From an optimization exercise on the open Yosys and OpenROAD flow, aimed at small area; shortcuts taken in it are not production practice.
Only simulation tests tie the RTL to the original design; equivalence was not proved.
Not every run is shown, and edits may drop behaviour that the tests do not exercise. The clock port is modelled as an ideal driver; clocking choices that lean on that would not hold on a real chip.

**Run 1: clock distribution**

Bar = 100 microns.
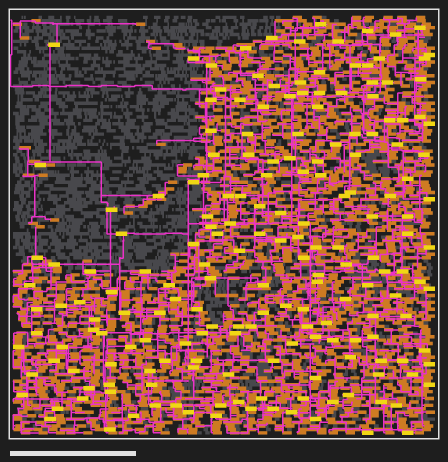
**Run 1: the metal 3 layer**

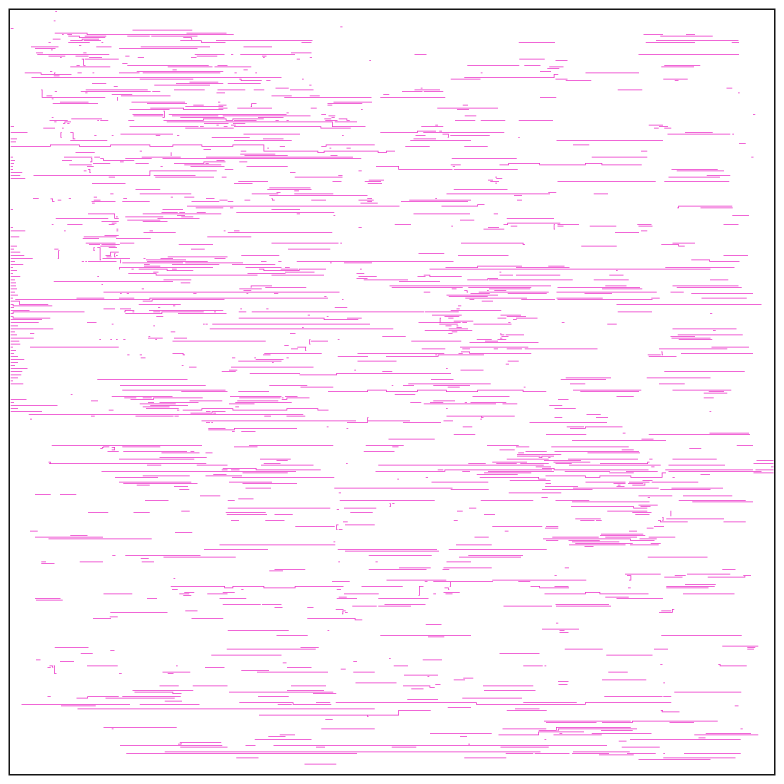
**Run 1: final layout**

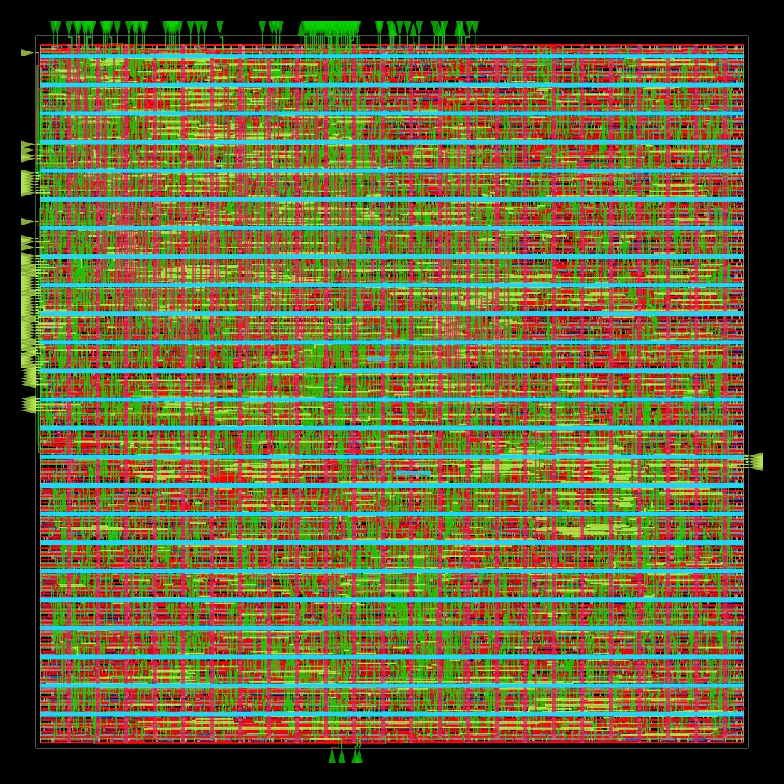
**Run 1: signal wires by layer**

Bar = 100 microns. Two of the layers only.
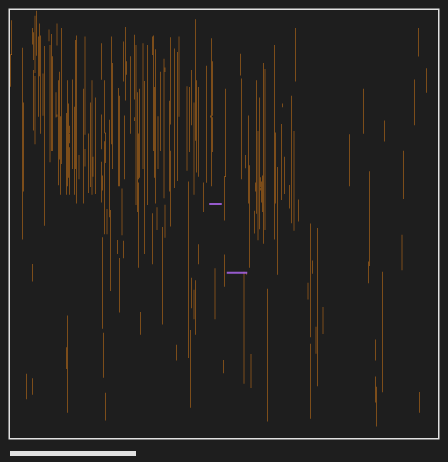
## flow/design.v in outline (module list and top-level ports)
// module conv_fa: 4 lines
// module conv_ha: 4 lines
// module conv_aoi222: 3 lines
// module conv_aoi22: 3 lines
// module conv_nor2: 3 lines
// module convolutor3x3: 2159 lines
module convolutor3x3 #(
		parameter IMAGE_WIDTH = 128,
		parameter IMAGE_HEIGHT = 128
	)(
		input signed [7:0]  pixel_in,
		input signed [7:0]  w9, w8, w7, w6, w5, w4, w3, w2, w1,
		input signed [31:0] bias,
		input [7:0]  width,
		input clk, rst_n, paddingl, paddingr, relu,
		output signed [31:0] pixel_out
	);
  // ...
==> flow/run.sh <==
#!/bin/bash
# synth_recipe.tcl (not shown) runs the flow's synth.tcl, then flattens the netlist and writes it again
# the make line also repeats each setting of config.mk as NAME=value (left out here)
make -C /OpenROAD-flow-scripts/flow DESIGN_CONFIG=/design/flow/config.mk WORK_HOME=/design/flow/orfs CLKGATE_MAP_FILE= SYNTH_SCRIPT=/design/flow/synth_recipe.tcl finish
==> flow/config.mk <==
export PLATFORM = sky130hd
export DESIGN_NAME = convolutor3x3
export DESIGN_NICKNAME = convolutor3x3
export VERILOG_FILES = /design/flow/design.v
export SDC_FILE = /design/flow/constraint.sdc
export NUM_CORES = 4
export LEC_CHECK = 0
export CAP_MARGIN = 30
export CORE_MARGIN = 2
export CORE_UTILIZATION = 60
export GPL_TIMING_DRIVEN = 0
export SLEW_MARGIN = 20
export SYNTH_HIERARCHICAL = 1
export SYNTH_MINIMUM_KEEP_SIZE = 0
==> flow/constraint.sdc <==
create_clock -name core_clock -period 34.0 [get_ports {clk}]
set_input_delay 6.8000 -clock core_clock [delete_from_list [all_inputs] [get_ports {clk}]]
set_output_delay 6.8000 -clock core_clock [all_outputs]
set_load 0.01 [all_outputs]
==> summary.txt, run 1 <==
Yosys
  – Dominant cell type by area after synthesis: dfxtp_1
  – Synth Area in Compound Gates: a little over a tenth
  – Ys Warns: 7
  – Post-Synth Simple-Gate Area: around 8%
  – Cell with the most instances after synthesis: dfxtp_1
  – Share of the synthesized area in the top cell type: between 60% and 70%
  – Synthesis-stage register bit count: 2080
  – Post-synth EDFFs: 0
  – Synth Area in XOR/XNOR: less than 1%
  – Cell area after synthesis: 67340 sq um
  – Top cells by area, synth: dfxtp_1 (61%), fa_1 (17%), a222oi_1 (10%)
  – Sequential fraction of the synthesis area: roughly 62%
  – Combinational family with the most area after synthesis: adder cells
  – Top cells by count, synth: dfxtp_1 (2064), a222oi_1 (672), fa_1 (574)
  – Multiplexer share of the synthesized area: 0.01672%
  – Cell count after synthesis: approximately 4.7k
  – Adder-cell share of the synthesized area: ~18%

Drt
  – Met2 Wirelength: a little under 90000 microns
  – Top sig layer: met5
  – DRC viols: 0
  – First drt pass iteration count: 14
  – Initial DRC count: ~7.5k
  – Vias per cell: between 6 and 7
  – Met3 Wirelength: roughly 18000 microns
  – DRT met1 WL: ~80000 microns
  – Routed Antenna Nets: 0

Setup path
  – Critical Path AT: 22.83 ns
  – R2r setup slk: between 20 and 30 ns
  – Worst-path fanout max: 12
  – CP Capture Type: primary output
  – Crit path kind: input pin to primary output
  – Length in cells of the worst reg-to-reg path: 15
  – Most used cell, CP: fa_1
  – WP depth: between 40 and 50
  – Buf/Inv on CP: 13
  – Slowest CP cell: nor4_2
  – Worst EP required: approximately 27 ns
  – Cell family with the largest share of critical-path delay: adder cells

STA
  – Final Hold Slack: 0.3012 ns
  – Hold Fails Final Rpt: 0
  – Slew HR: 31.30%
  – Slew Limit Fails: 0
  – Fin worst setup slack: between 4 and 5 ns
  – Measured slew at the worst slew-check pin: between 1 and 1.5 ns
  – RSZ-0062 raised after global routing: no
  – Achievable Freq: about 0.034 GHz
  – Min cycle time layout: around 30 ns

Cells and area
  – Commonest cells after routing, fill and taps aside: dfxtp_1 (2064), a222oi_1 (672), fa_1 (574), nand3_1 (336), clkbuf_16 (188)
  – Fin nets: 5842
  – Most common cell after layout, fill and taps aside: dfxtp_1
  – Seq. cell area: between 40000 and 50000 sq um
  – Area of the multi-input gates: roughly 25000 sq um
  – Final Non-Filler Cells: just under 7k
  – N_diodes: 4
  – Clk tree area frac: 8.176%
  – Buffering overhead: under 10%
  – Share of layout cells above drive strength 1: 11.27%
  – Fillers: around 7.6k
  – Inverters excl. clock: between 60 and 70
  – Fraction of area in multi-input gates: about a third
  – Area Growth Syn to Fin: 16.32%
  – Sequential share of cell area: 53.26%

Floorplanning
  – Initial core utilization: between 60% and 70%
  – Chip Width: 339.0 microns
  – Die ar.: ~110000 sq um
  – FP Rows: about 120
  – Core region area: 111000 sq um
  – Well Taps: roughly 1.5k

Placed design
  – GP Congestion: around 0.99
  – Dpl cell area: a little over 70000 sq um
  – Post-place setup slack: around 4.7 ns
  – I/O Buffers: about 110
  – HPWL Detailed: 148700 microns

Clock tree
  – CTS root buffer: clkbuf_16
  – Post-CTS setup buffers: 0
  – # clock sinks: roughly 2.1k
  – Clk buf depth: 3
  – Htree depth: 4
  – Hold buffers post-CTS: 0
  – CTS resizes: 0

Worst hold path
  – HP Class: flop to flop
  – Worst Hold Depth: 0

Global route
  – Met1 Use GR: between 40% and 50%
  – GRT overflow: 0
  – Grt met2 use: ~52%
  – Initial antenna violation count: 6
  – Largest net degree at the start of global routing: 17
  – GRT Max-Usage Layer: met2

Run status
  – Outcome: complete, no violations
-- 'clock distribution' (at the start) --
- cells driving clock nets: yellow (count 187)
- clock wires: magenta (length 19600 microns)
- flip-flops: orange (count 2080)
- routed clock nets: 188
- flops lie: all over the die
clock skew: 0.06009 ns
clock latency (worst-skew pair): 0.81 ns

-- 'the metal 3 layer' (at the start) --
- main direction: horizontal
- wire length on this layer: 18200 microns
- nets with wire on the layer: 837
met3 usage: 6.567%
total wire length: 196300 microns

-- 'final layout' (at the start) --
# IOs: 157
Finished Core Util: 70.59%
Post-Layout Inst Area: 78340 sq um

-- 'signal wires by layer' (at the start) --
- met5: purple (wire length 23.0 microns)
- met4: orange (wire length 9780 microns)
vias post-DR: 43.92k
wire per inst: 29.09 microns
Total GRT Usage: 34.07%

==> inputs of run 2 (changes only) <==
==> flow/flow/run.sh (new file) <==
#!/bin/bash
# Standard layout (standard.sh) with these changes to how it is made:
#  - clock tree: larger sink clusters and no dummy loads (fewer clock buffers);
#  - port buffers: buf_2 instead of the default delay cell;
#  - the buffers abc put in the netlist are removed at floorplan (repair adds
#    back what is needed).
set -euo pipefail
export CTS_ARGS="-sink_clustering_enable -repair_clock_nets -dont_use_dummy_load -sink_clustering_size 30 -sink_clustering_max_diameter 80"
export BUFFER_PORTS_ARGS="-buffer_cell sky130_fd_sc_hd__buf_2"
export REMOVE_ABC_BUFFERS=1
bash standard.sh > standard.log 2>&1
==> flow/standard.sh (new file) <==
#!/bin/bash
# synth_recipe.tcl (not shown) runs the flow's synth.tcl, then flattens the netlist and writes it again
# the make line also repeats each setting of config.mk as NAME=value (left out here)
make -C /OpenROAD-flow-scripts/flow DESIGN_CONFIG=/design/flow/config.mk WORK_HOME=/design/flow/orfs CLKGATE_MAP_FILE= SYNTH_SCRIPT=/design/flow/synth_recipe.tcl "${@:-finish}"
--- a/flow/config.mk
+++ b/flow/config.mk
@@ -7,7 +7,7 @@
 export LEC_CHECK = 0
 export CAP_MARGIN = 30
 export CORE_MARGIN = 2
-export CORE_UTILIZATION = 60
+export CORE_UTILIZATION = 64
 export GPL_TIMING_DRIVEN = 0
 export SLEW_MARGIN = 20
 export SYNTH_HIERARCHICAL = 1
removed: flow/run.sh
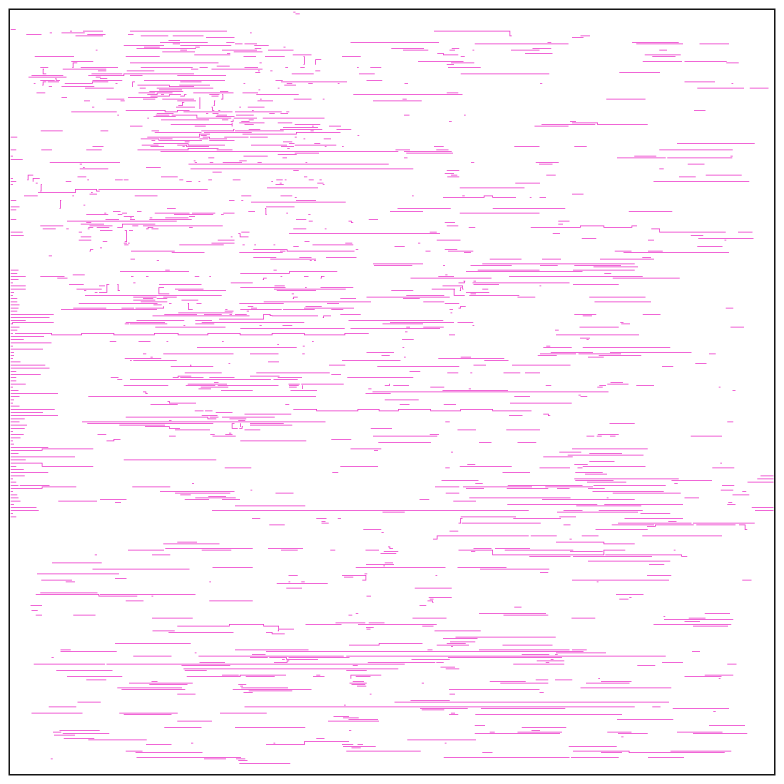
**Above:** run 2 (the metal 3 layer).
- share of all routed wire: 8.4%
- nets with wire on the layer: 831
- longest straight run: 167 microns
- wire length on this layer: 15400 microns
- main direction: horizontal
vias post-DR: 42.38k
total wire length: 182600 microns
met3 usage: 5.542%

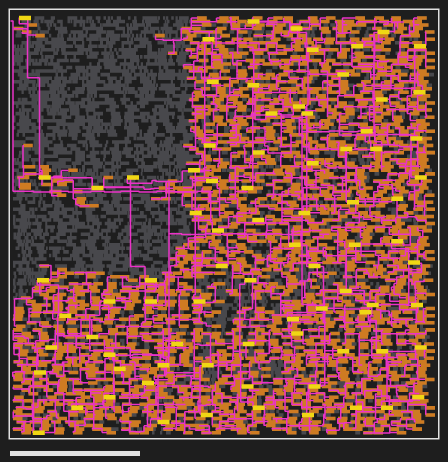
**Above:** run 2 (clock distribution).
Bar = 100 microns.
clock latency (worst-skew pair): 0.70 ns

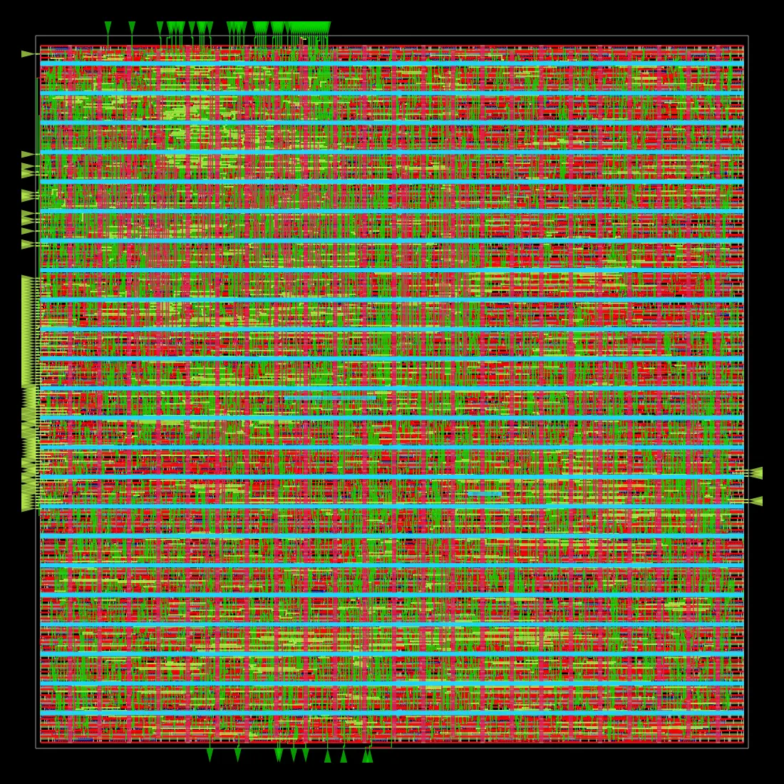
**Above:** run 2 (final layout).
Post-Layout Inst Area: 73020 sq um
Chip Width: 328.4 microns
Final Non-Filler Cells: 6264

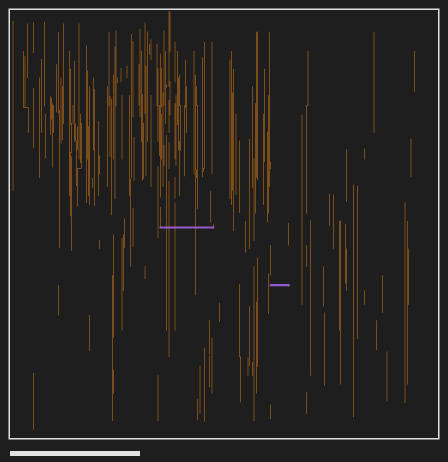
**Above:** run 2 (signal wires by layer).
Bar = 100 microns. Two of the layers only.
Total GRT Usage: 33.78%
wire per inst: 29.15 microns

==> summary.txt, run 2 <==
Cells and area
  – Most common cell after layout, fill and taps aside: dfxtp_1
  – Finished Core Util: 70.25% (-0.34 points)
  – Clk tree area frac: 2.776% (-5.4 points)
  – Share of layout cells above drive strength 1: 10.84% (-0.43 points)
  – Clk_buf instances: a little over 80
  – Seq. cell area: 41720 sq um (unchanged)
  – Area of the multi-input gates: 25140 sq um (about the same)
  – Fraction of area in multi-input gates: 34.44% (+2.3 points)
  – Fillers: 7275 (-4.7%)
  – Commonest cells after routing, fill and taps aside: dfxtp_1 (2064), a222oi_1 (672), fa_1 (574), nand3_1 (336), nand4_1 (169)
  – N_diodes: 4 (unchanged)
  – Buffering overhead: 2.941% (-0.82 points)
  – Fin nets: 5621 (-3.8%)
  – Inverters excl. clock: 64 (unchanged)

Yosys
  – Synth Area in XOR/XNOR: 0.1561% (unchanged)
  – Cell area after synthesis: 67340 sq um (unchanged)
  – Share of the synthesized area in the top cell type: 61.36% (unchanged)
  – Post-synth EDFFs: 0 (unchanged)
  – Cell count after synthesis: 4698 (unchanged)
  – Top cells by count, synth: dfxtp_1 (2064), a222oi_1 (672), fa_1 (574)
  – Combinational family with the most area after synthesis: adder cells
  – Ys Warns: 7 (unchanged)
  – Syn avg cell area: 14.33 sq um
  – Adder-cell share of the synthesized area: 17.81% (unchanged)
  – Synth Area in Compound Gates: 10.59% (unchanged)
  – Sequential fraction of the synthesis area: 61.95% (unchanged)
  – Cell with the most instances after synthesis: dfxtp_1
  – Dominant cell type by area after synthesis: dfxtp_1
  – Multiplexer share of the synthesized area: 0.01672% (unchanged)
  – Synthesis-stage register bit count: 2080 (unchanged)
  – Post-Synth Simple-Gate Area: 8.101% (unchanged)

STA
  – Slew HR: 22.32% (-9.0 points)
  – Final Hold Slack: 0.3041 ns (+0.002879 ns)
  – Measured slew at the worst slew-check pin: 1.155 ns (+0.1326 ns)
  – Clock skew: 0.09394 ns (+0.03384 ns)
  – Fin worst setup slack: 5.975 ns (+1.606 ns)
  – RSZ-0062 raised after global routing: no
  – Min cycle time layout: 28.02 ns (-1.606 ns)
  – Achievable Freq: 0.03568 GHz (+5.7%)

Global route
  – GRT overflow: 0 (unchanged)
  – Largest net degree at the start of global routing: 85 (+68)
  – Initial antenna violation count: 6 (unchanged)
  – GRT Max-Usage Layer: met2
  – Met1 Use GR: 47.34% (+0.23 points)
  – Grt met2 use: 51.41% (-0.86 points)

Drt
  – DRT met1 WL: 74150 microns (-6.9%)
  – Routed Antenna Nets: 0 (unchanged)
  – Met2 Wirelength: 82370 microns (-7.1%)
  – Met3 Wirelength: 15420 microns (-15%)
  – Initial DRC count: 7086 (-6.1%)
  – First drt pass iteration count: 11 (-3)
  – DRC viols: 0 (unchanged)
  – Vias per cell: 6.765 (+3.9%)
  – Top sig layer: met5

Floorplanning
  – # IOs: 157 (unchanged)
  – Initial core utilization: 64.79% (+4.1 points)
  – Core region area: 103900 sq um (-6.3%)
  – FP Rows: 118 (-3.3%)
  – Die ar.: 107800 sq um (-6.2%)
  – Well Taps: 1380 (-7.3%)

Setup path
  – CP Capture Type: primary output
  – Slowest CP cell: nor4_2
  – WP depth: 46 (-2.1%)
  – Worst EP required: 27.20 ns (about the same)
  – Length in cells of the worst reg-to-reg path: 13 (-2)
  – R2r setup slk: 28.63 ns (+0.30 ns)
  – Cell family with the largest share of critical-path delay: adder cells
  – Most used cell, CP: fa_1
  – Worst-path fanout max: 28 (+16)
  – Buf/Inv on CP: 12 (-1)
  – Crit path kind: input pin to primary output

Run status
  – Outcome: complete, no violations

Clock tree
  – CTS root buffer: clkbuf_16
  – Worst-path clk slew: about 0.11 ns
  – # clock sinks: 2080 (unchanged)
  – Post-CTS setup buffers: 0 (unchanged)
  – Hold buffers post-CTS: 0 (unchanged)
  – CTS resizes: 0 (unchanged)
  – Clk buf depth: 3 (unchanged)

Placed design
  – HPWL Detailed: 138200 microns (-7.1%)
  – GP Congestion: 0.9569 (-3.6%)
  – Post-place setup slack: 6.040 ns (+1.351 ns)
  – I/O Buffers: 156 (+37%)
  – DP Cell Count: a little over 6k

Worst hold path
  – Worst Hold Depth: 0 (unchanged)
  – HP Class: flop to flop
==> inputs of run 3 (changes only) <==
==> flow/flow/run.sh (replaced) <==
#!/bin/bash
# Standard layout (standard.sh) with two changes to how it is made:
#  - clock tree: larger sink clusters and no dummy loads (fewer clock buffers);
#  - port buffers: buf_2 instead of the default delay cell.
set -euo pipefail
export CTS_ARGS="-sink_clustering_enable -repair_clock_nets -dont_use_dummy_load -sink_clustering_size 30 -sink_clustering_max_diameter 80"
export BUFFER_PORTS_ARGS="-buffer_cell sky130_fd_sc_hd__buf_2"
bash standard.sh > standard.log 2>&1
--- a/flow/config.mk
+++ b/flow/config.mk
@@ -7,8 +7,9 @@
 export LEC_CHECK = 0
 export CAP_MARGIN = 30
 export CORE_MARGIN = 2
-export CORE_UTILIZATION = 64
+export CORE_UTILIZATION = 72
 export GPL_TIMING_DRIVEN = 0
+export PLACE_DENSITY = 0.78
 export SLEW_MARGIN = 20
 export SYNTH_HIERARCHICAL = 1
 export SYNTH_MINIMUM_KEEP_SIZE = 0
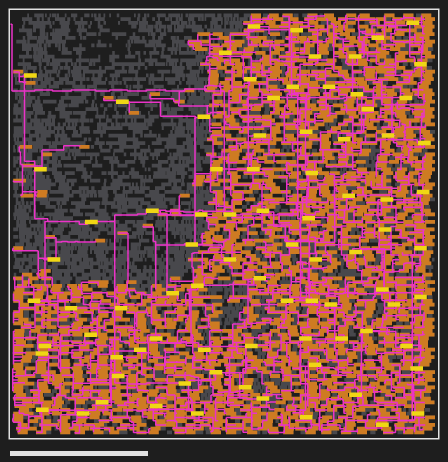
**Above:** run 3 (clock distribution).
Bar = 100 microns.
- clock wires: magenta (length 16800 microns)
- cells driving clock nets: yellow (count 84)
- flip-flops: orange (count 2080)
- routed clock nets: 85
- flops lie: all over the die
clock latency (worst-skew pair): 0.75 ns

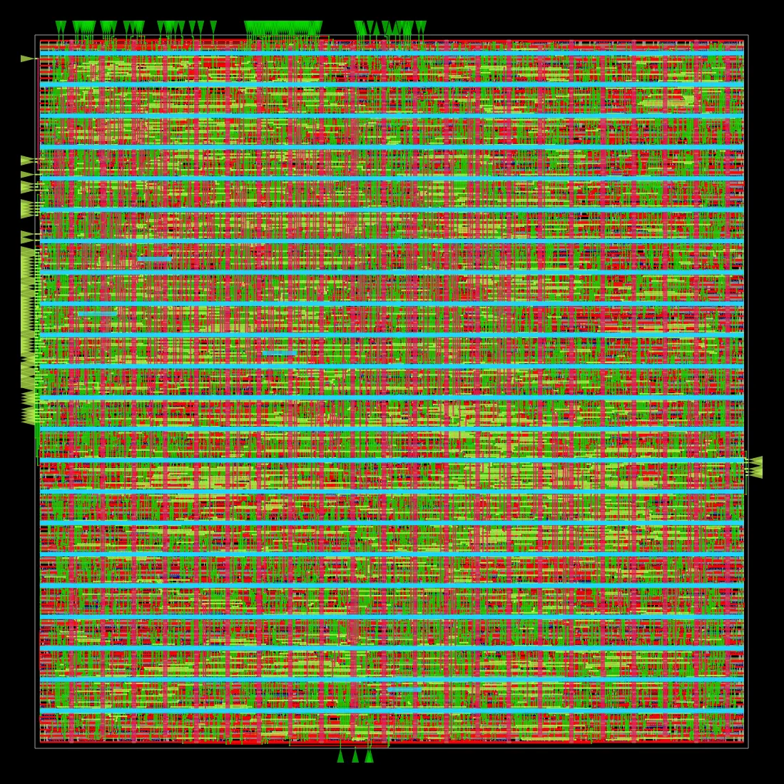
**Above:** run 3 (final layout).
Post-Layout Inst Area: 73120 sq um
DIE HEIGHT: 309.8 microns
Chip Width: 309.8 microns

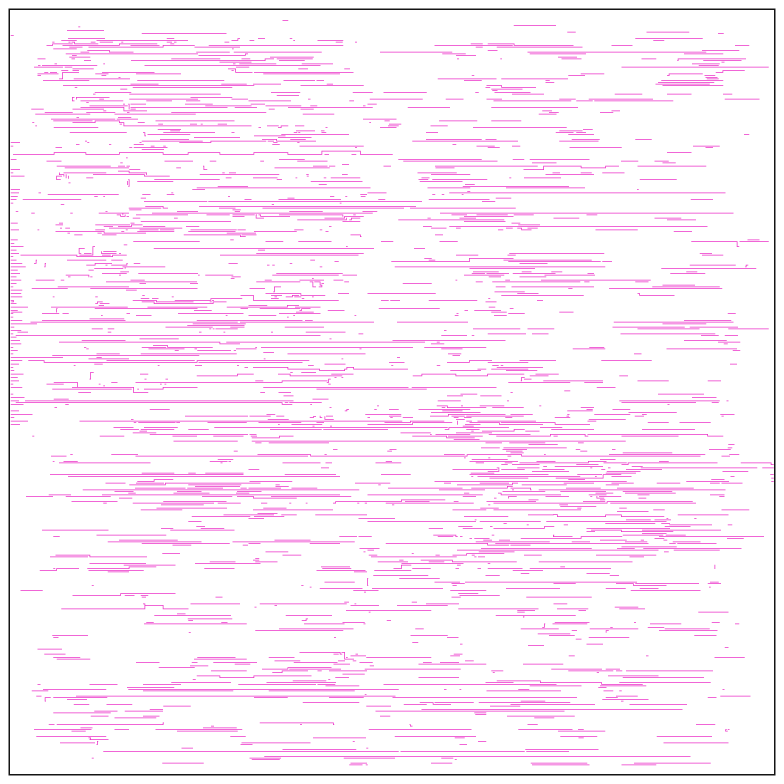
**Above:** run 3 (the metal 3 layer).
- nets with wire on the layer: 1041
- main direction: horizontal
- share of all routed wire: 12%
total wire length: 197400 microns
met3 usage: 9.290%
vias post-DR: 44.67k

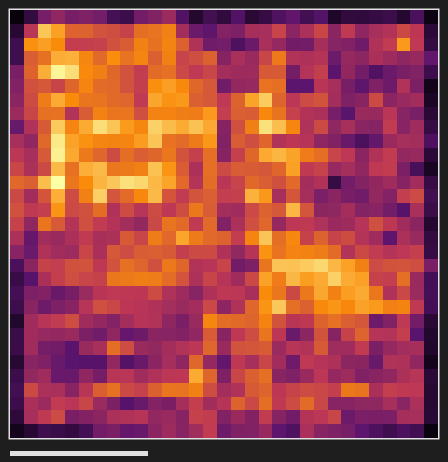
**Above:** run 3 (signal metal coverage by tile).
Bar = 100 microns. The die is cut into 31 by 31 equal tiles; black is low, pale yellow is high, scaled to the fullest tile. Values are wire area over tile area, all layers added.
- fullest tile: 0.73
- mean over tiles: 0.36
- tiles over half the peak: 48%
- nearly empty tiles: 0.10%
wire per inst: 31.51 microns
Total GRT Usage: 41.17%

==> summary.txt, run 3 <==
Setup path
  – Length in cells of the worst reg-to-reg path: 15 (+2)
  – Slowest CP cell: nor3b_1
  – R2r setup slk: 28.27 ns (-0.36 ns)
  – Most used cell, CP: fa_1
  – WP depth: 44 (-4.3%)
  – CP Capture Type: primary output
  – Crit path kind: input pin to primary output
  – Worst EP required: 27.20 ns (about the same)
  – Cell family with the largest share of critical-path delay: adder cells
  – Buf/Inv on CP: 13 (+1)

Floorplanning
  – Well Taps: 1254 (-9.1%)
  – FP Rows: 112 (-5.1%)
  – Initial core utilization: 72.37% (+7.6 points)
  – Die ar.: 95990 sq um (-11%)

Yosys
  – Adder-cell share of the synthesized area: 17.81% (unchanged)
  – Async S/R FF share, synth: less than 1%
  – Synth Area in Compound Gates: 10.59% (unchanged)
  – Cell area after synthesis: 67340 sq um (unchanged)
  – Share of the synthesized area in the top cell type: 61.36% (unchanged)
  – Post-Synth Simple-Gate Area: 8.101% (unchanged)
  – Top cells by count, synth: dfxtp_1 (2064), a222oi_1 (672), fa_1 (574)
  – Post-synth EDFFs: 0 (unchanged)
  – Multiplexer share of the synthesized area: 0.01672% (unchanged)
  – Cell count after synthesis: 4698 (unchanged)
  – Sequential fraction of the synthesis area: 61.95% (unchanged)
  – Combinational family with the most area after synthesis: adder cells
  – Synth Area in XOR/XNOR: 0.1561% (unchanged)
  – Dominant cell type by area after synthesis: dfxtp_1

Cells and area
  – Fin nets: 5747 (+2.2%)
  – Fraction of area in multi-input gates: 34.31% (-0.12 points)
  – Clk_buf instances: 84 (+3.7%)
  – Commonest cells after routing, fill and taps aside: dfxtp_1 (2064), a222oi_1 (672), fa_1 (574), nand3_1 (336), nand4_1 (169)
  – Inverters excl. clock: 64 (unchanged)
  – N_diodes: 6 (+2)
  – Fillers: 5648 (-22%)
  – Final Non-Filler Cells: 6266 (+0.032%)
  – Most common cell after layout, fill and taps aside: dfxtp_1
  – Area of the multi-input gates: 25090 sq um (-0.21%)
  – Clk tree area frac: 2.875% (+0.099 points)
  – Seq. cell area: 41720 sq um (unchanged)

Drt
  – DRT met1 WL: 72660 microns (-2.0%)
  – First drt pass iteration count: 14 (+3)
  – Met2 Wirelength: 87860 microns (+6.7%)
  – Initial DRC count: 8348 (+18%)
  – Vias per cell: 7.129 (+5.4%)
  – DRC viols: 0 (unchanged)

Global route
  – Initial antenna violation count: 10 (+4)
  – GRT Max-Usage Layer: met2
  – GRT overflow: 0 (unchanged)
  – Met1 Use GR: 55.44% (+8.1 points)
  – Largest net degree at the start of global routing: 31 (-64%)

Clock tree
  – CTS root buffer: clkbuf_16
  – Hold buffers post-CTS: 0 (unchanged)
  – CTS tree: done
  – # clock sinks: 2080 (unchanged)
  – Clk buf depth: 3 (unchanged)
  – Post-CTS setup buffers: 0 (unchanged)

STA
  – Achievable Freq: 0.03452 GHz (-3.3%)
  – Fin worst setup slack: 5.031 ns (-0.9440 ns)
  – Min cycle time layout: 28.97 ns (+0.9440 ns)
  – RSZ-0062 raised after global routing: no
  – Clock skew: 0.1226 ns (+0.02865 ns)
  – Slew HR: 26.17% (+3.8 points)

Worst hold path
  – HP Class: flop to flop
  – Worst Hold Depth: 0 (unchanged)

Placed design
  – I/O Buffers: 114 (-27%)
  – HPWL Detailed: 147000 microns (+6.4%)
  – GP Congestion: 1.038 (+8.4%)
  – Post-place setup slack: 5.384 ns (-0.6559 ns)
  – DP Cell Count: 6166 (-0.16%)

Flow run
  – Max-Cap Viols: 0

Run status
  – Outcome: complete, no violations
--- run 4: outline of the changes from run 3 ---
flow/design.v: 2176 -> 2304 lines; modules unchanged: 5
  convolutor3x3: edited, 2159 -> 2287 lines
==> flow/flow/run.sh (replaced) <==
#!/bin/bash
# Standard layout (standard.sh) with these changes to how it is made:
#  - clock tree: larger sink clusters and no dummy loads (fewer clock buffers);
#  - port buffers: buf_2 instead of the default delay cell;
#  - the buffers abc put in the netlist are removed at floorplan (repair adds
#    back what is needed).
set -euo pipefail
export CTS_ARGS="-sink_clustering_enable -repair_clock_nets -dont_use_dummy_load -sink_clustering_size 30 -sink_clustering_max_diameter 80"
export BUFFER_PORTS_ARGS="-buffer_cell sky130_fd_sc_hd__buf_2"
export REMOVE_ABC_BUFFERS=1
bash standard.sh > standard.log 2>&1
--- a/flow/config.mk
+++ b/flow/config.mk
@@ -8,7 +8,6 @@
 export CAP_MARGIN = 30
 export CORE_MARGIN = 2
-export CORE_UTILIZATION = 72
+export CORE_UTILIZATION = 64
 export GPL_TIMING_DRIVEN = 0
-export PLACE_DENSITY = 0.78
 export SLEW_MARGIN = 20
 export SYNTH_HIERARCHICAL = 1
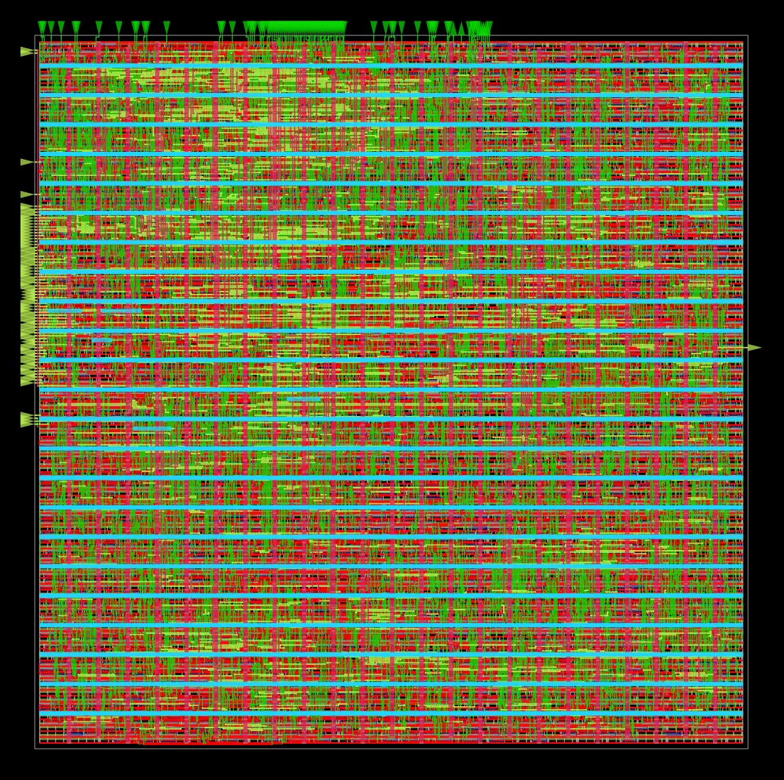
**Above:** run 4 (final layout).
Finished Core Util: 68.99%
total wire length: 178400 microns

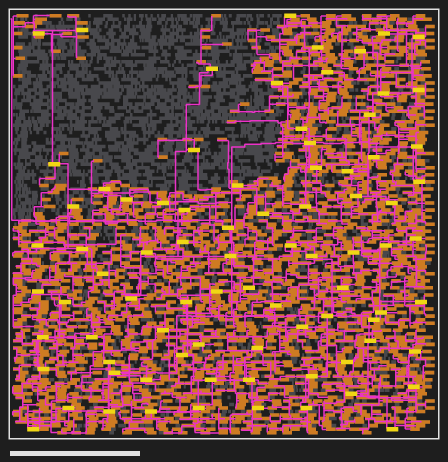
**Above:** run 4 (clock distribution).
Bar = 100 microns.
clock latency (worst-skew pair): 0.70 ns
clock skew: 0.08825 ns

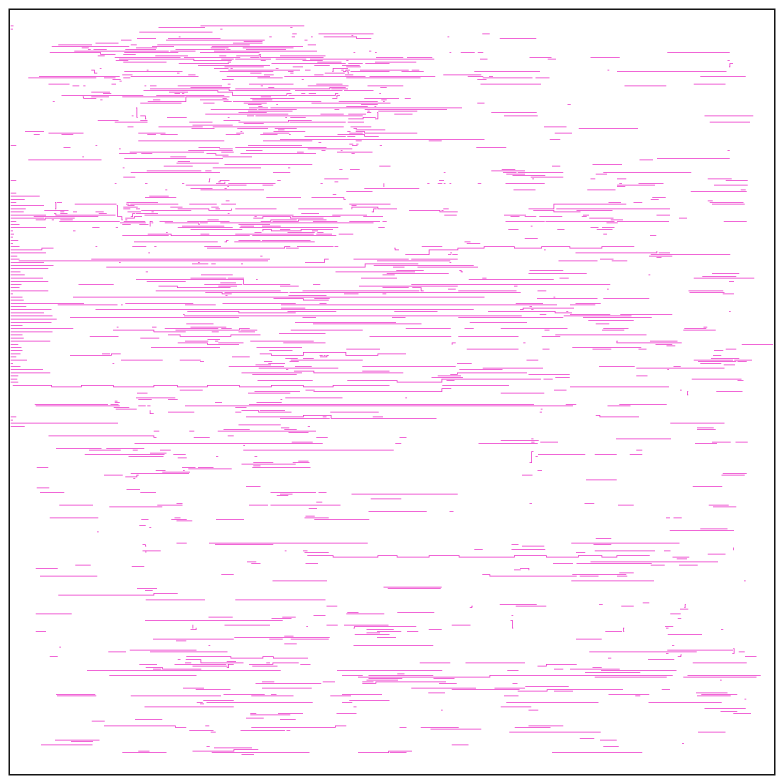
**Above:** run 4 (the metal 3 layer).
vias post-DR: 42.84k
met3 usage: 7.341%

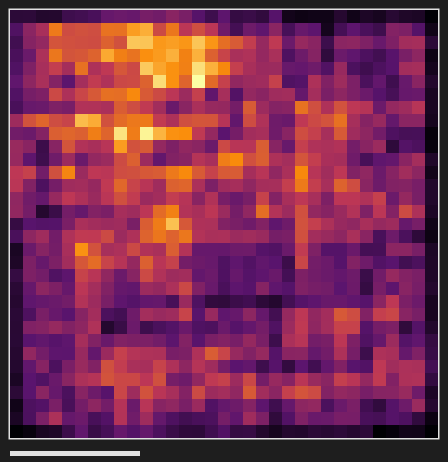
**Above:** run 4 (signal metal coverage by tile).
Bar = 100 microns. The die is cut into 33 by 33 equal tiles; black is low, pale yellow is high, scaled to the fullest tile. Values are wire area over tile area, all layers added.
Total GRT Usage: 32.86%
wire per inst: 28.11 microns

==> summary.txt, run 4 <==
Clock tree
  – # clock sinks: 2080 (unchanged)
  – Hold buffers post-CTS: 0 (unchanged)
  – Post-CTS setup buffers: 0 (unchanged)
  – CTS tree: done
  – Clk buf depth: 3 (unchanged)
  – CTS root buffer: clkbuf_16

Worst hold path
  – HP Class: flop to flop
  – Worst Hold Depth: 0 (unchanged)

Yosys
  – Dominant cell type by area after synthesis: dfxtp_1
  – Sequential fraction of the synthesis area: 61.52% (-0.43 points)
  – Cell area after synthesis: 67820 sq um (+0.70%)
  – Synth Area in Compound Gates: 10.52% (-0.074 points)
  – Multiplexer share of the synthesized area: 0.01661% (-0.00012 points)
  – Post-synth EDFFs: 0 (unchanged)
  – Share of the synthesized area in the top cell type: 60.93% (-0.43 points)
  – Synth Area in XOR/XNOR: 0.1550% (-0.0011 points)
  – Async S/R FF share, synth: 0.7692% (unchanged)
  – Post-Synth Simple-Gate Area: 8.751% (+0.65 points)
  – Adder-cell share of the synthesized area: 17.68% (-0.12 points)
  – Top cells by count, synth: dfxtp_1 (2064), a222oi_1 (672), fa_1 (574)

Placed design
  – GP Congestion: 0.9364 (-9.8%)
  – DP Cell Count: 6261 (+1.5%)
  – I/O Buffers: 156 (+37%)
  – Post-place setup slack: 5.917 ns (+0.5332 ns)

Setup path
  – Crit path kind: input pin to primary output
  – R2r setup slk: 28.49 ns (+0.22 ns)
  – Worst EP required: 27.20 ns (about the same)
  – Length in cells of the worst reg-to-reg path: 15 (unchanged)
  – Cell family with the largest share of critical-path delay: adder cells
  – WP depth: 45 (+2.3%)
  – Buf/Inv on CP: 11 (-2)

Drt
  – First drt pass iteration count: 13 (-1)
  – Vias per cell: 6.749 (-5.3%)
  – DRT met1 WL: 73130 microns (+0.64%)
  – Met2 Wirelength: 80890 microns (-7.9%)
  – Initial DRC count: 7537 (-9.7%)

STA
  – Slew HR: 25.76% (-0.40 points)
  – Min cycle time layout: 27.97 ns (-0.9943 ns)
  – Fin worst setup slack: 6.025 ns (+0.9943 ns)
  – Achievable Freq: 0.03575 GHz (+3.6%)

Run status
  – Outcome: complete, no violations

Global route
  – Met1 Use GR: 46.48% (-9.0 points)
  – Largest net degree at the start of global routing: 82 (+160%)
  – GRT Max-Usage Layer: met2
  – GRT overflow: 0 (unchanged)
  – Initial antenna violation count: 8 (-2)

Floorplanning
  – Chip Width: 329.5 microns (+6.4%)
  – Die ar.: 108600 sq um (+13%)
  – Initial core utilization: 64.51% (-7.9 points)
  – FP Rows: 119 (+6.3%)
  – Well Taps: 1391 (+11%)

Cells and area
  – Inverters excl. clock: 63 (-1.6%)
  – Area of the multi-input gates: 25190 sq um (+0.41%)
  – Fillers: 7595 (+34%)
  – Fin nets: 5696 (-0.89%)
  – Most common cell after layout, fill and taps aside: dfxtp_1
  – Final Non-Filler Cells: 6347 (+1.3%)
  – Clk tree area frac: 2.864% (-0.011 points)
  – Commonest cells after routing, fill and taps aside: dfxtp_1 (2064), a222oi_1 (672), fa_1 (574), nand3_1 (337), nor2_1 (268)
  – N_diodes: 1 (-5)

Flow run
  – Max-Cap Viols: 0 (unchanged)
--- run 5: outline of the changes from run 4 ---
flow/design.v: 2304 -> 2305 lines; modules unchanged: 5
  convolutor3x3: edited, 2287 -> 2288 lines
==> flow/flow/run.sh (replaced) <==
#!/bin/bash
# Standard layout (standard.sh) with these changes to how it is made:
#  - clock tree: larger sink clusters and no dummy loads (fewer clock buffers);
#  - port buffers: buf_1 instead of the default delay cell;
#  - the buffers abc put in the netlist are removed at floorplan (repair adds
#    back what is needed).
set -euo pipefail
export CTS_ARGS="-sink_clustering_enable -repair_clock_nets -dont_use_dummy_load -sink_clustering_size 30 -sink_clustering_max_diameter 80"
export BUFFER_PORTS_ARGS="-buffer_cell sky130_fd_sc_hd__buf_1"
export REMOVE_ABC_BUFFERS=1
bash standard.sh > standard.log 2>&1
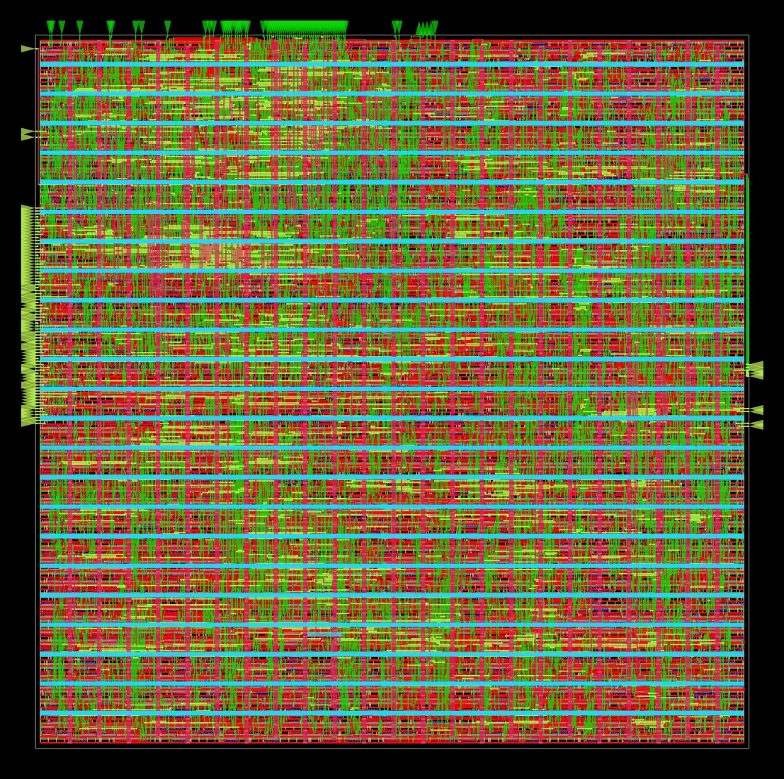
**Above:** run 5 (final layout).
Post-Layout Inst Area: 72090 sq um
Final Non-Filler Cells: 6347
DIE HEIGHT: 329 microns

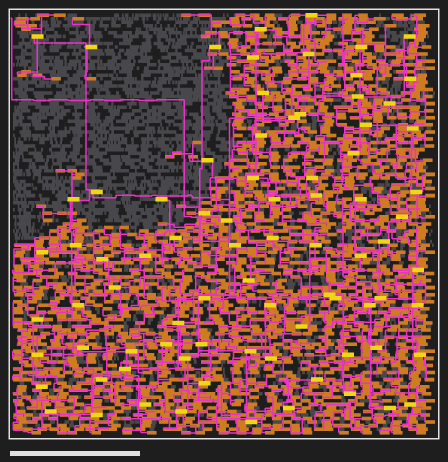
**Above:** run 5 (clock distribution).
Bar = 100 microns.
- flip-flops: orange (count 2080)
- clock wires: magenta (length 17300 microns)
- cells driving clock nets: yellow (count 82)
- routed clock nets: 83
- flops lie: all over the die
clock skew: 0.09947 ns

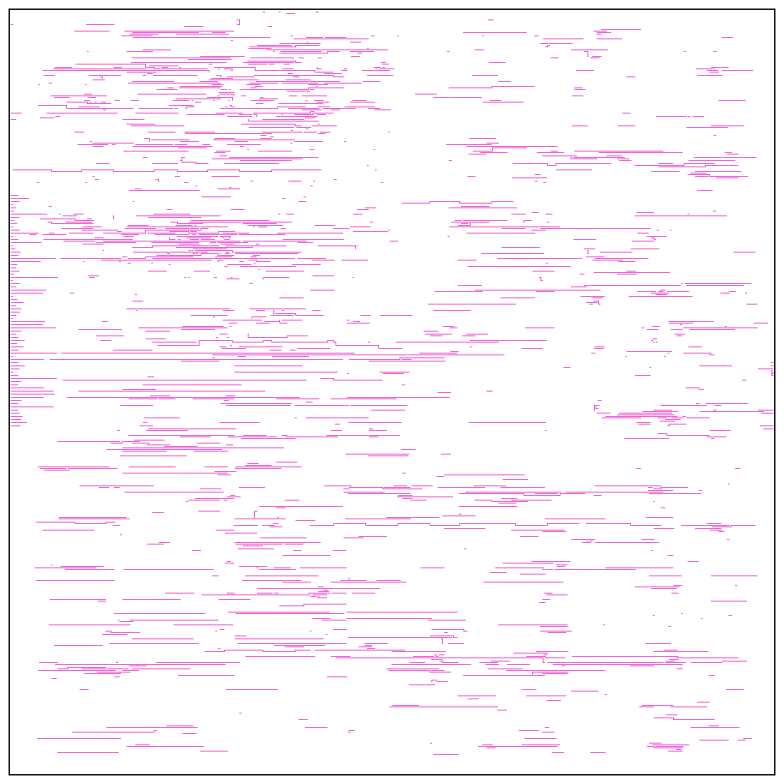
**Above:** run 5 (the metal 3 layer).
- longest straight run: 126 microns
- nets with wire on the layer: 864
- wire length on this layer: 15500 microns
- main direction: horizontal
vias post-DR: 42.32k
total wire length: 176200 microns
met3 usage: 5.052%

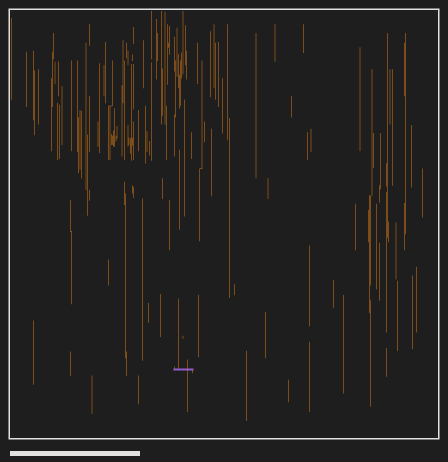
**Above:** run 5 (signal wires by layer).
Bar = 100 microns. Two of the layers only.
- met5: purple (wire length 13.8 microns)
- met4: orange (wire length 6630 microns)
Total GRT Usage: 32.46%
wire per inst: 27.77 microns

==> summary.txt, run 5 <==
STA
  – Slew HR: 28.60% (+2.8 points)
  – Min cycle time layout: 29.15 ns (+1.173 ns)
  – Fin Setup TNS: 0 ns
  – Setup Viol. Count Final: 0
  – Final Hold Slack: between 0.2 and 0.3 ns
  – Tcrit/Tclk final: 85.73%
  – Hold Fails Final Rpt: 0
  – Achievable Freq: 0.03431 GHz (-4.0%)
  – Slew Limit Fails: 0
  – RSZ-0062 raised after global routing: no
  – Measured slew at the worst slew-check pin: about 1.1 ns
  – Fin worst setup slack: 4.852 ns (-1.173 ns)

Cells and area
  – Top cell category: sequential cells
  – Clk tree area frac: 2.846% (-0.018 points)
  – Fin nets: 5703 (+0.12%)
  – Inverters excl. clock: 75 (+19%)
  – Clk_buf instances: 82
  – Finished Core Util: 68.68% (-0.31 points)
  – Fraction of area in multi-input gates: approximately a third
  – Buffering overhead: about 1.8%
  – Seq_cells: approximately 2.1k
  – Share of layout cells above drive strength 1: around 2.9%
  – Nonclk buf count: 210
  – Commonest cells after routing, fill and taps aside: dfxtp_1 (2064), a222oi_1 (672), fa_1 (574), nand3_1 (306), nor2_1 (289)
  – Multi-input comb cells: 2504
  – Area of the multi-input gates: 24970 sq um (-0.90%)
  – N_diodes: 5 (+4)
  – Seq. cell area: between 40000 and 50000 sq um
  – Fillers: 7529 (-0.87%)
  – Area Growth Syn to Fin: 6.643%
  – Most common cell after layout, fill and taps aside: dfxtp_1
  – Sequential share of cell area: between 50% and 60%

Clock tree
  – Worst-path clk slew: roughly 0.11 ns
  – CTS tree: done
  – Hold buffers post-CTS: 0 (unchanged)
  – CTS buffer count: 82
  – CTS root buffer: clkbuf_16
  – Post-CTS setup buffers: 0 (unchanged)
  – CTS resizes: 0
  – Clock latency (worst-skew pair): 0.72 ns (+0.02 ns)
  – Clk buf depth: 3 (unchanged)
  – # clock sinks: 2080 (unchanged)
  – Htree depth: 3

Global route
  – Vias in the first global route: about 42k
  – Met1 Use GR: 48.45% (+2.0 points)
  – Grt met2 use: 48.81%
  – Initial antenna violation count: 6 (-2)
  – GRT overflow: 0 (unchanged)
  – GRT Max-Usage Layer: met2
  – Global-route wire length before repair: 262700 microns
  – Largest net degree at the start of global routing: 86 (+4.9%)

Floorplanning
  – FP Rows: 119 (unchanged)
  – Initial core utilization: 64.40% (-0.11 points)
  – Chip Width: 329 microns (-0.16%)
  – Core region area: around 100000 sq um
  – Well Taps: 1391 (unchanged)
  – # IOs: between 150 and 200
  – Die ar.: 108200 sq um (-0.31%)

Placed design
  – Post-place setup slack: 4.907 ns (-1.010 ns)
  – GP Congestion: 0.9289 (-0.80%)
  – I/O Buffers: 156 (unchanged)
  – Dpl cell area: 69970 sq um
  – HPWL Detailed: 133500 microns
  – DP Cell Count: 6255 (-0.096%)

Setup path
  – Most used cell, CP: ha_1
  – Slowest CP cell: nor4_2
  – Critical path's largest stage delay: 0.85 ns
  – Length in cells of the worst reg-to-reg path: 14 (-1)
  – Buf/Inv on CP: 12 (+1)
  – Worst EP required: 27.20 ns (about the same)
  – WP depth: 57 (+27%)
  – Critical Path AT: 22.35 ns
  – Critical Path Source Type: input pin
  – Worst-path fanout max: 23
  – Crit path kind: input pin to primary output
  – Cell family with the largest share of critical-path delay: adder cells
  – R2r setup slk: 28.21 ns (-0.28 ns)
  – CP Capture Type: primary output

Yosys
  – Top cells by area, synth: dfxtp_1 (61%), fa_1 (17%), a222oi_1 (10%)
  – Dominant cell type by area after synthesis: dfxtp_1
  – Top FF cell, synth: dfxtp_1
  – Cell count after synthesis: approximately 4.8k
  – Synthesis-stage register bit count: 2080
  – Top cells by count, synth: dfxtp_1 (2064), a222oi_1 (672), fa_1 (574)
  – Multiplexer share of the synthesized area: 0.01666% (+0.000053 points)
  – Synth Area in Compound Gates: 10.24% (-0.28 points)
  – Async S/R FF share, synth: 0.7692% (unchanged)
  – Combinational family with the most area after synthesis: adder cells
  – Adder-cell share of the synthesized area: 17.94% (+0.26 points)
  – Post-Synth Simple-Gate Area: 8.605% (-0.15 points)
  – Post-synth EDFFs: 0 (unchanged)
  – Ys Warns: 7
  – Cell area after synthesis: 67600 sq um (-0.32%)
  – Synth Area in XOR/XNOR: 0.09069% (-0.064 points)
  – Distinct cell type count after synthesis: 33
  – Sequential fraction of the synthesis area: 61.72% (+0.19 points)
  – Share of the synthesized area in the top cell type: 61.12% (+0.19 points)
  – Cell with the most instances after synthesis: dfxtp_1
  – Syn avg cell area: about 14 sq um

Drt
  – DRT met1 WL: 75480 microns (+3.2%)
  – Top sig layer: met5
  – Met3 Wirelength: ~16000 microns
  – Vias per cell: 6.667 (-1.2%)
  – Initial DRC count: 7919 (+5.1%)
  – Routed Antenna Nets: 0
  – Met2 Wirelength: 78580 microns (-2.8%)
  – DRC viols: 0
  – First drt pass iteration count: 11 (-2)

Flow run
  – Max-Cap Viols: 0 (unchanged)

Run status
  – Outcome: complete, no violations

Worst hold path
  – Worst Hold Depth: 0 (unchanged)
  – HP Class: flop to flop
==> run 6: too many edits to list; what changed since run 5 <==
flow/design.v: 2305 -> 1969 lines; modules unchanged: 5
  conv_bsel: new, 3 lines
  convolutor3x3: edited, 2288 -> 1949 lines
==> module conv_bsel as of run 6 <==
module conv_bsel (input o, a, t, b, n, output y);
	assign y = ~(((o & a) | (t & b)) ^ n);
endmodule
--- a/flow/flow/run.sh
+++ b/flow/flow/run.sh
@@ -4,8 +4,12 @@
 #  - port buffers: buf_1 instead of the default delay cell;
 #  - the buffers abc put in the netlist are removed at floorplan (repair adds
-#    back what is needed).
+#    back what is needed);
+#  - after floorplan, combinational cells are set to the smallest drive
+#    strength of their family (downsize.tcl); repair sizes up what needs it.
 set -euo pipefail
+here="$(cd "$(dirname "${BASH_SOURCE[0]}")" && pwd)"
 export CTS_ARGS="-sink_clustering_enable -repair_clock_nets -dont_use_dummy_load -sink_clustering_size 30 -sink_clustering_max_diameter 80"
 export BUFFER_PORTS_ARGS="-buffer_cell sky130_fd_sc_hd__buf_1"
 export REMOVE_ABC_BUFFERS=1
+export POST_FLOORPLAN_TCL="$here/downsize.tcl"
 bash standard.sh > standard.log 2>&1
==> flow/flow/downsize.tcl (new file) <==
# Swap each combinational cell to the smallest cell of its family (same name
# up to the drive-strength suffix); repair_design and repair_timing later size
# up what needs it.  Registers, clock cells and physical cells are left alone.
set count 0
set saved 0.0
array set best {}
foreach inst [get_cells *] {
  set name [get_property $inst ref_name]
  if {![regexp {^(sky130_fd_sc_hd__[a-z0-9]+)_([0-9]+)$} $name -> base sz]} { continue }
  if {[regexp {__(df|dl|sdf|sedf|edf|conb|tap|fill|decap|clk|diode|probe|lpflow)} $base]} { continue }
  if {![info exists best($base)]} {
    set b ""
    set ba 1e9
    foreach lc [get_lib_cells ${base}_*] {
      set lcn [get_name $lc]
      if {![regexp "^${base}_\[0-9\]+\$" $lcn]} { continue }
      if {[get_property $lc dont_use]} { continue }
      set a [get_property $lc area]
      if {$a < $ba} { set ba $a; set b $lcn }
    }
    set best($base) [list $b $ba]
  }
  lassign $best($base) b ba
  if {$b ne "" && $b ne $name} {
    set a0 [get_property [get_lib_cells $name] area]
    if {$ba < $a0} {
      replace_cell $inst $b
      incr count
      set saved [expr {$saved + $a0 - $ba}]
    }
  }
}
puts "downsize: $count cells, [format %.1f $saved] um2"
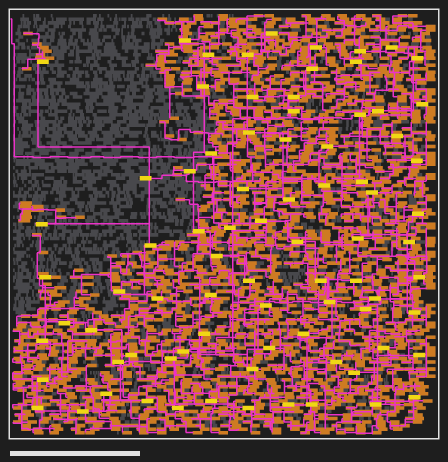
**Above:** run 6 (clock distribution).
Bar = 100 microns.
clock skew: 0.08330 ns
clock latency (worst-skew pair): 0.72 ns

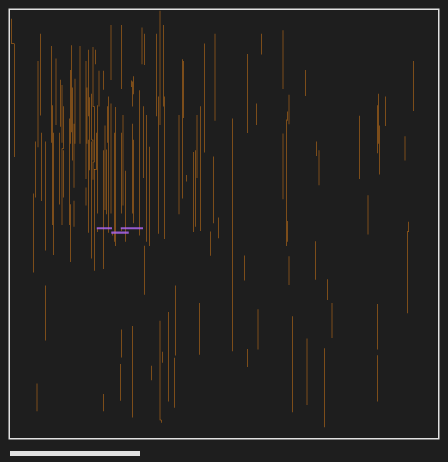
**Above:** run 6 (signal wires by layer).
Bar = 100 microns. Two of the layers only.
- met5: purple (wire length 37.7 microns)
- met4: orange (wire length 6830 microns)
wire per inst: 27.05 microns
total wire length: 175700 microns
vias post-DR: 42.33k

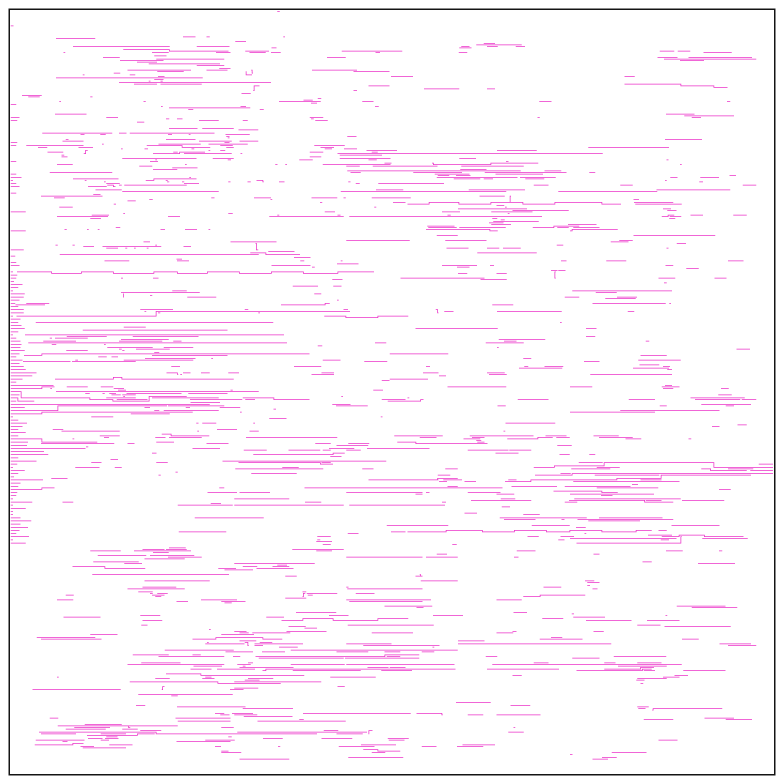
**Above:** run 6 (the metal 3 layer).
- share of all routed wire: 7.8%
- longest straight run: 115 microns
- wire length on this layer: 13700 microns
met3 usage: 4.727%

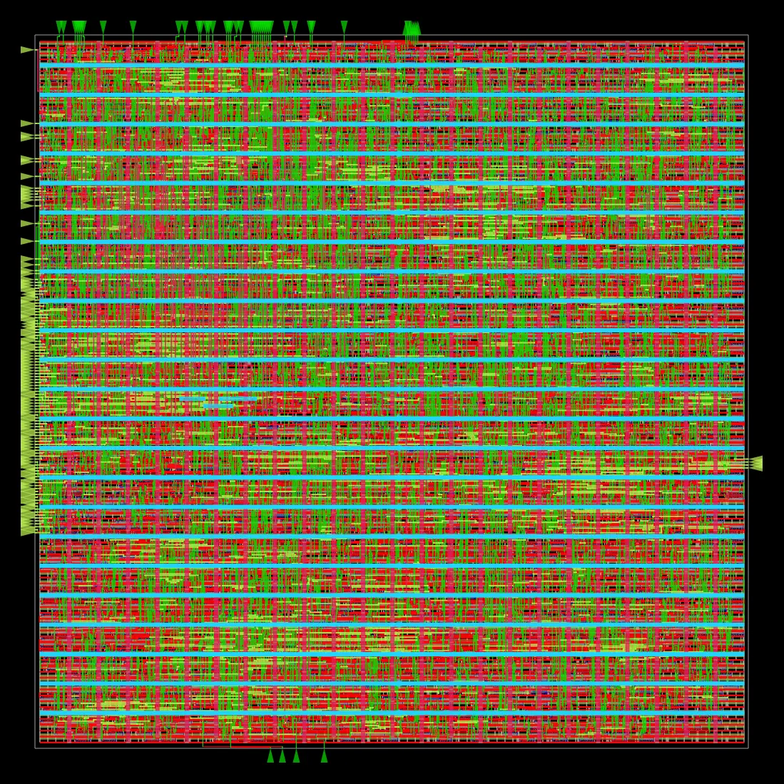
**Above:** run 6 (final layout).
Final Non-Filler Cells: 6494
Chip Width: 329.5 microns
Finished Core Util: 67.63%
FP Rows: 119

==> summary.txt, run 6 <==
Clock tree
  – CTS resizes: 0 (unchanged)
  – # clock sinks: 2080 (unchanged)
  – Worst-path clk slew: 0.10 ns (about the same)
  – CTS buffer count: 81 (-1.2%)
  – Post-CTS setup buffers: 0 (unchanged)
  – Clk buf depth: 3 (unchanged)
  – CTS tree: done
  – Hold buffers post-CTS: 0 (unchanged)
  – Htree depth: 3 (unchanged)
  – CTS root buffer: clkbuf_16

Placed design
  – I/O Buffers: 156 (unchanged)
  – Dpl cell area: 69130 sq um (-1.2%)
  – HPWL Detailed: 133500 microns (about the same)
  – Post-place setup slack: 4.437 ns (-0.4700 ns)
  – DP Cell Count: 6405 (+2.4%)
  – GP Congestion: 0.9437 (+1.6%)

Yosys
  – Synth Area in XOR/XNOR: 4.158% (+4.1 points)
  – Syn avg cell area: 13.91 sq um (-0.77%)
  – Top FF cell, synth: dfxtp_1
  – Multiplexer share of the synthesized area: 0.3634% (+0.35 points)
  – Synthesis-stage register bit count: 2080 (unchanged)
  – Async S/R FF share, synth: 0.7692% (unchanged)
  – Top cells by count, synth: dfxtp_1 (2064), a222oi_1 (672), nor2_1 (400)
  – Combinational family with the most area after synthesis: compound AO/OA/AOI/OAI gates
  – Cell area after synthesis: 67820 sq um (+0.32%)
  – Distinct cell type count after synthesis: 51 (+55%)
  – Sequential fraction of the synthesis area: 61.52% (-0.20 points)
  – Top cells by area, synth: dfxtp_1 (61%), fa_1 (11%), a222oi_1 (9.9%)
  – Post-synth EDFFs: 0 (unchanged)
  – Adder-cell share of the synthesized area: 11.36% (-6.6 points)
  – Cell with the most instances after synthesis: dfxtp_1
  – Dominant cell type by area after synthesis: dfxtp_1
  – Share of the synthesized area in the top cell type: 60.93% (-0.20 points)
  – Ys Warns: 7 (unchanged)
  – Cell count after synthesis: 4877 (+1.1%)
  – Post-Synth Simple-Gate Area: 6.276% (-2.3 points)
  – Synth Area in Compound Gates: 15.42% (+5.2 points)

Flow run
  – Max-Cap Viols: 0 (unchanged)

Drt
  – First drt pass iteration count: 11 (unchanged)
  – Met3 Wirelength: 13710 microns (-12%)
  – Initial DRC count: 7008 (-12%)
  – Vias per cell: 6.518 (-2.2%)
  – Met2 Wirelength: 78610 microns (about the same)
  – Top sig layer: met5
  – DRT met1 WL: 76490 microns (+1.3%)
  – Routed Antenna Nets: 0 (unchanged)
  – DRC viols: 0 (unchanged)

Worst hold path
  – Worst Hold Depth: 0 (unchanged)
  – HP Class: flop to flop

Cells and area
  – Buffering overhead: 1.496% (-0.33 points)
  – Post-Layout Inst Area: 71190 sq um (-1.2%)
  – Fin nets: 5625 (-1.4%)
  – Nonclk buf count: 193 (-8.1%)
  – Clk tree area frac: 2.847% (about the same)
  – Clk_buf instances: 81 (-1.2%)
  – Fillers: 7719 (+2.5%)
  – Share of layout cells above drive strength 1: 3.002% (+0.073 points)
  – Most common cell after layout, fill and taps aside: dfxtp_1
  – Inverters excl. clock: 102 (+36%)
  – Top cell category: sequential cells
  – Fraction of area in multi-input gates: 34.05% (-0.58 points)
  – N_diodes: 6 (+1)
  – Seq_cells: 2080 (unchanged)
  – Area Growth Syn to Fin: 4.976%
  – Sequential share of cell area: 58.60% (+0.73 points)
  – Multi-input comb cells: 2641 (+5.5%)
  – Commonest cells after routing, fill and taps aside: dfxtp_1 (2064), a222oi_1 (672), nor2_1 (400), fa_1 (358), a22oi_1 (265)
  – Seq. cell area: 41720 sq um (unchanged)
  – Area of the multi-input gates: 24240 sq um (-2.9%)

STA
  – RSZ-0062 raised after global routing: no
  – Fin worst setup slack: 4.444 ns (-0.4085 ns)
  – Min cycle time layout: 29.56 ns (+0.4085 ns)
  – Hold Fails Final Rpt: 0 (unchanged)
  – Final Hold Slack: 0.2663 ns (+0.002902 ns)
  – Tcrit/Tclk final: 86.93% (+1.2 points)
  – Slew Limit Fails: 0 (unchanged)
  – Slew HR: 29.25% (+0.65 points)
  – Achievable Freq: 0.03383 GHz (-1.4%)
  – Setup Viol. Count Final: 0 (unchanged)
  – Measured slew at the worst slew-check pin: 1.053 ns (-0.01562 ns)
  – Fin Setup TNS: 0 ns (unchanged)

Global route
  – Vias in the first global route: 40.97k (-1.6%)
  – Global-route wire length before repair: 259000 microns (-1.4%)
  – GRT Max-Usage Layer: met2
  – Largest net degree at the start of global routing: 42 (-51%)
  – Total GRT Usage: 31.95% (-0.51 points)
  – Grt met2 use: 49.41% (+0.60 points)
  – GRT overflow: 0 (unchanged)
  – Initial antenna violation count: 5 (-1)
  – Met1 Use GR: 46.22% (-2.2 points)

Floorplanning
  – Die ar.: 108600 sq um (+0.32%)
  – Core region area: 105300 sq um (+0.28%)
  – Initial core utilization: 64.43% (about the same)
  – Well Taps: 1391 (unchanged)
  – # IOs: 157 (unchanged)

Setup path
  – Critical path's largest stage delay: 0.77 ns (-0.08 ns)
  – Critical Path Source Type: input pin
  – CP Capture Type: primary output
  – Crit path kind: input pin to primary output
  – Cell family with the largest share of critical-path delay: adder cells
  – Worst EP required: 27.20 ns (about the same)
  – R2r setup slk: 28.18 ns (-0.03 ns)
  – Critical Path AT: 22.76 ns (+0.41 ns)
  – Buf/Inv on CP: 11 (-1)
  – Slowest CP cell: and2_1
  – WP depth: 58 (+1.8%)
  – Length in cells of the worst reg-to-reg path: 12 (-2)
  – Worst-path fanout max: 16 (-30%)
  – Most used cell, CP: ha_1

Run status
  – Outcome: complete, no violations
--- run 7: outline of the changes from run 6 ---
flow/design.v: 1969 -> 1972 lines; modules unchanged: 6
  conv_bselp: new, 3 lines
  convolutor3x3: edited, 1949 -> 1949 lines
==> module conv_bselp as of run 7 <==
module conv_bselp (input o, a, t, b, n, output y);
	assign y = ((o & a) | (t & b)) ^ n;
endmodule
--- a/flow/config.mk
+++ b/flow/config.mk
@@ -6,5 +6,5 @@
 export NUM_CORES = 4
 export LEC_CHECK = 0
-export CAP_MARGIN = 30
+export CAP_MARGIN = 20
 export CORE_MARGIN = 2
 export CORE_UTILIZATION = 64
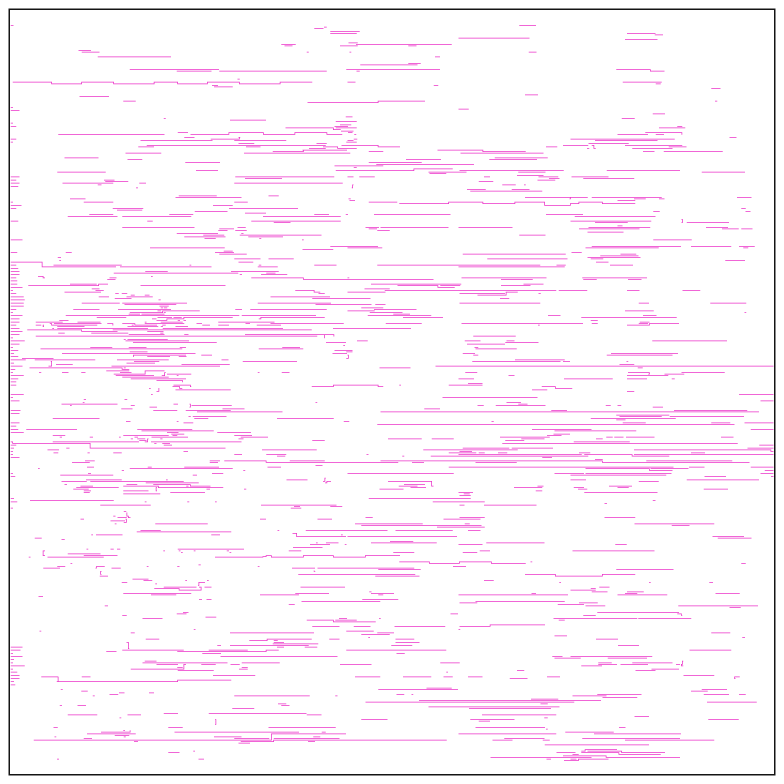
**Above:** run 7 (the metal 3 layer).
- wire length on this layer: 15100 microns
- main direction: horizontal
- longest straight run: 163 microns
- nets with wire on the layer: 811
total wire length: 179500 microns
met3 usage: 5.101%
vias post-DR: 42.45k

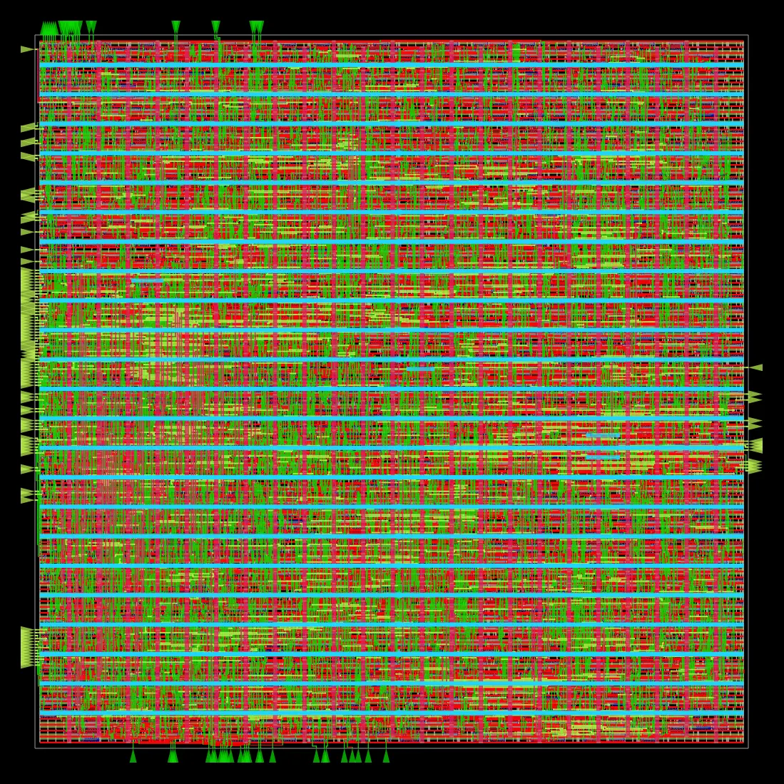
**Above:** run 7 (final layout).
DIE HEIGHT: 329.3 microns
Finished Core Util: 67.46%
Die ar.: 108400 sq um

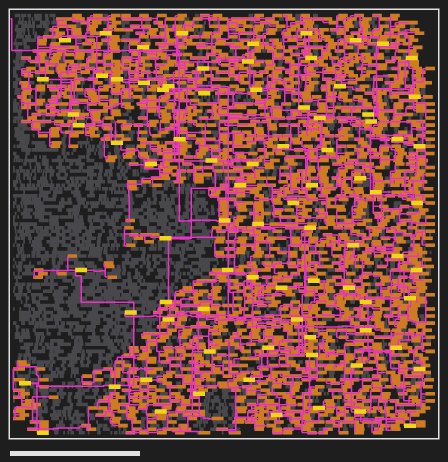
**Above:** run 7 (clock distribution).
Bar = 100 microns.
- cells driving clock nets: yellow (count 82)
- flip-flops: orange (count 2080)
- clock wires: magenta (length 17200 microns)
- routed clock nets: 83
clock skew: 0.09908 ns

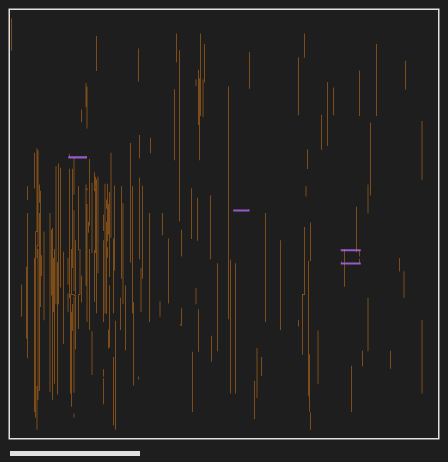
**Above:** run 7 (signal wires by layer).
Bar = 100 microns. Two of the layers only.
- met4: orange (wire length 7720 microns)
- met5: purple (wire length 51.5 microns)
Total GRT Usage: 32.81%
wire per inst: 27.94 microns

==> summary.txt, run 7 <==
Run status
  – Outcome: complete, no violations

Placed design
  – DP Cell Count: 6338 (-1.0%)
  – I/O Buffers: 156 (unchanged)
  – Post-place setup slack: 4.321 ns (-0.1156 ns)
  – GP Congestion: 0.9834 (+4.2%)
  – Dpl cell area: 68850 sq um (-0.40%)
  – HPWL Detailed: 137200 microns (+2.7%)

Cells and area
  – Commonest cells after routing, fill and taps aside: dfxtp_1 (2064), a222oi_1 (672), nor2_1 (365), fa_1 (358), a22oi_1 (302)
  – N_diodes: 5 (-1)
  – Multi-input comb cells: 2582 (-2.2%)
  – Fin nets: 5557 (-1.2%)
  – Clk tree area frac: 2.893% (+0.046 points)
  – Buffering overhead: 1.390% (-0.11 points)
  – Seq. cell area: 41720 sq um (unchanged)
  – Sequential share of cell area: 58.83% (+0.23 points)
  – Clk_buf instances: 82 (+1.2%)
  – Seq_cells: 2080 (unchanged)
  – Most common cell after layout, fill and taps aside: dfxtp_1
  – Final Non-Filler Cells: 6425 (-1.1%)
  – Top cell category: sequential cells
  – Fillers: 7918 (+2.6%)
  – Area Growth Syn to Fin: 4.707%
  – Post-Layout Inst Area: 70920 sq um (-0.39%)
  – Fraction of area in multi-input gates: 33.90% (-0.16 points)
  – Area of the multi-input gates: 24040 sq um (-0.84%)
  – Nonclk buf count: 187 (-3.1%)
  – Inverters excl. clock: 98 (-3.9%)
  – Share of layout cells above drive strength 1: 2.764% (-0.24 points)

Setup path
  – WP depth: 58 (unchanged)
  – Cell family with the largest share of critical-path delay: adder cells
  – Critical Path AT: 23.17 ns (+0.41 ns)
  – Crit path kind: input pin to primary output
  – Most used cell, CP: ha_1
  – Critical path's largest stage delay: 0.95 ns (+0.18 ns)
  – Length in cells of the worst reg-to-reg path: 16 (+4)
  – R2r setup slk: 28.01 ns (-0.17 ns)
  – Worst EP required: 27.20 ns (about the same)
  – Slowest CP cell: a222oi_1
  – Critical Path Source Type: input pin
  – CP Capture Type: primary output
  – Buf/Inv on CP: 12 (+1)
  – Worst-path fanout max: 15 (-1)

Clock tree
  – # clock sinks: 2080 (unchanged)
  – Post-CTS setup buffers: 0 (unchanged)
  – Htree depth: 3 (unchanged)
  – CTS root buffer: clkbuf_16
  – Worst-path clk slew: 0.11 ns (about the same)
  – Clock latency (worst-skew pair): 0.72 ns (about the same)
  – CTS tree: done
  – Clk buf depth: 3 (unchanged)
  – Hold buffers post-CTS: 0 (unchanged)
  – CTS buffer count: 82 (+1.2%)
  – CTS resizes: 0 (unchanged)

Drt
  – Top sig layer: met5
  – Vias per cell: 6.608 (+1.4%)
  – DRC viols: 0 (unchanged)
  – Met3 Wirelength: 15080 microns (+10%)
  – Met2 Wirelength: 80060 microns (+1.8%)
  – Initial DRC count: 7180 (+2.5%)
  – DRT met1 WL: 76610 microns (+0.15%)
  – First drt pass iteration count: 14 (+3)
  – Routed Antenna Nets: 0 (unchanged)

Floorplanning
  – Initial core utilization: 64.43% (about the same)
  – # IOs: 157 (unchanged)
  – Chip Width: 329.3 microns (about the same)
  – Well Taps: 1391 (unchanged)
  – FP Rows: 119 (unchanged)
  – Core region area: 105100 sq um (-0.14%)

Flow run
  – Max-Cap Viols: 0 (unchanged)

Yosys
  – Distinct cell type count after synthesis: 47 (-7.8%)
  – Async S/R FF share, synth: 0.7692% (unchanged)
  – Synth Area in XOR/XNOR: 4.604% (+0.45 points)
  – Share of the synthesized area in the top cell type: 61.01% (+0.080 points)
  – Adder-cell share of the synthesized area: 11.38% (+0.015 points)
  – Combinational family with the most area after synthesis: compound AO/OA/AOI/OAI gates
  – Cell area after synthesis: 67730 sq um (-0.13%)
  – Top cells by count, synth: dfxtp_1 (2064), a222oi_1 (672), nor2_1 (365)
  – Cell count after synthesis: 4791 (-1.8%)
  – Syn avg cell area: 14.14 sq um (+1.7%)
  – Cell with the most instances after synthesis: dfxtp_1
  – Post-synth EDFFs: 0 (unchanged)
  – Top cells by area, synth: dfxtp_1 (61%), fa_1 (11%), a222oi_1 (9.9%)
  – Sequential fraction of the synthesis area: 61.60% (+0.081 points)
  – Ys Warns: 7 (unchanged)
  – Post-Synth Simple-Gate Area: 5.845% (-0.43 points)
  – Dominant cell type by area after synthesis: dfxtp_1
  – Synth Area in Compound Gates: 15.78% (+0.35 points)
  – Synthesis-stage register bit count: 2080 (unchanged)
  – Multiplexer share of the synthesized area: 0.01663% (-0.35 points)
  – Top FF cell, synth: dfxtp_1

STA
  – Achievable Freq: 0.03337 GHz (-1.4%)
  – Fin worst setup slack: 4.032 ns (-0.4118 ns)
  – Tcrit/Tclk final: 88.14% (+1.2 points)
  – RSZ-0062 raised after global routing: no
  – Fin Setup TNS: 0 ns (unchanged)
  – Slew Limit Fails: 0 (unchanged)
  – Final Hold Slack: 0.2756 ns (+0.009225 ns)
  – Hold Fails Final Rpt: 0 (unchanged)
  – Measured slew at the worst slew-check pin: 1.185 ns (+0.1315 ns)
  – Slew HR: 20.29% (-9.0 points)
  – Setup Viol. Count Final: 0 (unchanged)
  – Min cycle time layout: 29.97 ns (+0.4118 ns)

Global route
  – Grt met2 use: 50.40% (+0.99 points)
  – Initial antenna violation count: 11 (+6)
  – GRT Max-Usage Layer: met2
  – Largest net degree at the start of global routing: 37 (-12%)
  – Met1 Use GR: 47.30% (+1.1 points)
  – GRT overflow: 0 (unchanged)
  – Global-route wire length before repair: 263900 microns (+1.9%)
  – Vias in the first global route: 41.06k (+0.24%)

Worst hold path
  – Worst Hold Depth: 0 (unchanged)
  – HP Class: flop to flop
--- run 8: outline of the changes from run 7 ---
flow/design.v: 1972 -> 1937 lines; modules unchanged: 7
  convolutor3x3: edited, 1949 -> 1914 lines
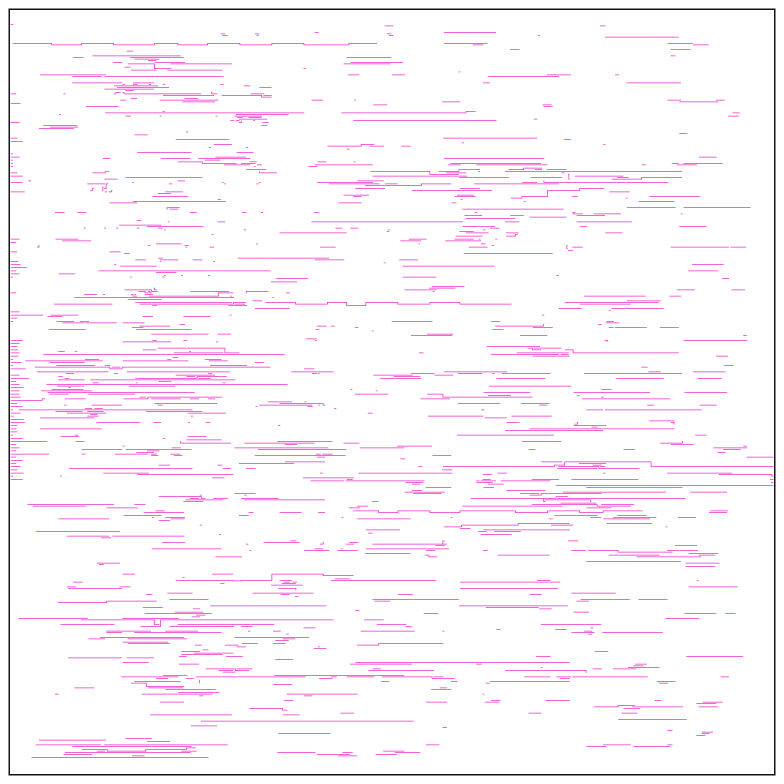
**Above:** run 8 (the metal 3 layer).
- wire length on this layer: 13300 microns
- share of all routed wire: 7.6%
- main direction: horizontal
- nets with wire on the layer: 740
total wire length: 173700 microns
vias post-DR: 41.92k
met3 usage: 4.028%

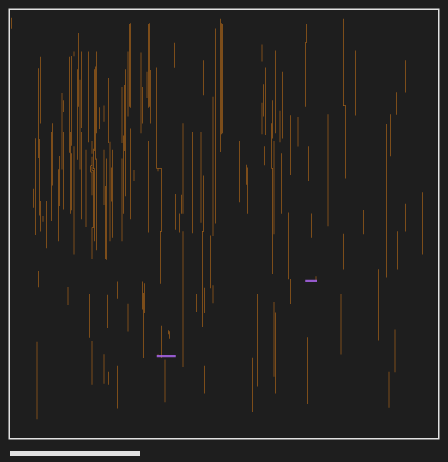
**Above:** run 8 (signal wires by layer).
Bar = 100 microns. Two of the layers only.
- met4: orange (wire length 6940 microns)
- met5: purple (wire length 20.2 microns)
wire per inst: 27.14 microns
Total GRT Usage: 31.71%

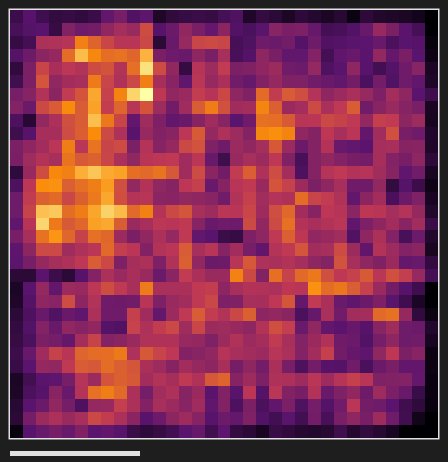
**Above:** run 8 (signal metal coverage by tile).
Bar = 100 microns. The die is cut into 33 by 33 equal tiles; black is low, pale yellow is high, scaled to the fullest tile. Values are wire area over tile area, all layers added.
- mean over tiles: 0.27
- tiles over half the peak: 23%
- densest ninth of the die: middle left
- nearly empty tiles: 0.80%
- fullest tile: 0.67

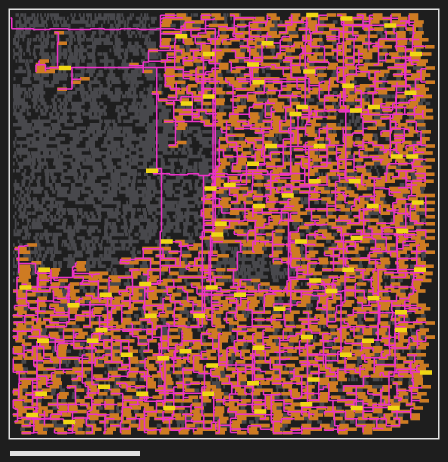
**Above:** run 8 (clock distribution).
Bar = 100 microns.
- flip-flops: orange (count 2080)
- clock wires: magenta (length 17000 microns)
- cells driving clock nets: yellow (count 81)
- flops lie: all over the die
clock skew: 0.1009 ns

==> summary.txt, run 8 <==
Setup path
  – Worst-path fanout max: 31 (+16)
  – Cell family with the largest share of critical-path delay: adder cells
  – Crit path kind: input pin to primary output
  – Worst EP required: 27.20 ns (about the same)
  – Most used cell, CP: ha_1
  – Length in cells of the worst reg-to-reg path: 14 (-2)
  – Critical Path AT: 22.86 ns (-0.31 ns)

Placed design
  – Post-place setup slack: 3.887 ns (-0.4343 ns)
  – I/O Buffers: 156 (unchanged)
  – Dpl cell area: 68800 sq um (about the same)
  – DP Cell Count: 6314 (-0.38%)
  – HPWL Detailed: 131300 microns (-4.3%)
  – GP Congestion: 0.9351 (-4.9%)

Global route
  – GRT Max-Usage Layer: met2
  – Vias in the first global route: 40.42k (-1.6%)
  – GRT overflow: 0 (unchanged)
  – Grt met2 use: 48.44% (-2.0 points)
  – Largest net degree at the start of global routing: 36 (-2.7%)
  – Initial antenna violation count: 9 (-2)
  – Met1 Use GR: 46.61% (-0.69 points)

Clock tree
  – Hold buffers post-CTS: 0 (unchanged)
  – CTS resizes: 0 (unchanged)
  – Worst-path clk slew: 0.10 ns (about the same)
  – # clock sinks: 2080 (unchanged)

Drt
  – Vias per cell: 6.550 (-0.88%)
  – Initial DRC count: 7171 (-0.13%)
  – Met2 Wirelength: 78140 microns (-2.4%)
  – Top sig layer: met5

Yosys
  – Async S/R FF share, synth: 0.7692% (unchanged)
  – Share of the synthesized area in the top cell type: 61.18% (+0.17 points)
  – Cell with the most instances after synthesis: dfxtp_1
  – Dominant cell type by area after synthesis: dfxtp_1
  – Top cells by count, synth: dfxtp_1 (2064), a222oi_1 (672), nor2_1 (403)
  – Synth Area in XOR/XNOR: 4.643% (+0.039 points)
  – Combinational family with the most area after synthesis: compound AO/OA/AOI/OAI gates
  – Sequential fraction of the synthesis area: 61.77% (+0.17 points)
  – Top FF cell, synth: dfxtp_1
  – Ys Warns: 7 (unchanged)
  – Multiplexer share of the synthesized area: 0.01667% (+0.000047 points)

Cells and area
  – Area Growth Syn to Fin: 4.909%
  – Multi-input comb cells: 2604 (+0.85%)
  – Area of the multi-input gates: 24120 sq um (+0.32%)
  – Fin nets: 5532 (-0.45%)
  – Buffering overhead: 1.483% (+0.093 points)
  – Final Non-Filler Cells: 6400 (-0.39%)
  – Seq. cell area: 41720 sq um (unchanged)

STA
  – Slew Limit Fails: 0 (unchanged)
  – Slew HR: 22.43% (+2.1 points)
  – Tcrit/Tclk final: 87.24% (-0.90 points)
  – Final Hold Slack: 0.2355 ns (-0.04005 ns)
  – Fin Setup TNS: 0 ns (unchanged)
  – Min cycle time layout: 29.66 ns (-0.3054 ns)
  – Measured slew at the worst slew-check pin: 1.164 ns (-0.02119 ns)

Flow run
  – Max-Cap Viols: 0 (unchanged)

Floorplanning
  – DIE HEIGHT: 328.9 microns (-0.14%)

Run status
  – Outcome: complete, no violations

what the ideal ports hide:
The results above use ideal ports. As a check the final layouts listed here were re-extracted and re-timed, cells and wires unchanged.
Step 1, drivers: a clkbuf_16 drives clk and a buf_2 each remaining input, both assumed.
Step 2, shift: input delay + t, output delay - t, t = (earliest + latest rising clock arrival at the registers) / 2. This alone moves slack from input paths to output paths.
a / b / c = ideal / step 1 / step 2; a / b = the first two.
run | t (ns) | setup WS [ns] | cell pins on the clock port's net
run 1 | 0.867 | 4.369 / 4.340 / 4.340 | 1
run 2 | 0.726 | 5.975 / 5.951 / 5.951 | 1
run 3 | 0.752 | 5.031 / 5.012 / 5.012 | 1
run 4 | 0.736 | 6.025 / 6.002 / 6.002 | 1
run 5 | 0.741 | 4.852 / 4.769 / 4.769 | 1
run 6 | 0.748 | 4.444 / 4.331 / 4.331 | 1
run 7 | 0.738 | 4.032 / 4.005 / 4.005 | 1
run 8 | 0.737 | 4.337 / 4.210 / 4.210 | 1
After both steps setup and hold are still met in every run listed. For run 8, which loses most, drivers alone change the setup slack by -0.127 ns; drivers and shift together by -0.127 ns.
